This is an optimization exercise on Yosys and OpenROAD, whose aim is small area, not a production implementation.
Function was checked by simulation only, so behaviour that the tests miss may differ from the original.
Not every run is shown, and edits may drop behaviour that the tests do not exercise.
In runs 9 and 10 the design's own scripts or RTL, not TritonCTS, make the clock network.
The clock input has no modelled driver; a real chip could not lean on it and would need a root buffer or a full tree.
Power is estimated from default activity; no workload was simulated.

`design/flow/design.v`:
```
`timescale 1ns / 1ps
module clk_div(
   input wire sys_clk,
   input wire sys_clk_rst,
   output wire gen_clk, 
   output wire ps_clk, 
   output wire fsk_clk, 
   output wire gen_en,
   output wire ps_en,
   output wire fsk_en
);
   parameter fsk_div=5;
   parameter ps_div=fsk_div*16;
   parameter gen_div=ps_div*16;
   reg [$clog2(fsk_div)-1:0] fsk_cnt;
   reg [$clog2(ps_div)-1:0] ps_cnt;
   reg [$clog2(gen_div)-1:0] gen_cnt;
   reg gen_clk_reg;
   reg ps_clk_reg;
   reg fsk_clk_reg;
   assign gen_clk=gen_clk_reg;
   assign ps_clk=ps_clk_reg;
   assign fsk_clk=fsk_clk_reg;
   assign gen_en=~(gen_cnt<gen_div-1) & ~gen_clk_reg;
   assign ps_en=~(ps_cnt<ps_div-1) & ~ps_clk_reg;
   assign fsk_en=~(fsk_cnt<fsk_div-1) & ~fsk_clk_reg;
   always@(posedge sys_clk or posedge sys_clk_rst) begin
     if(sys_clk_rst) begin
       gen_cnt<=32'd0;
       ps_cnt<=32'd0;
       fsk_cnt<=32'd0;
       gen_clk_reg<=1'b0;
       ps_clk_reg<=1'b0;
       fsk_clk_reg<=1'b0;
     end
     else begin
       if(gen_cnt<gen_div-1) begin
         gen_cnt<=gen_cnt+32'd1;
         gen_clk_reg<=gen_clk_reg;
       end
       else begin
         gen_cnt<=32'd0;
         gen_clk_reg<=~gen_clk_reg;
       end
       if(ps_cnt<ps_div-1) begin
         ps_cnt<=ps_cnt+32'd1;
         ps_clk_reg<=ps_clk_reg;
       end
       else begin
         ps_cnt<=32'd0;
         ps_clk_reg<=~ps_clk_reg;
       end
       if(fsk_cnt<fsk_div-1) begin
         fsk_cnt<=fsk_cnt+32'd1;
         fsk_clk_reg<=fsk_clk_reg;
       end
       else begin
         fsk_cnt<=32'd0;
         fsk_clk_reg<=~fsk_clk_reg;
       end
     end
   end
endmodule
`timescale 1ns / 1ps
module sig_gen(
  input wire clk,
  input wire rst,
  input wire en,
  output wire [7:0] data_out
);
  reg [7:0] data_out_reg;
  assign data_out=data_out_reg;
  always@(posedge clk or posedge rst) begin
   if(rst) begin
    data_out_reg<=8'd0;
   end
   else if(en) begin
    data_out_reg<=data_out_reg+8'd1;
   end
  end
endmodule
`timescale 1ns / 1ps
module hamming_encode(
    input wire [7:0] bitstream,
    input wire clk,
    input wire rst,
    input wire en,
    output wire [15:0] hammingcode
);    
    reg [2:0] check1;
    reg [2:0] check2;
    reg [15:0] hammingcode_reg;
    assign hammingcode=hammingcode_reg;
always @(*) begin
    check1[2] <= bitstream[7] ^ bitstream[6] ^ bitstream[5];
    check1[1] <= bitstream[7] ^ bitstream[6] ^ bitstream[4];
    check1[0] <= bitstream[7] ^ bitstream[5] ^ bitstream[4];
    check2[2] <= bitstream[3] ^ bitstream[2] ^ bitstream[1];
    check2[1] <= bitstream[3] ^ bitstream[2] ^ bitstream[0];
    check2[0] <= bitstream[3] ^ bitstream[1] ^ bitstream[0];
end
always @(posedge clk or posedge rst) begin
    if (rst) begin
        hammingcode_reg <= 16'd0;
    end
    else if (en) hammingcode_reg <= {2'b11,bitstream[7:4], check1[2:0], bitstream[3:0], check2[2:0]};
end
endmodule
`timescale 1ns / 1ps
module P2S(
   input wire clk, 
   input wire rst,
   input wire en,
   input wire [15:0] din,
   output reg dout,
   output reg sig_valid
    );
    reg [3:0] cnt;
    always@(posedge clk or posedge rst) begin
      if(rst) begin
        cnt <= 4'd0;
        dout <= 1'b0;
        sig_valid <= 1'b0;
      end
      else if(en) begin
      if(din[15:14]==2'b11) begin
        dout <= din[15-cnt];
        sig_valid<=1'b1;
        if(cnt<=14) cnt <= cnt + 4'd1;
        else cnt <= 4'd0;
       end 
       else sig_valid<=1'b0;
      end
    end
endmodule
`timescale 1ns / 1ps
module fsk_modulate (
    input wire clk,
    input wire rst,
    input wire en,
    input wire bit_in,
    input wire sig_valid,
    output wire wave_out
);
    reg [3:0] cnt;
    reg wave_h, wave_l;
    always @(posedge clk or posedge rst) begin
		if (rst) begin
			cnt <= 4'b0000;
			wave_h <= 0;
			wave_l <= 0;
		end
		else if (en) begin
		 if(sig_valid) begin
			if(cnt == 4'b0111) begin
				wave_h <= ~wave_h;
				wave_l <= ~wave_l;
				cnt <= 4'b0000;
			end
			else if(~(cnt%4)) begin
				wave_h <= ~wave_h;
			end
			cnt <= cnt + 1;
		 end
		 else cnt<=4'b0;
		end
    end
    assign wave_out = bit_in?wave_h:wave_l;
endmodule
`timescale 1ns / 1ps
module fsk_demodulate(
   input wire clk,
   input wire rst,
   input wire en,
   input wire in,
   output reg out
 );
    reg [4:0] zeronum;
    reg [4:0] clknum;
    reg last,outreg;
    always@(posedge clk or posedge rst)
    begin
		if (rst) begin
			last<=0;
			zeronum<=0;
			clknum<=5'b0;
			outreg<=0;
			out<=0;
		end
		else if (en) begin
			clknum<=clknum+1;
			if(in!=last)
			begin
				zeronum<=zeronum+1;
			end
			if(clknum == 3) 
			begin
				if(zeronum > 1)
				begin
					outreg<=1;
				end
				else
				begin
					outreg<=0;
				end
			end 
			if(clknum == 15)
			begin
				clknum<=0;
				zeronum<=0;
				out<=outreg;
			end
			last<=in;
		end
    end
endmodule
`timescale 1ns / 1ps
module S2P(
  input wire clk, 
  input wire rst,
  input wire en,
  input wire din,
  output reg [13:0] hammingcode
    );
    reg [1:0] current;
    reg [1:0] next;
    parameter IDLE = 2'b00;
    parameter START = 2'b01;
    parameter RECEIVE = 2'b11;
    reg [13:0] temp_reg;
    reg current_bit;
    reg [15:0] cnt;
    reg flag; 
    always@(posedge clk or posedge rst) begin
      if(rst) begin
       current <= IDLE;
      end
      else if(en) begin
       current <= next;
      end
    end
    always@(*) begin
     case(current)
      IDLE:
        if(current_bit) next<=START;
        else next<=IDLE;
      START:
        if(current_bit) next<=RECEIVE;
        else next<=IDLE; 
      RECEIVE:begin
        if(cnt<13) begin
         next <= RECEIVE; 
        end
        else begin
         next <= IDLE;
        end
      end
      default:next <= IDLE;
     endcase
    end
    always@(posedge clk or posedge rst) begin
     if(rst) begin
      current_bit <= 1'b0;
      temp_reg <= 14'b0;
      cnt <= 16'd0;
      flag <= 1'b0;
      hammingcode <= 14'b0;
     end
     else if(en) begin
      current_bit<=din;
      case(current)
        IDLE:begin
         flag<=1'b0;
         temp_reg<=14'b0;
        end
        START:begin
         flag<=1'b0;
         temp_reg<=14'b0;
        end
        RECEIVE:begin
         temp_reg[13-cnt]<=current_bit;
         cnt<=cnt+16'd1;
         flag<=1'b0;
         if(cnt==13) begin
          flag<=1'b1;
          cnt<=16'd0;
         end
        end
        default:begin
         flag<=1'b0;
         temp_reg<=14'b0;
        end
      endcase
      if(flag) begin
       hammingcode <= temp_reg;
      end
     end
    end
endmodule
`timescale 1ns / 1ps
module hamming_decode(
    input [13:0] code,
    input clk,
    input rst,
    input en,
    output reg [7:0] bitstream
    );
    reg [2:0] check1;
    reg [2:0] check2;
always @(*) begin
    check1[2] <= code[13] ^ code[12] ^ code[11] ^ code[9];
    check1[1] <= code[13] ^ code[12] ^ code[10] ^ code[8];
    check1[0] <= code[13] ^ code[11] ^ code[10] ^ code[7];
    check2[2] <= code[6] ^ code[5] ^ code[4] ^ code[2];
    check2[1] <= code[6] ^ code[5] ^ code[3] ^ code[1];
    check2[0] <= code[6] ^ code[4] ^ code[3] ^ code[0];
end
always @(posedge clk or posedge rst) begin
     if (rst) begin
       bitstream <= 4'd0;
     end
     else if (en) begin
        case(check1)
            3'b111: bitstream[7:4] <= {~code[13], code[12:10]};
            3'b110: bitstream[7:4] <= {code[13], ~code[12], code[11:10]};
            3'b101: bitstream[7:4] <= {code[13:12], ~code[11], code[10]};
            3'b011: bitstream[7:4] <= {code[13:11], ~code[10]};
            default: bitstream[7:4] <= code[13:10];
        endcase
        case(check2)
            3'b111: bitstream[3:0] <= {~code[6], code[5:3]};
            3'b110: bitstream[3:0] <= {code[6], ~code[5], code[4:3]};
            3'b101: bitstream[3:0] <= {code[6:5], ~code[4], code[3]};
            3'b011: bitstream[3:0] <= {code[6:4], ~code[3]};
            default: bitstream[3:0] <= code[6:3];
        endcase
     end
end
endmodule
`timescale 1ns / 1ps
module Tx_top(
  input wire sys_clk,
  input wire sys_clk_rst,
  input wire rst,
  output wire [7:0] data_out, 
  output wire [15:0] hammingcode,
  output wire fsk_out 
);
  wire gen_clk;
  wire ps_clk;
  wire fsk_clk;
  wire gen_en;
  wire ps_en;
  wire fsk_en;
  clk_div my_clk_div(
   .sys_clk(sys_clk),
   .sys_clk_rst(sys_clk_rst),
   .gen_clk(gen_clk),
   .ps_clk(ps_clk),
   .fsk_clk(fsk_clk),
   .gen_en(gen_en),
   .ps_en(ps_en),
   .fsk_en(fsk_en)
  );
  sig_gen my_sig_gen(
    .clk(sys_clk),
    .en(gen_en),
    .rst(rst),
    .data_out(data_out)
  );
  hamming_encode my_hamming_encode(
    .bitstream(data_out),
    .clk(sys_clk),
    .en(gen_en),
    .rst(rst),
    .hammingcode(hammingcode)
  );
  wire dout;
  wire sig_valid;
  P2S my_P2S(
    .clk(sys_clk),
    .en(ps_en),
    .rst(rst),
    .din(hammingcode),
    .dout(dout),
    .sig_valid(sig_valid)
  );
  fsk_modulate my_fsk_modulate(
    .clk(sys_clk),
    .en(fsk_en),
    .rst(rst),
    .bit_in(dout),
    .sig_valid(sig_valid),
    .wave_out(fsk_out)
  );
endmodule
`timescale 1ns / 1ps
module Rx_top(
  input wire sys_clk,
  input wire sys_clk_rst,
  input wire rst,
  input wire bit_in, 
  output wire [13:0] hammingcode,
  output wire [7:0] sig_out
);
  wire gen_clk;
  wire ps_clk;
  wire fsk_clk;
  wire gen_en;
  wire ps_en;
  wire fsk_en;
  clk_div my_clk_div(
   .sys_clk(sys_clk),
   .sys_clk_rst(sys_clk_rst),
   .gen_clk(gen_clk),
   .ps_clk(ps_clk),
   .fsk_clk(fsk_clk),
   .gen_en(gen_en),
   .ps_en(ps_en),
   .fsk_en(fsk_en)
  );
  wire de_fsk_out;
  fsk_demodulate my_fsk_demodulate(
    .clk(sys_clk),
    .en(fsk_en),
    .rst(rst),
    .in(bit_in),
    .out(de_fsk_out)
  );
  S2P my_S2P(
    .clk(sys_clk),
    .en(ps_en),
    .rst(rst),
    .din(de_fsk_out),
    .hammingcode(hammingcode)
  );
  hamming_decode my_hamming_decode(
    .code(hammingcode),
    .clk(sys_clk),
    .en(gen_en),
    .rst(rst),
    .bitstream(sig_out)
  );
endmodule
`timescale 1ns / 1ps
module comm_top(
  input wire sys_clk,
  input wire sys_clk_rst,
  input wire rst,
  input wire bit_in, 
  output wire bit_out, 
  output wire [7:0] data_trans, 
  output wire [7:0] data_recev 
);
  wire [15:0] en_hamming_code; 
  wire [13:0] de_hamming_code; 
Tx_top my_Tx_top(
  .sys_clk(sys_clk),
  .sys_clk_rst(sys_clk_rst),
  .rst(rst),
  .data_out(data_trans), 
  .hammingcode(en_hamming_code),
  .fsk_out(bit_out) 
);
Rx_top my_Rx_top(
  .sys_clk(sys_clk),
  .sys_clk_rst(sys_clk_rst),
  .rst(rst),
  .bit_in(bit_in), 
  .hammingcode(de_hamming_code),
  .sig_out(data_recev) 
);
endmodule
```
`design/flow/run.sh`:
```
#!/bin/bash
# synth_recipe.tcl (not shown) runs the flow's synth.tcl, then flattens the netlist and writes it again
# the make line also repeats each setting of config.mk as NAME=value (left out here)
make -C /OpenROAD-flow-scripts/flow DESIGN_CONFIG=/design/flow/config.mk WORK_HOME=/design/flow/orfs CLKGATE_MAP_FILE= SYNTH_SCRIPT=/design/flow/synth_recipe.tcl finish
```
`design/flow/config.mk`:
```
export PLATFORM = sky130hd
export DESIGN_NAME = comm_top
export DESIGN_NICKNAME = comm_top
export VERILOG_FILES = /design/flow/design.v
export SDC_FILE = /design/flow/constraint.sdc
export NUM_CORES = 4
export LEC_CHECK = 0
export CAP_MARGIN = 20
export CORE_MARGIN = 2
export CORE_UTILIZATION = 40
export SLEW_MARGIN = 20
```
`design/flow/constraint.sdc`:
```
create_clock -name core_clock -period 10.0 [get_ports {sys_clk}]
set_input_delay 2.0000 -clock core_clock [delete_from_list [all_inputs] [get_ports {sys_clk}]]
set_output_delay 2.0000 -clock core_clock [all_outputs]
set_load 0.01 [all_outputs]
```
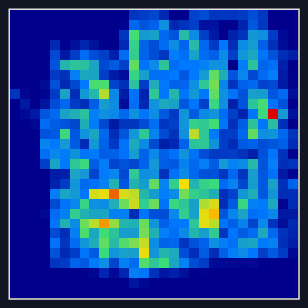
**Above:** run 1 (wire density map).
Drawn at 2 px/um. 29 x 29 tiles, from dark blue (low) to red (high), scaled to the fullest tile. Values are wire area over tile area, all layers added.
mean over tiles: 0.10
fullest tile: 0.55
emptiest ninth of the die: north-west
densest ninth of the die: center
tiles over half the peak: 5.2%
nearly empty tiles: 27%
Vias: 5433
WL final: 14120 um

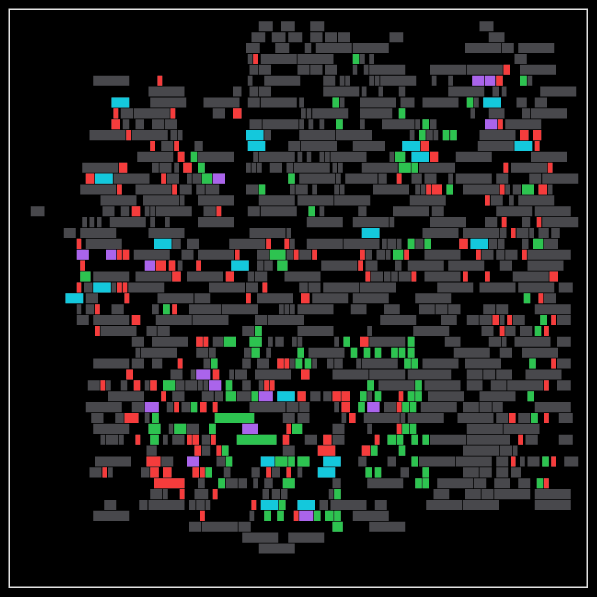
**Above:** run 1 (gate-type map).
Drawn at 4 px/um.
[inverting AOI/OAI gates] green | cells: 107 | most used: o21ai_0
[AND-OR and OR-AND gates] purple | cells: 15 | most used: a22o_1 | where: all over the die
[adder and majority cells] cyan | cells: 20 | most used: ha_1
[NOR gates] red | cells: 140 | most used: nor2_1
final non-filler cell total: 1084
fraction of area in multi-input gates: 43.62%
commonest non-fill, non-tap cell in the layout: dfrtp_1

==> results.txt, run 1 <==
simple-gate share of the synthesized area - 20.24%
CTS tree - yes
post-placement cell count - 1053
mean routed wirelength per cell - 13.03 um
fmax - 277.8 MHz
WHS Path Cells - 1
setup bufs post-CTS - 0
CP Max Fanout - 11
gpl congestion - 0.7915
critical path endpoint - my_Rx_top.my_S2P.temp_reg[1]$_DFFE_PP0P_
total leakage power - 3.878 nW
Sink Count - 152
Worst slew margin - 37.79%
nets@finish - 830
global routing met2 resource utilization - 23.01%
Well Taps - 265
Synth area leader - dfrtp_1
status - timing/DRC/antenna clean
Pint - 0.001023 W
post-synthesis mux area share - 3.965%
initial DRC count - 361
Top FF cell, synth - dfrtp_1
Reg clk slew, reported paths - 0.06 ns
Clock buf/inv share - 6.766%
initial antenna violation count - 0
Syn Area/Cell - 9.834 um^2
largest net degree at the start of global routing - 70
antenna fix cells - 0
Area after DPL - 8255 um^2
highest-count cells in the layout ignoring fill and taps - dfrtp_1 (152), nand2_1 (103), nor2_1 (88), xnor2_1 (62), o21ai_0 (56)
gr busiest metal - met2
Hold Fails Final Rpt - 0
total power - 0.001307 W
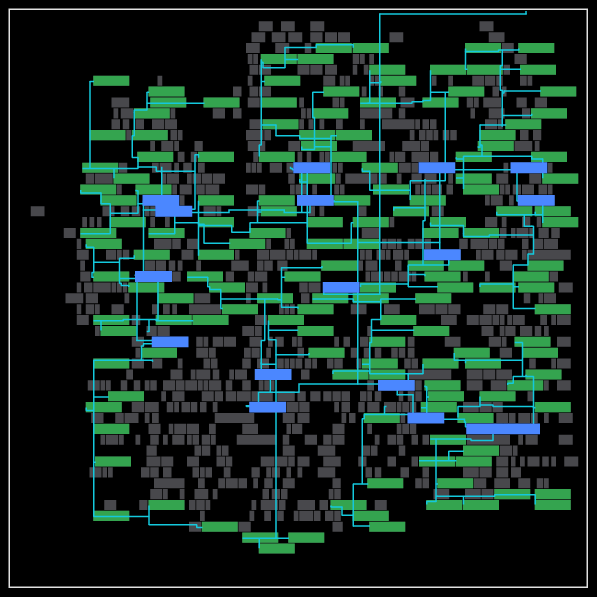
**Above:** run 1 (routed clock nets over the placement).
Drawn at 4 px/um.
[clock drivers] blue | count: 17
[flip-flops] green | count: 152
[clock wires] cyan | length: 1950 um
flops lie: all over the die
Clk. pwr: 0.000651 W
clock network fraction of design power: 49.8%
Max Clock Skew: 0.006777 ns

**Run 1: close-up of the layout**

Region (11, 83) to (61, 133) um. Cells in gray, sequential cells in the stronger gray; small squares are vias.
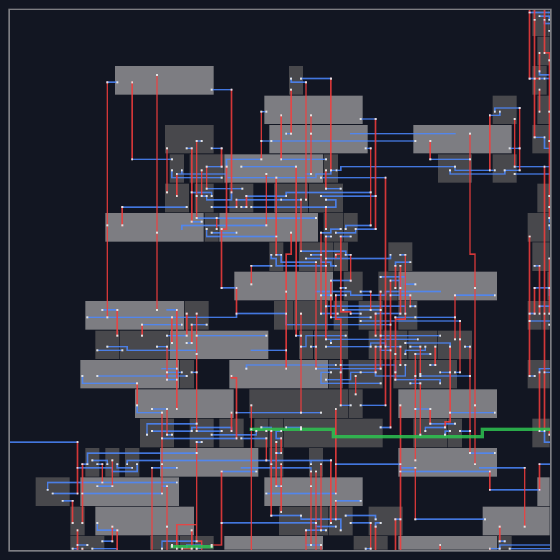

==> run 2: changes to the inputs <==
==> design/flow/design.v (replaced) <==
`timescale 1ns / 1ps
module comm_top(
  input wire sys_clk,
  input wire sys_clk_rst,
  input wire rst,
  input wire bit_in,
  output wire bit_out,
  output wire [7:0] data_trans,
  output wire [7:0] data_recev
);
  reg [2:0] c5;
  reg [8:0] k;
  always @(posedge sys_clk or posedge sys_clk_rst)
    if (sys_clk_rst) begin
      c5 <= 3'd0;
      k  <= 9'd0;
    end else if (c5[2]) begin
      c5 <= 3'd0;
      k  <= k + 9'd1;
    end else
      c5 <= c5 + 3'd1;
  wire fsk_en = c5[2] & ~k[0];
  wire ps_en  = c5[2] & (k[4:0] == 5'd15);
  wire gen_en = c5[2] & (k == 9'd255);
  reg [7:0] prev;
  reg [3:0] pcnt;
  reg       valid, dout;
  reg [3:0] mcnt;
  reg       wave_h, wave_l;
  assign data_trans = prev + 8'd1;
  wire started = valid | ~&prev;
  wire [2:0] p1 = {prev[7]^prev[6]^prev[5], prev[7]^prev[6]^prev[4], prev[7]^prev[5]^prev[4]};
  wire [2:0] p2 = {prev[3]^prev[2]^prev[1], prev[3]^prev[2]^prev[0], prev[3]^prev[1]^prev[0]};
  wire [15:0] word = {2'b11, prev[7:4], p1, prev[3:0], p2};
  wire tx_bit = word[~pcnt];
  always @(posedge sys_clk or posedge rst)
    if (rst) begin
      prev   <= 8'hFF;
      pcnt   <= 4'd0;
      valid  <= 1'b0;
      dout   <= 1'b0;
      mcnt   <= 4'd0;
      wave_h <= 1'b0;
      wave_l <= 1'b0;
    end else begin
      if (gen_en) prev <= data_trans;
      if (ps_en & started) begin
        valid <= 1'b1;
        dout  <= tx_bit;
        pcnt  <= pcnt + 4'd1;
      end
      if (fsk_en) begin
        if (valid) begin
          wave_h <= ~wave_h;
          if (mcnt == 4'd7) wave_l <= ~wave_l;
          mcnt <= mcnt + 4'd1;
        end else
          mcnt <= 4'd0;
      end
    end
  assign bit_out = dout ? wave_h : wave_l;
  reg       last, dm_out;
  reg [3:0] clknum;
  reg [1:0] zn;
  reg       cb, flag;
  reg [3:0] s;
  reg [7:0] hcd, drecv;
  reg [6:0] sr;
  reg [3:0] hi;
  function [3:0] corr(input [6:0] x);
    reg [2:0] c;
    begin
      c = {x[6]^x[5]^x[4]^x[2], x[6]^x[5]^x[3]^x[1], x[6]^x[4]^x[3]^x[0]};
      corr = x[6:3] ^ {c == 3'b111, c == 3'b110, c == 3'b101, c == 3'b011};
    end
  endfunction
  wire [3:0] nib = corr(sr);
  always @(posedge sys_clk or posedge rst)
    if (rst) begin
      last   <= 1'b0;
      dm_out <= 1'b0;
      clknum <= 4'd0;
      zn     <= 2'd0;
      cb     <= 1'b0;
      flag   <= 1'b0;
      s      <= 4'd0;
      hcd    <= 8'd0;
      drecv  <= 8'd0;
    end else begin
      if (fsk_en) begin
        clknum <= clknum + 4'd1;
        last   <= bit_in;
        if (clknum == 4'd15) begin
          zn     <= 2'd0;
          dm_out <= zn[1];
        end else if ((bit_in != last) && (clknum < 4'd3))
          zn <= zn + 2'd1;
      end
      if (ps_en) begin
        cb   <= dm_out;
        s    <= (s[3:1] == 3'd0 && !cb) ? 4'd0 : s + 4'd1;
        flag <= (s == 4'd15);
        if (flag) hcd <= {hi, nib};
      end
      if (gen_en) drecv <= hcd;
    end
  always @(posedge sys_clk)
    if (ps_en) begin
      sr <= {sr[5:0], cb};
      if (s == 4'd9) hi <= nib;
    end
  assign data_recev = drecv;
endmodule
--- a/design/flow/config.mk
+++ b/design/flow/config.mk
@@ -8,4 +8,5 @@
 export CAP_MARGIN = 20
 export CORE_MARGIN = 2
 export CORE_UTILIZATION = 40
+export CTS_BUF_LIST = sky130_fd_sc_hd__clkbuf_4
 export SLEW_MARGIN = 20
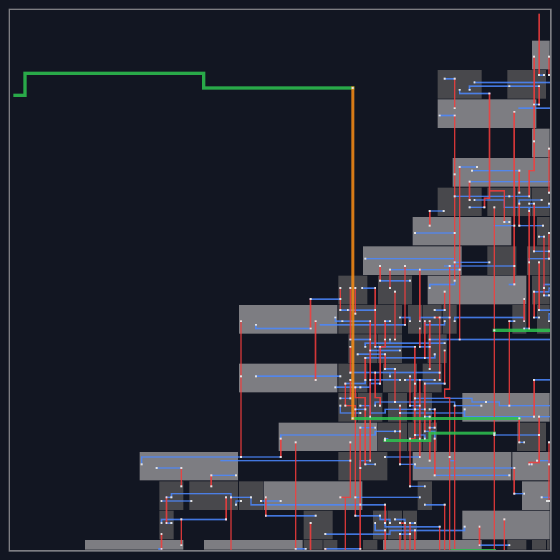
**Above:** run 2 (close-up of the layout).
Region (0, 48) to (50, 98) um. Cells in gray, sequential cells in the stronger gray; small squares are vias.
[metal 3] green
[metal 4] orange
[metal 1] blue
[metal 2] red
cells with their middle in the window: 55
sequential cells in the window: 13
netlist names of flops here include: s (4), c5 (2), k (2)
most frequent: dfrtp_1 (11), nand2_1 (8), clkbuf_4 (4)

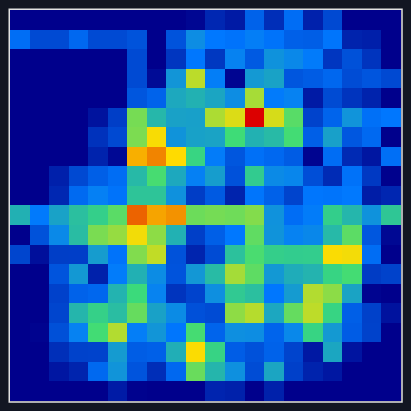
**Above:** run 2 (wire density map).
Drawn at 4 px/um. 20 x 20 tiles, from dark blue (low) to red (high), scaled to the fullest tile. Values are wire area over tile area, all layers added.
nearly empty tiles: 24%
tiles over half the peak: 13%
fullest tile: 0.40
emptiest ninth of the die: north-west
densest ninth of the die: center
Vias: 2225
mean routed wirelength per cell: 12.72 um

==> run 2 against run 1 <==
Compared with the run above: non-clock buffer count stayed put; setup slack lost 0.85 ns; via count is 59% lower; synthesized area down 55%; utilization down 0.37 points; worst hold slack better by 0.011 ns; global-route usage shrank 2.1 points; final area is 56% lower; clock skew grew 0.011 ns; fmax fell by 19%; critical path type is now reg2out.
==> results.txt, run 2 <==
status - timing/DRC/antenna clean
total leakage power - 1.661 nW (-57%)
post-placement cell count - 427 (-59%)
gr busiest metal - met2
simple-gate share of the synthesized area - 13.69% (-6.6 points)
gpl congestion - 0.7863 (-0.66%)
WL final - 5633 um (-60%)
initial antenna violation count - 0 (unchanged)
global routing met2 resource utilization - 19.68% (-3.3 points)
largest net degree at the start of global routing - 51 (-27%)
fmax - 224.8 MHz (-19%)
Syn Area/Cell - 11.32 um^2 (+15%)
CP Max Fanout - 11 (unchanged)
CTS tree - yes
antenna fix cells - 0 (unchanged)
WHS Path Cells - 1 (unchanged)
Hold Fails Final Rpt - 0 (unchanged)
Max Clock Skew - 0.01811 ns (+0.01134 ns)
Top FF cell, synth - dfrtp_1
Synth area leader - dfrtp_1
Pint - 0.0003536 W (-65%)
Area after DPL - 3807 um^2 (-54%)
Well Taps - 108 (-59%)
Sink Count - 73 (-52%)
fraction of area in multi-input gates - 39.44% (-4.2 points)
slowest stage delay, CP - 0.64 ns
clock network fraction of design power - 32.0% (-18 points)
die width - 97.81 um
highest-count cells in the layout ignoring fill and taps - dfrtp_1 (54), nand2_1 (38), xnor2_1 (27), clkdlybuf4s50_1 (20), mux2_2 (18)
initial DRC count - 50 (-86%)
final non-filler cell total - 443 (-59%)
nets@finish - 346 (-58%)
critical path endpoint - data_trans[7]
Clk. pwr - 0.000147 W (-77%)
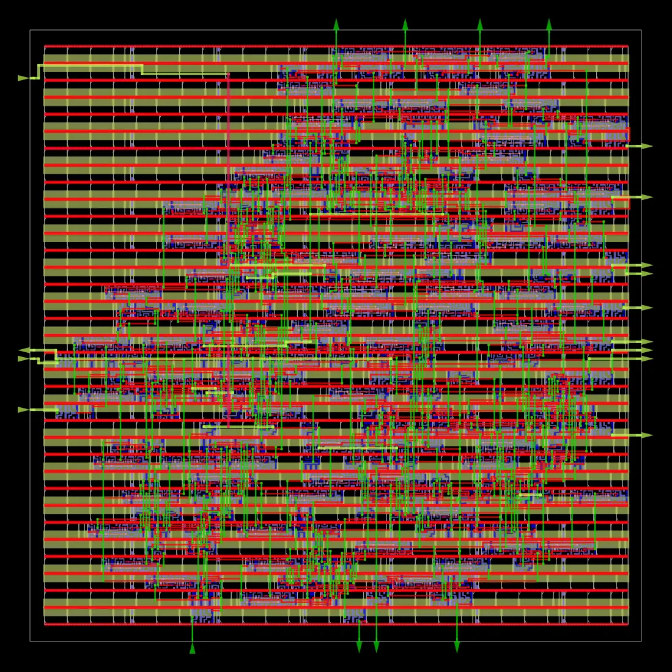
**Above:** run 2 (routing view).
Highest Signal Layer: met4
DR WL met3: 233 um
met2 WL: 2537 um
wl on met1: 2818 um
GRT Overall Usage: 12.84%

**Run 2: gate-type map**

Drawn at 6 px/um.
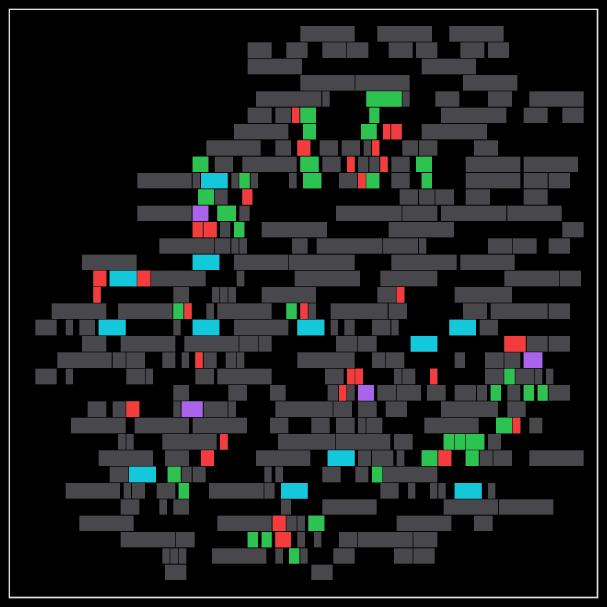

==> run 3: changes to the inputs <==
--- a/design/flow/config.mk
+++ b/design/flow/config.mk
@@ -8,5 +8,4 @@
 export CAP_MARGIN = 20
 export CORE_MARGIN = 2
 export CORE_UTILIZATION = 40
-export CTS_BUF_LIST = sky130_fd_sc_hd__clkbuf_4
 export SLEW_MARGIN = 20
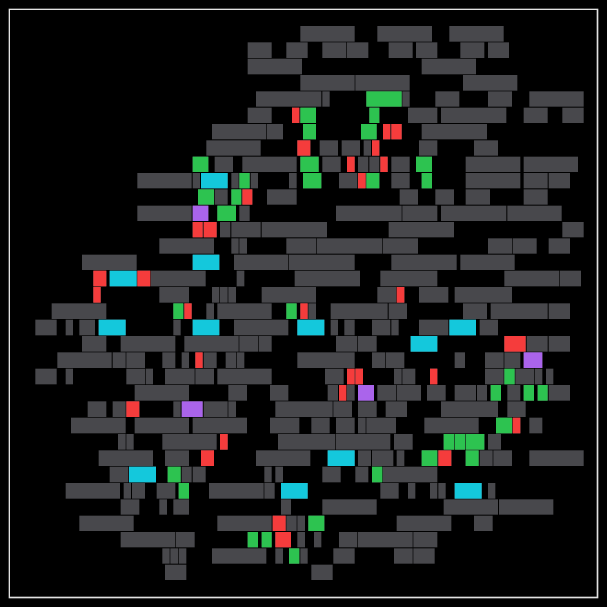
**Above:** run 3 (gate-type map).
Drawn at 6 px/um.
[inverting AOI/OAI gates] green | cells: 34 | most used: a21oi_1
[NOR gates] red | cells: 30 | most used: nor2_1
[adder and majority cells] cyan | cells: 12 | most used: ha_1
[AND-OR and OR-AND gates] purple | cells: 4
final non-filler cell total: 443
fraction of area in multi-input gates: 38.79%

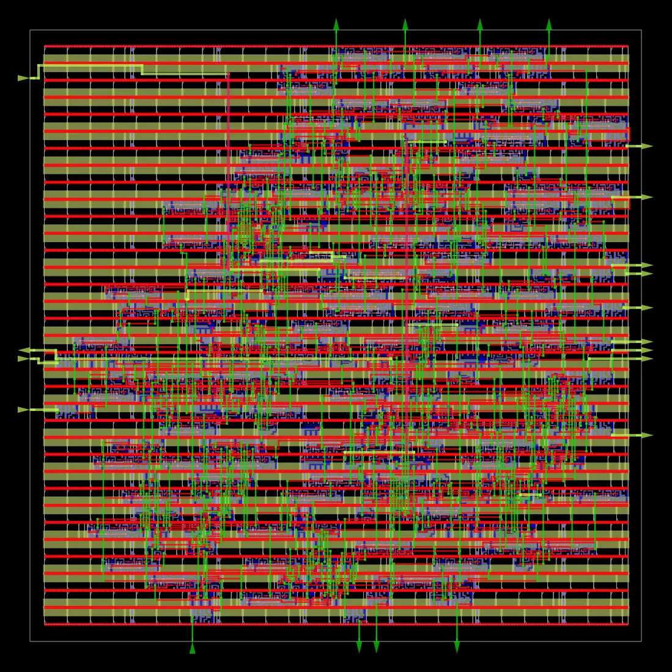
**Above:** run 3 (routing view).
mean routed wirelength per cell: 12.90 um
Vias: 2213
wl on met1: 2857 um
GRT Overall Usage: 13.13%
met2 WL: 2558 um

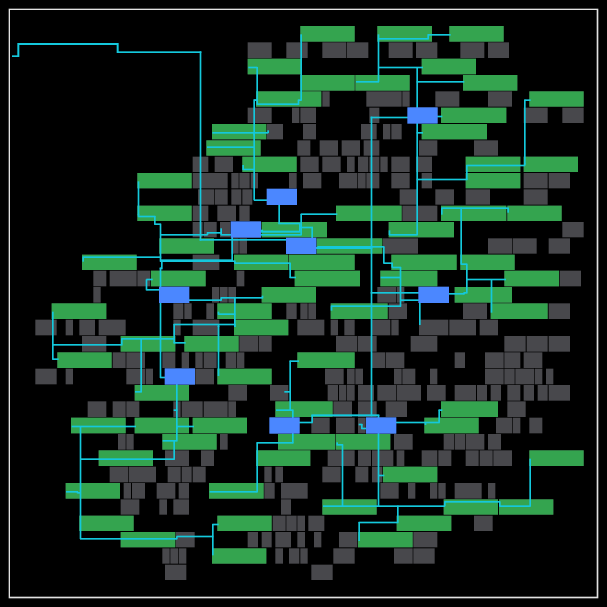
**Above:** run 3 (routed clock nets over the placement).
Drawn at 6 px/um.
[flip-flops] green | count: 73
[clock drivers] blue | count: 9
[clock wires] cyan | length: 940 um
routed clock nets: 10
Clk. pwr: 0.000201 W
clock network fraction of design power: 39.2%
clock latency on the worst-skew pair: 0.34 ns

==> run 3 against run 2 <==
Compared with the run above: non-clock buffer count unchanged; still clean; first-iteration DRC count increased by 8.0%; largest power group unchanged; highest routed layer unchanged; clock-buffer cell count increased by 1; setup slack improved by 0.059 ns.
==> results.txt, run 3 <==
WL final - 5716 um (+1.5%)
gpl congestion - 0.7863 (unchanged)
initial antenna violation count - 0 (unchanged)
largest net degree at the start of global routing - 51 (unchanged)
Synth area leader - dfrtp_1
Hold Fails Final Rpt - 0 (unchanged)
Area after DPL - 3807 um^2 (unchanged)
filler instances - 810
WHS Path Cells - 1 (unchanged)
CP Max Fanout - 11 (unchanged)
highest-count cells in the layout ignoring fill and taps - dfrtp_1 (54), nand2_1 (38), xnor2_1 (27), clkdlybuf4s50_1 (20), mux2_2 (18)
CTS tree - yes
die width - 97.81 um (unchanged)
total leakage power - 1.690 nW (+1.7%)
global routing met2 resource utilization - 19.89% (+0.21 points)
initial DRC count - 54 (+8.0%)
Syn Area/Cell - 11.32 um^2 (unchanged)
slowest stage delay, CP - 0.63 ns (about the same)
Max Clock Skew - 0.01057 ns (-0.007544 ns)
nets@finish - 346 (unchanged)
Sink Count - 73 (unchanged)
critical path endpoint - data_trans[7]
gr busiest metal - met2
post-placement cell count - 427 (unchanged)
status - timing/DRC/antenna clean
Pint - 0.0003999 W (+13%)
antenna fix cells - 0 (unchanged)
simple-gate share of the synthesized area - 13.69% (unchanged)
Top FF cell, synth - dfrtp_1
**Run 3: close-up of the layout**

Region (0, 48) to (50, 98) um. Cells in gray, sequential cells in the stronger gray; small squares are vias.
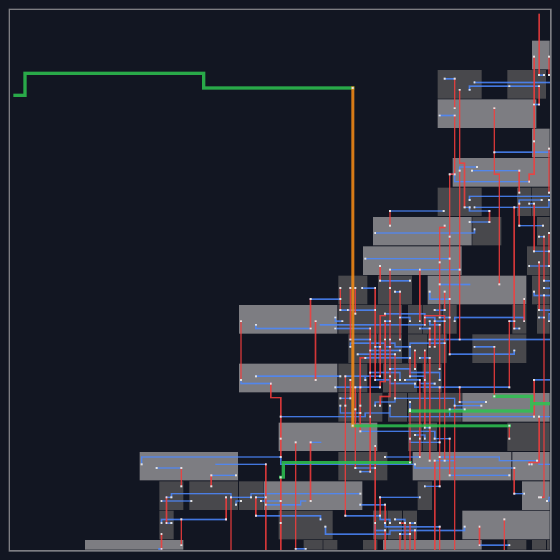

==> run 4: changes to the inputs <==
==> design/flow/flow/run.sh (new file) <==
#!/bin/bash
# Own layout flow: the standard ORFS flow (standard.sh) with these changes:
#  - synthesis maps logic with an area-oriented ABC script (flow/synth_area.tcl),
#  - ports are buffered with the smallest buffer (buf_1),
#  - clock tree built from small clock buffers, without dummy loads.
# All tool output goes to standard.log here; ORFS's per-step logs stay in orfs/logs.
set -euo pipefail
F=$(cd "$(dirname "$0")" && pwd)
bash standard.sh \
  SYNTH_SCRIPT=$F/synth_area.tcl \
  "BUFFER_PORTS_ARGS=-buffer_cell sky130_fd_sc_hd__buf_1" \
  "CTS_ARGS=-sink_clustering_enable -repair_clock_nets -buf_list {sky130_fd_sc_hd__clkbuf_8} -sink_clustering_size 40 -sink_clustering_max_diameter 200 -dont_use_dummy_load" \
  finish > standard.log 2>&1
==> design/flow/flow/area.abc (new file) <==
strash
balance
rewrite
refactor
balance
rewrite
rewrite -z
balance
refactor -z
rewrite -z
balance
balance
rewrite
refactor
balance
rewrite
rewrite -z
balance
refactor -z
rewrite -z
balance
dch -f
amap
topo
==> design/flow/flow/synth_area.tcl (new file) <==
# The standard flow's synthesis script (synth_recipe.tcl), with one change: Yosys's abc call maps the
# logic with the area-oriented ABC script area.abc beside this file instead of ORFS's
# speed script. Registers are mapped before abc runs, so they are the same as in the
# standard synthesis.
set area_abc_script [file join [file dirname [file normalize [info script]]] area.abc]
proc use_area_abc {name1 name2 op} {
  global abc_args area_abc_script
  set i [lsearch -exact $abc_args -script]
  if { $i >= 0 && [lindex $abc_args [expr {$i + 1}]] ne $area_abc_script } {
    set abc_args [lreplace $abc_args [expr {$i + 1}] [expr {$i + 1}] $area_abc_script]
  }
}
trace add variable ::abc_args write use_area_abc

proc synth {args} { yosys synth -nofsm -noshare {*}$args }
source $::env(SCRIPTS_DIR)/synth.tcl
# left out here: clear keep_hierarchy, flatten, clean up, hide names made inside functions, write 1_2_yosys.v
==> design/flow/standard.sh (new file) <==
#!/bin/bash
# synth_recipe.tcl (not shown) runs the flow's synth.tcl, then flattens the netlist and writes it again
# the make line also repeats each setting of config.mk as NAME=value (left out here)
make -C /OpenROAD-flow-scripts/flow DESIGN_CONFIG=/design/flow/config.mk WORK_HOME=/design/flow/orfs CLKGATE_MAP_FILE= SYNTH_SCRIPT=/design/flow/synth_recipe.tcl "${@:-finish}"
removed: design/flow/run.sh
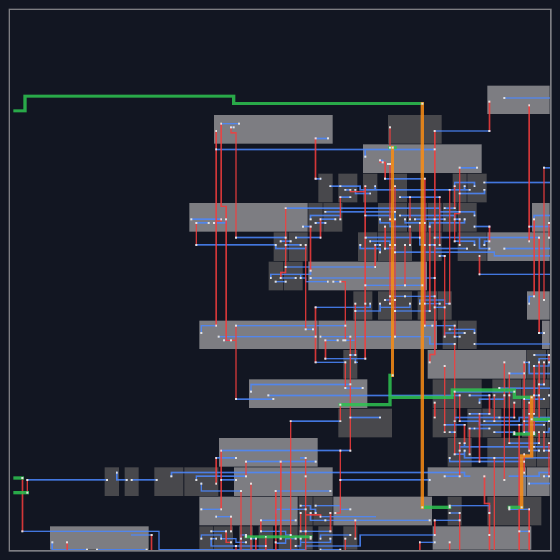
**Above:** run 4 (close-up of the layout).
Region (0, 44) to (50, 94) um. Cells in gray, sequential cells in the stronger gray; small squares are vias.
[metal 3] green
[metal 1] blue
[metal 2] red
[metal 4] orange
cells with their middle in the window: 79
sequential cells in the window: 17
netlist names of flops here include: sr (7), k (4), s (2)
most frequent: nor2_1 (13), dfrtp_1 (10), a21oi_1 (9)

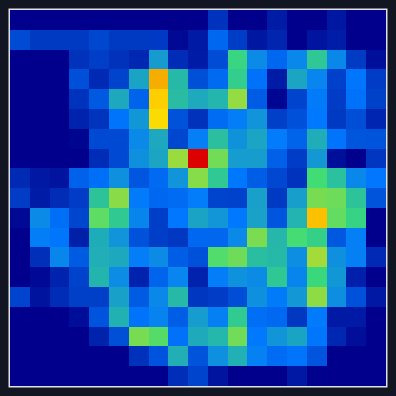
**Above:** run 4 (wire density map).
Drawn at 4 px/um. 19 x 19 tiles, from dark blue (low) to red (high), scaled to the fullest tile. Values are wire area over tile area, all layers added.
tiles over half the peak: 6.6%
nearly empty tiles: 23%
emptiest ninth of the die: north-west
mean over tiles: 0.10
fullest tile: 0.52
mean routed wirelength per cell: 12.90 um
WL final: 5819 um
Vias: 2308
GRT Overall Usage: 14.86%

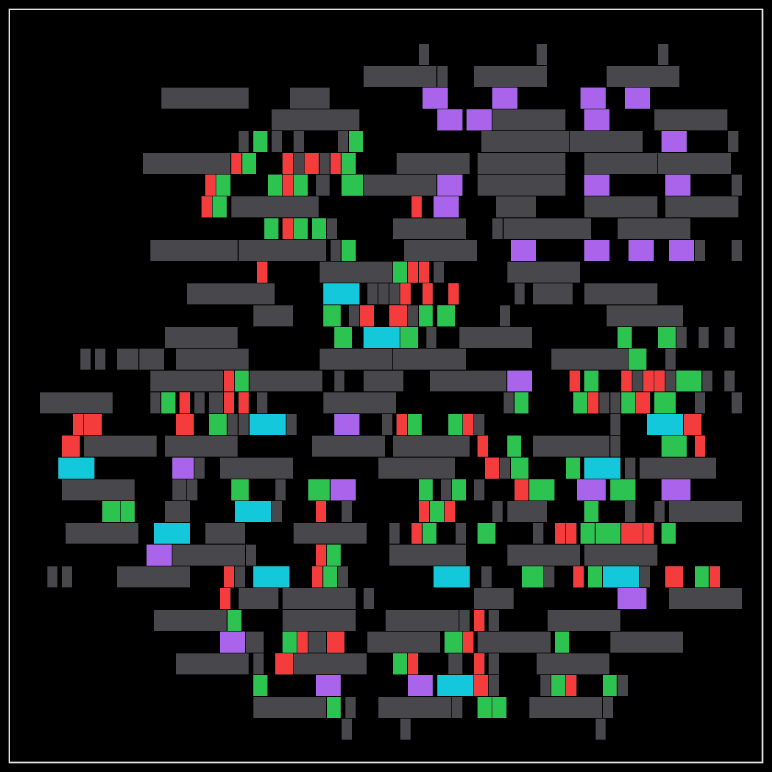
**Above:** run 4 (gate-type map).
Drawn at 8 px/um.
[NOR gates] red | cells: 62 | most used: nor2_1
[inverting AOI/OAI gates] green | cells: 68 | most used: a21oi_1
[AND-OR and OR-AND gates] purple | cells: 27 | most used: o22a_1
[adder and majority cells] cyan | cells: 12 | most used: ha_1
fraction of area in multi-input gates: 33.80%
final non-filler cell total: 451

==> run 4 against run 3 <==
Compared with the run above: still clean on timing, DRC and antenna; worst hold slack improved by 0.0038 ns; clock skew rose by 0.012 ns; final cell count rose by 1.8%.
==> results.txt, run 4 <==
status - timing/DRC/antenna clean
Pint - 0.0003839 W (-4.0%)
CP Max Fanout - 5 (-6)
total leakage power - 1.447 nW (-14%)
filler instances - 762 (-5.9%)
simple-gate share of the synthesized area - 13.14% (-0.55 points)
wl on met1 - 3029 um (+6.0%)
Sink Count - 73 (unchanged)
initial antenna violation count - 0 (unchanged)
Max Clock Skew - 0.02282 ns (+0.01225 ns)
Hold Fails Final Rpt - 0 (unchanged)
die width - 93.98 um (-3.9%)
initial DRC count - 74 (+37%)
Clk. pwr - 0.000173 W (-14%)
clock network fraction of design power - 35.8% (-3.4 points)
highest-count cells in the layout ignoring fill and taps - dfrtp_1 (54), nor2_1 (47), clkinv_1 (36), nand2_1 (32), a21oi_1 (26)
largest net degree at the start of global routing - 51 (unchanged)
post-placement cell count - 442 (+3.5%)
gr busiest metal - met2
Area after DPL - 3448 um^2 (-9.4%)
global routing met2 resource utilization - 22.14% (+2.2 points)
antenna fix cells - 0 (unchanged)
clock latency on the worst-skew pair - 0.35 ns (about the same)
Top FF cell, synth - dfrtp_1
Synth area leader - dfrtp_1
CTS tree - yes
WHS Path Cells - 1 (unchanged)
**Run 4: routed clock nets over the placement**

Drawn at 6 px/um.
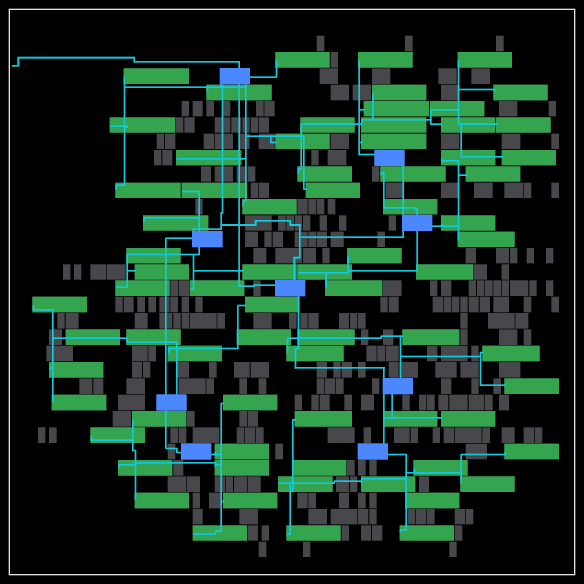

==> run 5: changes to the inputs <==
--- a/design/flow/flow/run.sh
+++ b/design/flow/flow/run.sh
@@ -9,5 +9,5 @@
 bash standard.sh \
   SYNTH_SCRIPT=$F/synth_area.tcl \
   "BUFFER_PORTS_ARGS=-buffer_cell sky130_fd_sc_hd__buf_1" \
-  "CTS_ARGS=-sink_clustering_enable -repair_clock_nets -buf_list {sky130_fd_sc_hd__clkbuf_8} -sink_clustering_size 40 -sink_clustering_max_diameter 200 -dont_use_dummy_load" \
+  "CTS_ARGS=-sink_clustering_enable -repair_clock_nets -buf_list {sky130_fd_sc_hd__clkbuf_16} -sink_clustering_size 80 -sink_clustering_max_diameter 500 -dont_use_dummy_load" \
   finish > standard.log 2>&1
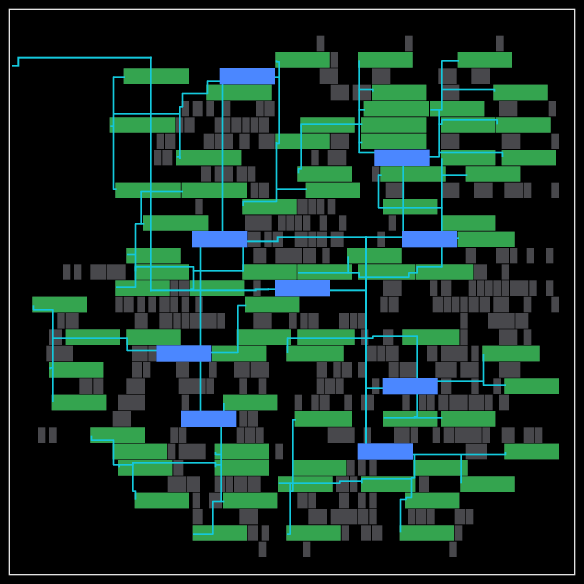
**Above:** run 5 (routed clock nets over the placement).
Drawn at 6 px/um.
[clock wires] cyan | length: 847 um
[clock drivers] blue | count: 9
[flip-flops] green | count: 73
flops lie: all over the die
routed clock nets: 10
clock network fraction of design power: 45.2%
Clk. pwr: 0.000256 W
Max Clock Skew: 0.01604 ns

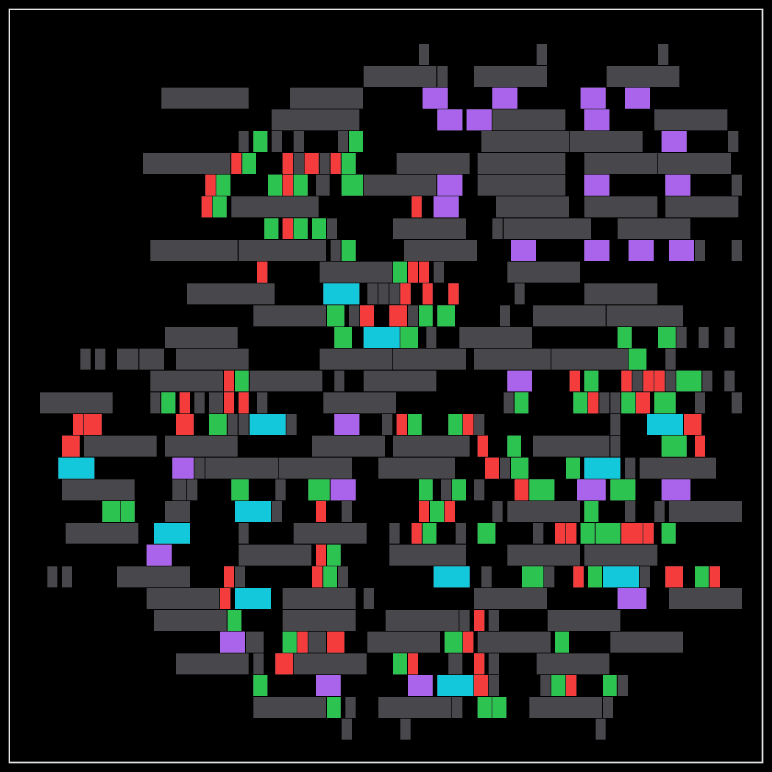
**Above:** run 5 (gate-type map).
Drawn at 8 px/um.
[NOR gates] red | cells: 62 | most used: nor2_1
[AND-OR and OR-AND gates] purple | cells: 27 | most used: o22a_1
[adder and majority cells] cyan | cells: 12 | most used: ha_1
[inverting AOI/OAI gates] green | cells: 68 | most used: a21oi_1
fraction of area in multi-input gates: 32.87%

==> run 5 against run 4 <==
Compared with the run above: clock-buffer cell count unchanged; critical path depth unchanged; flip-flop and latch count stayed put; global-route usage rose by 0.074 points; utilization increased by 1.3 points; via count increased by 0.30%; final cell count stayed put.
==> results.txt, run 5 <==
Vias - 2315 (+0.30%)
antenna fix cells - 0 (unchanged)
simple-gate share of the synthesized area - 13.14% (unchanged)
Pint - 0.0004613 W (+20%)
GRT Overall Usage - 14.94% (+0.074 points)
CP Max Fanout - 5 (unchanged)
Setup WS pre-CTS - 6.332 ns
initial DRC count - 71 (-4.1%)
CTS tree - yes
final non-filler cell total - 451 (unchanged)
highest-count cells in the layout ignoring fill and taps - dfrtp_1 (54), nor2_1 (47), clkinv_1 (36), nand2_1 (32), a21oi_1 (26)
RSZ-0062 raised after global routing - false
status - timing/DRC/antenna clean
Synth area leader - dfrtp_1
final setup margin - 6.004 ns
global routing met2 resource utilization - 21.90% (-0.24 points)
gr busiest metal - met2
initial antenna violation count - 0 (unchanged)
post-synthesis mux area share - 0%
WHS Path Cells - 1 (unchanged)
Top FF cell, synth - dfrtp_1
die width - 93.98 um (unchanged)
clock latency on the worst-skew pair - 0.33 ns (-0.02 ns)
Hold Fails Final Rpt - 0 (unchanged)
Sink Count - 73 (unchanged)
largest net degree at the start of global routing - 51 (unchanged)
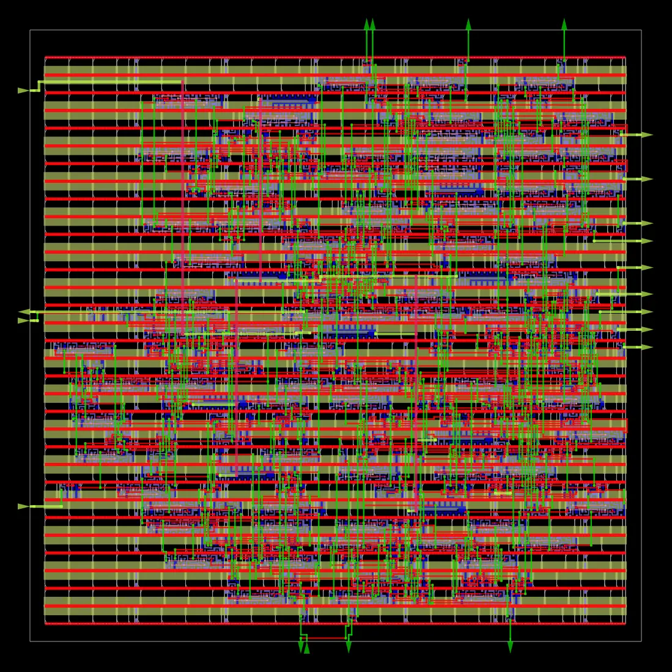
**Above:** run 5 (routing view).
mean routed wirelength per cell: 12.82 um
wl on met1: 2976 um
met2 WL: 2491 um

==> run 6: changes to the inputs <==
--- a/design/flow/flow/run.sh
+++ b/design/flow/flow/run.sh
@@ -9,5 +9,5 @@
 bash standard.sh \
   SYNTH_SCRIPT=$F/synth_area.tcl \
   "BUFFER_PORTS_ARGS=-buffer_cell sky130_fd_sc_hd__buf_1" \
-  "CTS_ARGS=-sink_clustering_enable -repair_clock_nets -buf_list {sky130_fd_sc_hd__clkbuf_16} -sink_clustering_size 80 -sink_clustering_max_diameter 500 -dont_use_dummy_load" \
+  "CTS_ARGS=-sink_clustering_enable -repair_clock_nets -buf_list {sky130_fd_sc_hd__clkbuf_4 sky130_fd_sc_hd__clkbuf_8} -dont_use_dummy_load" \
   finish > standard.log 2>&1
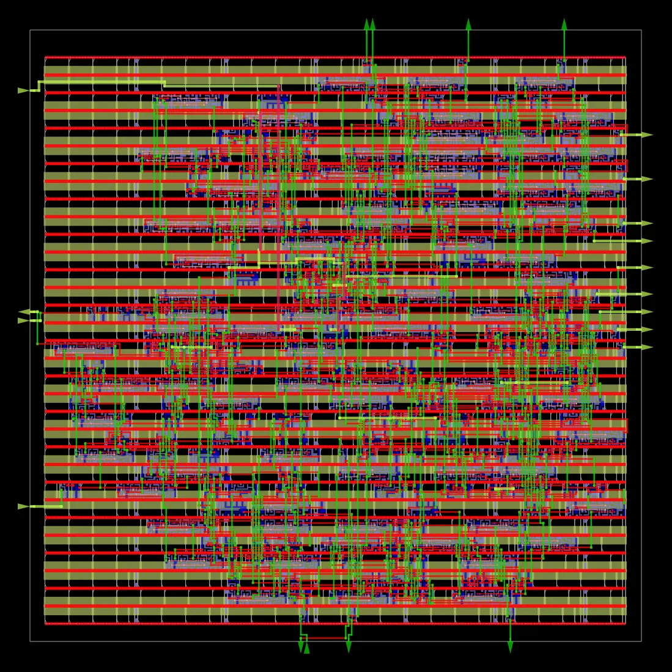
**Above:** run 6 (routing view).
met2 WL: 2562 um
DR WL met3: 157 um

==> run 6 against run 5 <==
Compared with the run above: still clean; synthesized area stayed put; clock-buffer cell count stayed put; combinational power is 0.6% lower; total power is 15% lower; synthesized cell count stayed put; final cell count stayed put; register-to-register slack hardly changed; flip-flop and latch count stayed put; critical endpoint unchanged; largest power group unchanged.
==> results.txt, run 6 <==
status - timing/DRC/antenna clean
clock network fraction of design power - 35.8% (-9.4 points)
GRT Overall Usage - 14.86% (-0.074 points)
final setup margin - 5.985 ns (-0.01892 ns)
Vias - 2308 (-0.30%)
Pint - 0.0003839 W (-17%)
clock latency on the worst-skew pair - 0.35 ns (+0.02 ns)
Clk. pwr - 0.000173 W (-32%)
Max Clock Skew - 0.02282 ns (+0.006784 ns)
Top FF cell, synth - dfrtp_1
WHS Path Cells - 1 (unchanged)
initial antenna violation count - 0 (unchanged)
largest net degree at the start of global routing - 51 (unchanged)
CP Max Fanout - 5 (unchanged)
mean routed wirelength per cell - 12.90 um (+0.66%)
initial DRC count - 74 (+4.2%)
CTS tree - yes
wl on met1 - 3029 um (+1.8%)
simple-gate share of the synthesized area - 13.14% (unchanged)
antenna fix cells - 0 (unchanged)
global routing met2 resource utilization - 22.14% (+0.24 points)
die width - 93.98 um (unchanged)
final non-filler cell total - 451 (unchanged)
gr busiest metal - met2
fraction of area in multi-input gates - 33.80% (+0.93 points)
==> run 7: changes to the inputs <==
--- a/design/flow/design.v
+++ b/design/flow/design.v
@@ -25,8 +25,7 @@
   reg [7:0] prev;
   reg [3:0] pcnt;
   reg       valid, dout;
-  reg [3:0] mcnt;
-  reg       wave_h, wave_l;
+  reg [4:0] m;
   assign data_trans = prev + 8'd1;
   wire started = valid | ~&prev;
   wire [2:0] p1 = {prev[7]^prev[6]^prev[5], prev[7]^prev[6]^prev[4], prev[7]^prev[5]^prev[4]};
@@ -39,9 +38,7 @@
       pcnt   <= 4'd0;
       valid  <= 1'b0;
       dout   <= 1'b0;
-      mcnt   <= 4'd0;
-      wave_h <= 1'b0;
-      wave_l <= 1'b0;
+      m      <= 5'd8;
     end else begin
       if (gen_en) prev <= data_trans;
       if (ps_en & started) begin
@@ -49,16 +46,9 @@
         dout  <= tx_bit;
         pcnt  <= pcnt + 4'd1;
       end
-      if (fsk_en) begin
-        if (valid) begin
-          wave_h <= ~wave_h;
-          if (mcnt == 4'd7) wave_l <= ~wave_l;
-          mcnt <= mcnt + 4'd1;
-        end else
-          mcnt <= 4'd0;
-      end
+      if (fsk_en & valid) m <= m + 5'd1;
     end
-  assign bit_out = dout ? wave_h : wave_l;
+  assign bit_out = dout ? m[0] : m[4];
   reg       last, dm_out;
   reg [3:0] clknum;
   reg [1:0] zn;
==> design/flow/flow/run.sh (replaced) <==
#!/bin/bash
# Own layout flow: the standard ORFS flow (standard.sh) with these changes:
#  - synthesis maps logic with an area-oriented ABC script (flow/synth_area.tcl),
#  - ports are buffered with the smallest buffer (buf_1),
#  - the clock tree is one clock buffer driving all registers (flow/clock_buffer.tcl).
# All tool output goes to standard.log here; ORFS's per-step logs stay in orfs/logs.
set -euo pipefail
F=$(cd "$(dirname "$0")" && pwd)
export CLOCK_BUFFER_CELL=${CLOCK_BUFFER_CELL:-sky130_fd_sc_hd__clkbuf_16}
bash standard.sh \
  SYNTH_SCRIPT=$F/synth_area.tcl \
  "BUFFER_PORTS_ARGS=-buffer_cell sky130_fd_sc_hd__buf_1" \
  PRE_CTS_TCL=$F/clock_buffer.tcl \
  finish > standard.log 2>&1
==> design/flow/flow/clock_buffer.tcl (new file) <==
# PRE_CTS_TCL hook: the clock tree is one clock buffer, placed at the centre of the
# registers, that drives every register's clock pin. clock_tree_synthesis is then a
# no-op for the rest of cts.tcl, which goes on to legalise, repair timing and save.
set cell $::env(CLOCK_BUFFER_CELL)
set block [ord::get_db_block]
set dbu [$block getDbUnitsPerMicron]
set clk_net [$block findNet sys_clk]
set sx 0.0
set sy 0.0
set n 0
foreach it [$clk_net getITerms] {
  set box [[$it getInst] getBBox]
  set sx [expr {$sx + ([$box xMin] + [$box xMax]) / 2.0}]
  set sy [expr {$sy + ([$box yMin] + [$box yMax]) / 2.0}]
  incr n
}
set x [expr {$sx / $n / $dbu}]
set y [expr {$sy / $n / $dbu}]
puts "clock buffer: $cell at ($x, $y) driving $n clock pins"
insert_buffer -buffer_cell $cell -net sys_clk -location [list $x $y] \
  -buffer_name clkbuf_root -net_name sys_clk_buf
[$block findNet sys_clk_buf] setSigType CLOCK
proc clock_tree_synthesis {args} { puts "clock_tree_synthesis skipped: one clock buffer inserted" }
==> run 7 against run 6 <==
Compared with the run above: synthesized cell count grew 0.94%; the run now fails in 4_1_cts; synthesized area shrank 0.54%.
==> results.txt, run 7 <==
simple-gate share of the synthesized area - 12.74% (-0.39 points)
Synth Warn # - 1
EDFF count, synth - 11
IO buf count - 20
status - stopped before the end
tool error - Error: cts.tcl, 6 invalid command name "NULL"
synth cell count leaders - dfrtp_1 (52), nor2_1 (52), clkinv_1 (46)
Post-synth ARST share - 84.72%
post-placement cell count - 444
Setup WS pre-CTS - 6.306 ns
I/O pin total - 21
Syn Inst Count - 322
die width - 93.73 um (-0.26%)
Seq cells post-synth - 72
Synth Area in Compound Gates - 18.96%
Synth cell types - 30
DP Wirelength - 4065 um
Mapped Area - 3221 um^2
initial core utilization - 41.46%
gpl congestion - 0.8598
largest family of logic cells by synthesized area - compound AO/OA/AOI/OAI gates
Top FF cell, synth - dfrtp_1
synth top area cells - dfrtp_1 (40%), edfxtp_1 (10%), dfstp_2 (7.3%), nor2_1 (6.1%), clkinv_1 (5.4%)
Synth Area in Adders - 4.662%
Yosys top cell area share - 40.40%
syn_nets - 338
Syn Area/Cell - 10.00 um^2
site row count - 32
register area share after synthesis - 58.00%
Failed at - 4_1_cts
Area after DPL - 3423 um^2
Synth area leader - dfrtp_1
Synth Area in XOR/XNOR - 0.2720%
Die Y - 93.73 um
post-synthesis mux area share - 0%
==> run 8: changes to the inputs <==
--- a/design/flow/flow/clock_buffer.tcl
+++ b/design/flow/flow/clock_buffer.tcl
@@ -19,5 +19,7 @@
 puts "clock buffer: $cell at ($x, $y) driving $n clock pins"
 insert_buffer -buffer_cell $cell -net sys_clk -location [list $x $y] \
   -buffer_name clkbuf_root -net_name sys_clk_buf
-[$block findNet sys_clk_buf] setSigType CLOCK
+set buf_net [[[$block findInst clkbuf_root] findITerm X] getNet]
+$buf_net setSigType CLOCK
+puts "clock buffer output net: [$buf_net getName]"
 proc clock_tree_synthesis {args} { puts "clock_tree_synthesis skipped: one clock buffer inserted" }
==> run 8 against run 7 <==
Compared with the run above: the run again fails in 4_1_cts; synthesized cell count unchanged; synthesized area stayed put.
==> results.txt, run 8 <==
Mapped Area - 3221 um^2 (unchanged)
Synth cell types - 30 (unchanged)
Synth Area in Adders - 4.662% (unchanged)
EDFF count, synth - 11 (unchanged)
register area share after synthesis - 58.00% (unchanged)
Post-synth ARST share - 84.72% (unchanged)
Syn Inst Count - 322 (unchanged)
synth top area cells - dfrtp_1 (40%), edfxtp_1 (10%), dfstp_2 (7.3%), nor2_1 (6.1%), clkinv_1 (5.4%)
Synth Area in XOR/XNOR - 0.2720% (unchanged)
site row count - 32 (unchanged)
Area after DPL - 3423 um^2 (unchanged)
tool error - Error: cts.tcl, 6 invalid command name "NULL"
DP Wirelength - 4065 um (unchanged)
status - stopped before the end
IO buf count - 20 (unchanged)
post-placement cell count - 444 (unchanged)
Setup WS pre-CTS - 6.306 ns (unchanged)
Yosys top cell area share - 40.40% (unchanged)
Seq cells post-synth - 72 (unchanged)
synth cell count leaders - dfrtp_1 (52), nor2_1 (52), clkinv_1 (46)
Failed at - 4_1_cts
simple-gate share of the synthesized area - 12.74% (unchanged)
Syn Area/Cell - 10.00 um^2 (unchanged)
largest family of logic cells by synthesized area - compound AO/OA/AOI/OAI gates
I/O pin total - 21 (unchanged)
Synth area leader - dfrtp_1
gpl congestion - 0.8598 (unchanged)
syn_nets - 338 (unchanged)
Synth Area in Compound Gates - 18.96% (unchanged)
die width - 93.73 um (unchanged)
Synth Warn # - 1 (unchanged)
Top FF cell, synth - dfrtp_1
initial core utilization - 41.46% (unchanged)
post-synthesis mux area share - 0% (unchanged)
Die Y - 93.73 um (unchanged)
==> run 9: changes to the inputs <==
==> design/flow/flow/run.sh (replaced) <==
#!/bin/bash
# Own layout flow: the standard ORFS flow (standard.sh) with these changes:
#  - synthesis maps logic with an area-oriented ABC script (flow/synth_area.tcl),
#  - ports are buffered with the smallest buffer (buf_1),
#  - the clock tree is a few clock buffers, each driving a group of nearby registers
#    (flow/clock_buffer.tcl).
# All tool output goes to standard.log here; ORFS's per-step logs stay in orfs/logs.
set -euo pipefail
F=$(cd "$(dirname "$0")" && pwd)
export CLOCK_BUFFER_CELL=${CLOCK_BUFFER_CELL:-sky130_fd_sc_hd__clkbuf_8}
export CLOCK_GROUPS=${CLOCK_GROUPS:-4}
bash standard.sh \
  SYNTH_SCRIPT=$F/synth_area.tcl \
  "BUFFER_PORTS_ARGS=-buffer_cell sky130_fd_sc_hd__buf_1" \
  PRE_CTS_TCL=$F/clock_buffer.tcl \
  finish > standard.log 2>&1
==> design/flow/flow/clock_buffer.tcl (replaced) <==
# PRE_CTS_TCL hook: a small clock tree built by hand. The registers are split into
# CLOCK_GROUPS groups by position (halves in x, then halves in y), and each group's
# clock pins are driven by one CLOCK_BUFFER_CELL placed at the group's centre; the
# clock port drives only these buffers. clock_tree_synthesis is then a no-op for the
# rest of cts.tcl, which goes on to legalise, repair timing and save.
set cell $::env(CLOCK_BUFFER_CELL)
set groups $::env(CLOCK_GROUPS)
set block [ord::get_db_block]
set dbu [$block getDbUnitsPerMicron]
set clk_net [$block findNet sys_clk]

set sinks {}
foreach it [$clk_net getITerms] {
  set inst [$it getInst]
  set box [$inst getBBox]
  lappend sinks [list [expr {([$box xMin] + [$box xMax]) / 2.0 / $dbu}] \
    [expr {([$box yMin] + [$box yMax]) / 2.0 / $dbu}] \
    "[$inst getName]/[[$it getMTerm] getName]"]
}

# split a list of sinks in two halves along coordinate index k
proc halves {sinks k} {
  set s [lsort -real -index $k $sinks]
  set h [expr {[llength $s] / 2}]
  return [list [lrange $s 0 [expr {$h - 1}]] [lrange $s $h end]]
}
set parts [list $sinks]
set k 0
while { [llength $parts] < $groups } {
  set next {}
  foreach p $parts { lappend next {*}[halves $p $k] }
  set parts $next
  set k [expr {1 - $k}]
}

set i 0
foreach p $parts {
  set sx 0.0
  set sy 0.0
  set pins {}
  foreach s $p {
    set sx [expr {$sx + [lindex $s 0]}]
    set sy [expr {$sy + [lindex $s 1]}]
    lappend pins [get_pins [lindex $s 2]]
  }
  set x [expr {$sx / [llength $p]}]
  set y [expr {$sy / [llength $p]}]
  puts "clock buffer $i: $cell at ($x, $y) driving [llength $p] clock pins"
  insert_buffer -buffer_cell $cell -net sys_clk -load_pins $pins -location [list $x $y] \
    -buffer_name clkbuf_$i -net_name sys_clk_$i
  incr i
}
foreach it [$clk_net getITerms] {
  set buf_net [[[$it getInst] findITerm X] getNet]
  $buf_net setSigType CLOCK
  puts "clock buffer [[$it getInst] getName] drives net [$buf_net getName] with [expr {[llength [$buf_net getITerms]] - 1}] pins"
}
proc clock_tree_synthesis {args} { puts "clock_tree_synthesis skipped: clock buffers inserted by hand" }
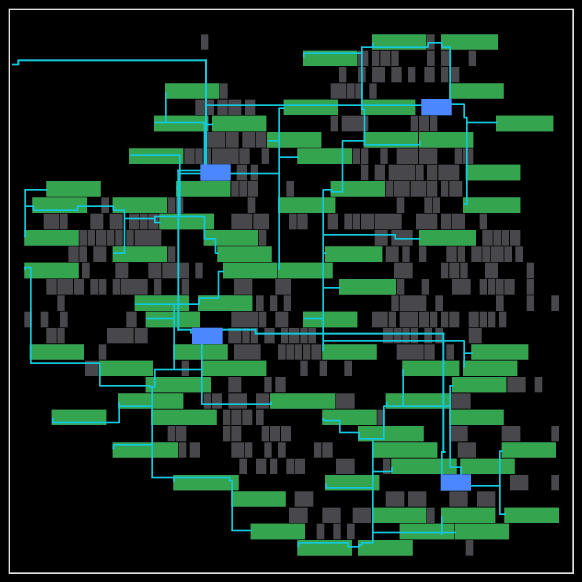
**Above:** run 9 (routed clock nets over the placement).
Drawn at 6 px/um.
[flip-flops] green | count: 72
[clock drivers] blue | count: 4
[clock wires] cyan | length: 846 um
routed clock nets: 5
flops lie: all over the die
Clk. pwr: 0.000110 W
clock latency on the worst-skew pair: 0.17 ns
clock network fraction of design power: 26.5%

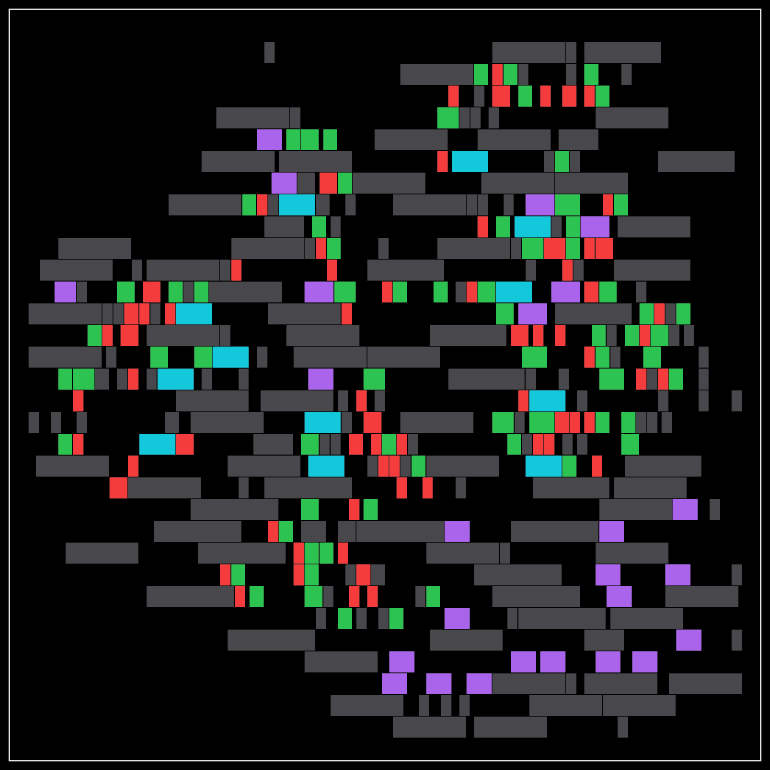
**Above:** run 9 (gate-type map).
Drawn at 8 px/um.
[AND-OR and OR-AND gates] purple | cells: 25 | most used: o22a_1
[adder and majority cells] cyan | cells: 12 | most used: ha_1
[inverting AOI/OAI gates] green | cells: 68 | most used: a21oi_1
[NOR gates] red | cells: 68 | most used: nor2_1
final non-filler cell total: 448
fraction of area in multi-input gates: 33.91%

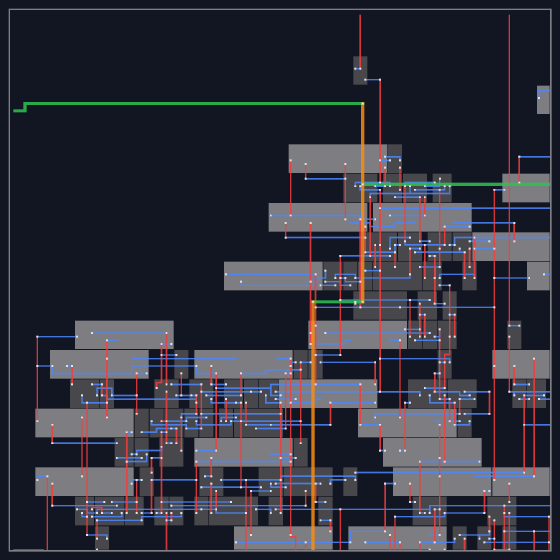
**Above:** run 9 (close-up of the layout).
Region (0, 44) to (50, 94) um. Cells in gray, sequential cells in the stronger gray; small squares are vias.
[metal 1] blue
[metal 4] orange
[metal 3] green
[metal 2] red
cells with their middle in the window: 90
sequential cells in the window: 20
netlist names of flops here include: k (8), clknum (4), s (2)
most frequent: dfrtp_1 (19), clkinv_1 (12), nor2_1 (12)

==> run 9 against run 8 <==
Compared with the run above: now clean on timing, DRC and antenna; synthesized area stayed put; synthesized cell count stayed put.
==> results.txt, run 9 <==
synth cell count leaders - dfrtp_1 (52), nor2_1 (52), clkinv_1 (46)
RSZ-0062 raised after global routing - false
Comb power - 0.00000678 W
switching share of power - 19.03%
Seq cells post-synth - 72 (unchanged)
syn_nets - 338 (unchanged)
Setup WS pre-CTS - 6.306 ns (unchanged)
Synth Area in Compound Gates - 18.96% (unchanged)
Well Taps - 102
routed via count divided by cell count - 5.100
DP Wirelength - 4065 um (unchanged)
WHS Path Cells - 1
die width - 93.73 um (unchanged)
initial core utilization - 41.46% (unchanged)
#MultiIn Comb - 204
gpl congestion - 0.8598 (unchanged)
Mapped Area - 3221 um^2 (unchanged)
Synth cell types - 30 (unchanged)
design area - 3480 um^2
status - timing/DRC/antenna clean
global routing met2 resource utilization - 23.57%
worst slew pin tran - 0.8331 ns
largest family of logic cells by synthesized area - compound AO/OA/AOI/OAI gates
fmax - 255.4 MHz
Synth Warn # - 1 (unchanged)
synth top area cells - dfrtp_1 (40%), edfxtp_1 (10%), dfstp_2 (7.3%), nor2_1 (6.1%), clkinv_1 (5.4%)
EDFF count, synth - 11 (unchanged)
HP Start - c5[0]$_DFF_PP0_
Yosys top cell area share - 40.40% (unchanged)
Synth Area in Adders - 4.662% (unchanged)
Synth area leader - dfrtp_1
Die Y - 93.73 um (unchanged)
IO buf count - 20 (unchanged)
register area share after synthesis - 58.00% (unchanged)
Area after DPL - 3423 um^2 (unchanged)
Top FF cell, synth - dfrtp_1
site row count - 32 (unchanged)
post-synthesis mux area share - 0% (unchanged)
Syn Area/Cell - 10.00 um^2 (unchanged)
Syn Inst Count - 322 (unchanged)
post-placement cell count - 444 (unchanged)
Synth Area in XOR/XNOR - 0.2720% (unchanged)
**Run 9: routing view**

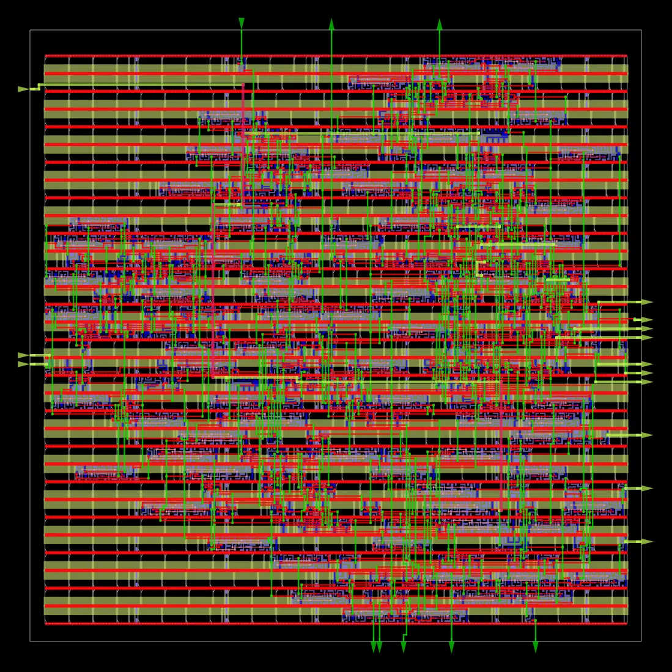

==> run 10: changes to the inputs <==
--- a/design/flow/design.v
+++ b/design/flow/design.v
@@ -22,25 +22,26 @@
   wire fsk_en = c5[2] & ~k[0];
   wire ps_en  = c5[2] & (k[4:0] == 5'd15);
   wire gen_en = c5[2] & (k == 9'd255);
-  reg [7:0] prev;
+  reg [7:0] nprev;                  
+  wire [7:0] prev = ~nprev;
   reg [3:0] pcnt;
   reg       valid, dout;
   reg [4:0] m;
-  assign data_trans = prev + 8'd1;
-  wire started = valid | ~&prev;
+  assign data_trans = 8'd0 - nprev;
+  wire started = valid | (|nprev);
   wire [2:0] p1 = {prev[7]^prev[6]^prev[5], prev[7]^prev[6]^prev[4], prev[7]^prev[5]^prev[4]};
   wire [2:0] p2 = {prev[3]^prev[2]^prev[1], prev[3]^prev[2]^prev[0], prev[3]^prev[1]^prev[0]};
   wire [15:0] word = {2'b11, prev[7:4], p1, prev[3:0], p2};
   wire tx_bit = word[~pcnt];
   always @(posedge sys_clk or posedge rst)
     if (rst) begin
-      prev   <= 8'hFF;
+      nprev  <= 8'd0;
       pcnt   <= 4'd0;
       valid  <= 1'b0;
       dout   <= 1'b0;
       m      <= 5'd8;
     end else begin
-      if (gen_en) prev <= data_trans;
+      if (gen_en) nprev <= nprev - 8'd1;
       if (ps_en & started) begin
         valid <= 1'b1;
         dout  <= tx_bit;
@@ -84,7 +85,7 @@
           zn     <= 2'd0;
           dm_out <= zn[1];
         end else if ((bit_in != last) && (clknum < 4'd3))
-          zn <= zn + 2'd1;
+          zn <= {zn[1] | zn[0], 1'b1};
       end
       if (ps_en) begin
         cb   <= dm_out;
--- a/design/flow/flow/run.sh
+++ b/design/flow/flow/run.sh
@@ -1,6 +1,7 @@
 #!/bin/bash
 # Own layout flow: the standard ORFS flow (standard.sh) with these changes:
 #  - synthesis maps logic with an area-oriented ABC script (flow/synth_area.tcl),
+#    and leaves adders to ABC instead of mapping them to half/full-adder cells,
 #  - ports are buffered with the smallest buffer (buf_1),
 #  - the clock tree is a few clock buffers, each driving a group of nearby registers
 #    (flow/clock_buffer.tcl).
@@ -13,4 +14,5 @@
   SYNTH_SCRIPT=$F/synth_area.tcl \
   "BUFFER_PORTS_ARGS=-buffer_cell sky130_fd_sc_hd__buf_1" \
   PRE_CTS_TCL=$F/clock_buffer.tcl \
+  ADDER_MAP_FILE= \
   finish > standard.log 2>&1
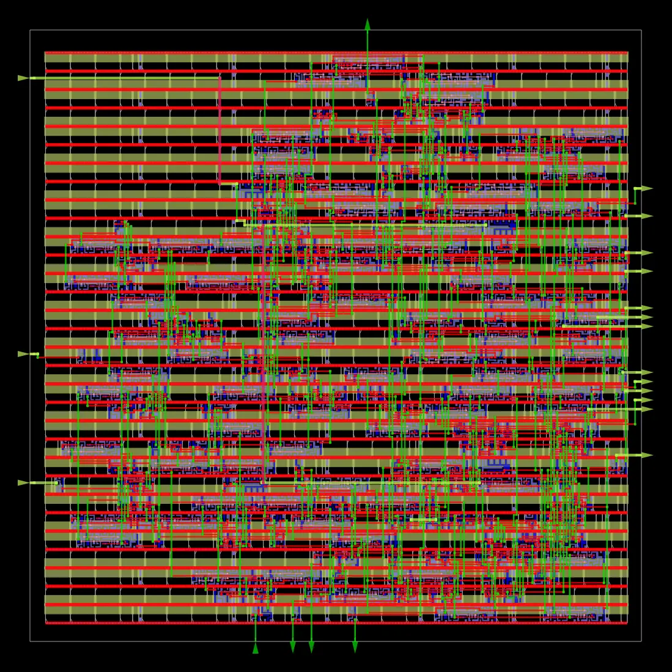
**Above:** run 10 (routing view).
DR WL met3: 145 um
wl on met1: 2560 um
mean routed wirelength per cell: 12.27 um

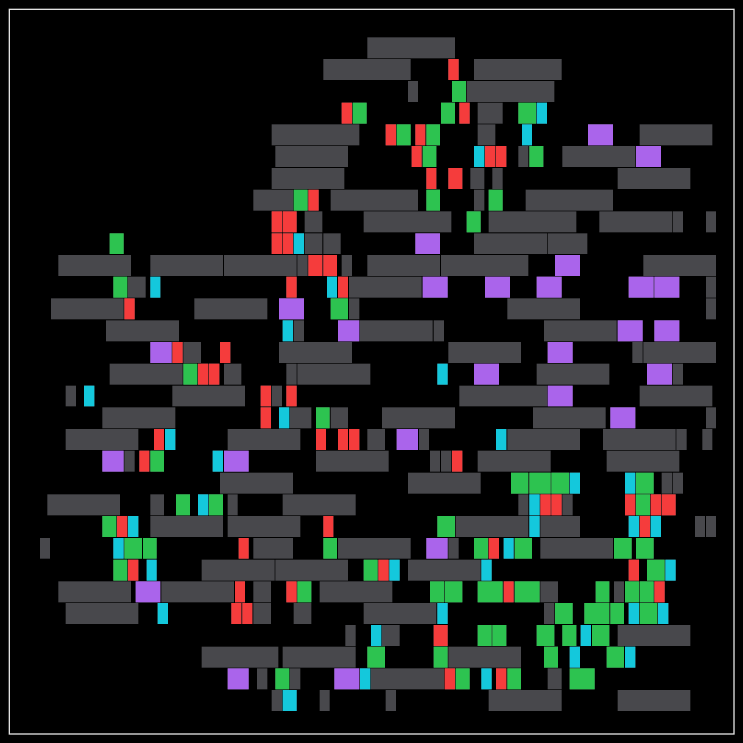
**Above:** run 10 (gate-type map).
Drawn at 8 px/um.
[inverters] cyan | cells: 38 | most used: clkinv_1
[AND-OR and OR-AND gates] purple | cells: 26 | most used: o22a_1
[NOR gates] red | cells: 55 | most used: nor2_1
[inverting AOI/OAI gates] green | cells: 62 | most used: a21oi_1 | where: all over the die
fraction of area in multi-input gates: 30.18%
final non-filler cell total: 417

==> run 10 against run 9 <==
Compared with the run above: still clean on timing, DRC and antenna; register-to-register slack got worse by 0.92 ns; sequential share of layout area rose by 3.6 points; combinational power is 13% lower; final cell count shrank 6.9%; worst hold slack improved by 0.011 ns; via count decreased by 9.4%; setup slack better by 0.024 ns; total power shrank 0.77%; critical path depth grew 1; die area shrank 7.0%; critical endpoint unchanged.
==> results.txt, run 10 <==
Well Taps - 99 (-2.9%)
post-cts resize count - 0
#MultiIn Comb - 183 (-10%)
Comb pwr share - 1.4%
synth cell count leaders - dfrtp_1 (60), nor2_1 (49), clkinv_1 (38)
clock latency on the worst-skew pair - 0.17 ns (about the same)
Synth cell types - 25 (-17%)
status - timing/DRC/antenna clean
Synth Area in Compound Gates - 19.10% (+0.14 points)
synth top area cells - dfrtp_1 (50%), edfxtp_1 (11%), nor2_1 (6.2%), o22a_1 (5.9%), clkinv_1 (4.8%)
gpl congestion - 0.8136 (-5.4%)
Area after DPL - 3186 um^2 (-6.9%)
IO buf count - 20 (unchanged)
Mapped Area - 2987 um^2 (-7.3%)
HP Start - c5[0]$_DFF_PP0_
Synth Area in XOR/XNOR - 0.2933% (+0.021 points)
largest family of logic cells by synthesized area - compound AO/OA/AOI/OAI gates
Syn Area/Cell - 10.16 um^2 (+1.6%)
Worst path slowest cell - dfrtp_1
Max Clock Skew - 0.01031 ns
final setup margin - 6.108 ns
Syn Inst Count - 294 (-8.7%)
clock network fraction of design power - 26.6% (about the same)
Seq cells post-synth - 72 (unchanged)
core footprint - 7253 um^2
switching share of power - 18.83% (-0.20 points)
Top FF cell, synth - dfrtp_1
site row count - 31 (-3.1%)
WHS Path Cells - 1 (unchanged)
Clk. pwr - 0.000110 W (about the same)
inverters - 38
worst slew pin tran - 1.023 ns (+0.1898 ns)
Setup WS pre-CTS - 6.322 ns (+0.01648 ns)
Synth Area in Adders - 0% (-4.7 points)
Yosys top cell area share - 50.27% (+9.9 points)
Synth Warn # - 1 (unchanged)
post-placement cell count - 413 (-7.0%)
global routing met2 resource utilization - 21.62% (-2.0 points)
design area - 3242 um^2 (-6.8%)
DP Wirelength - 3675 um (-9.6%)
I/O pin total - 21
initial core utilization - 41.18% (-0.29 points)
die width - 90.41 um (-3.5%)
Comb power - 0.00000587 W (-13%)
EDFF count, synth - 11 (unchanged)
met2 WL - 2357 um
register area share after synthesis - 62.21% (+4.2 points)
Pint - 0.0003347 W
routed via count divided by cell count - 4.966 (-2.6%)
Synth area leader - dfrtp_1
RSZ-0062 raised after global routing - false
fmax - 256.9 MHz (+0.61%)
most numerous cell in the Yosys netlist - dfrtp_1
Slew Viols, Final - 0
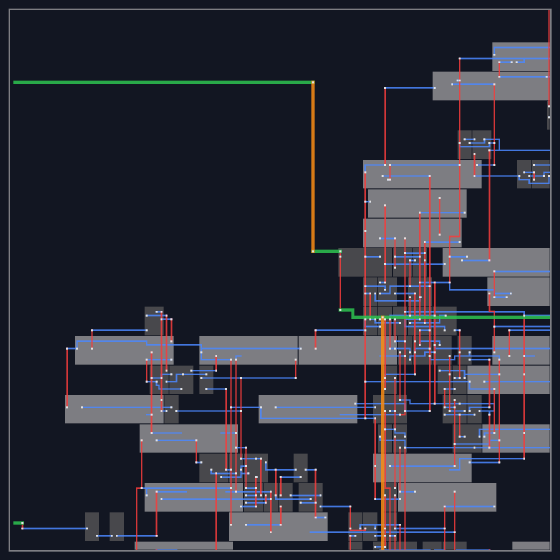
**Above:** run 10 (close-up of the layout).
Region (0, 40) to (50, 90) um. Cells in gray, sequential cells in the stronger gray; small squares are vias.
[metal 2] red
[metal 1] blue
[metal 3] green
[metal 4] orange
most frequent: nor2_1 (15), dfrtp_1 (15), nand2_1 (6)
cells with their middle in the window: 66
netlist names of flops here include: k (4), s (4), sr (4)
sequential cells in the window: 19

==> static timing again, ports no longer ideal <==
Ports are ideal in the flow. The routed layouts listed here were re-timed in OpenROAD.
Step 1 sets driving cells, clkbuf_16 on the clock port and buf_2 on the other inputs (assumed; they add their load-dependent delay and slew).
Step 2 also shifts input and output timing later by t, the mid clock arrival at the registers, as if the neighbouring blocks saw the same clock.
Three values: ideal ports, drivers, drivers and shift; two values: the first two.
| run | shift t [ns] | setup slack, ns | slew at the worst register clock pin (ns) |
|---|---|---|---|
| run 1 | 0.455 | 6.401 / 6.376 / 6.384 | 0.07 / 0.07 |
| run 2 | 0.421 | 5.552 / 5.524 / 5.945 | 0.12 / 0.12 |
| run 3 | 0.363 | 5.611 / 5.581 / 5.945 | 0.08 / 0.08 |
| run 4 | 0.363 | 5.985 / 5.956 / 6.319 | 0.08 / 0.08 |
| run 5 | 0.355 | 6.004 / 5.969 / 6.324 | 0.06 / 0.06 |
| run 6 | 0.363 | 5.985 / 5.956 / 6.319 | 0.08 / 0.08 |
| run 9 | 0.227 | 6.084 / 6.019 / 6.246 | 0.11 / 0.11 |
| run 10 | 0.221 | 6.108 / 6.048 / 6.269 | 0.11 / 0.11 |
After both steps setup and hold are still met in every run listed. The setup slack of run 1, which loses most, moves by -0.025 ns with the drivers and by -0.017 ns with both steps. Setup slack includes reset recovery checks.
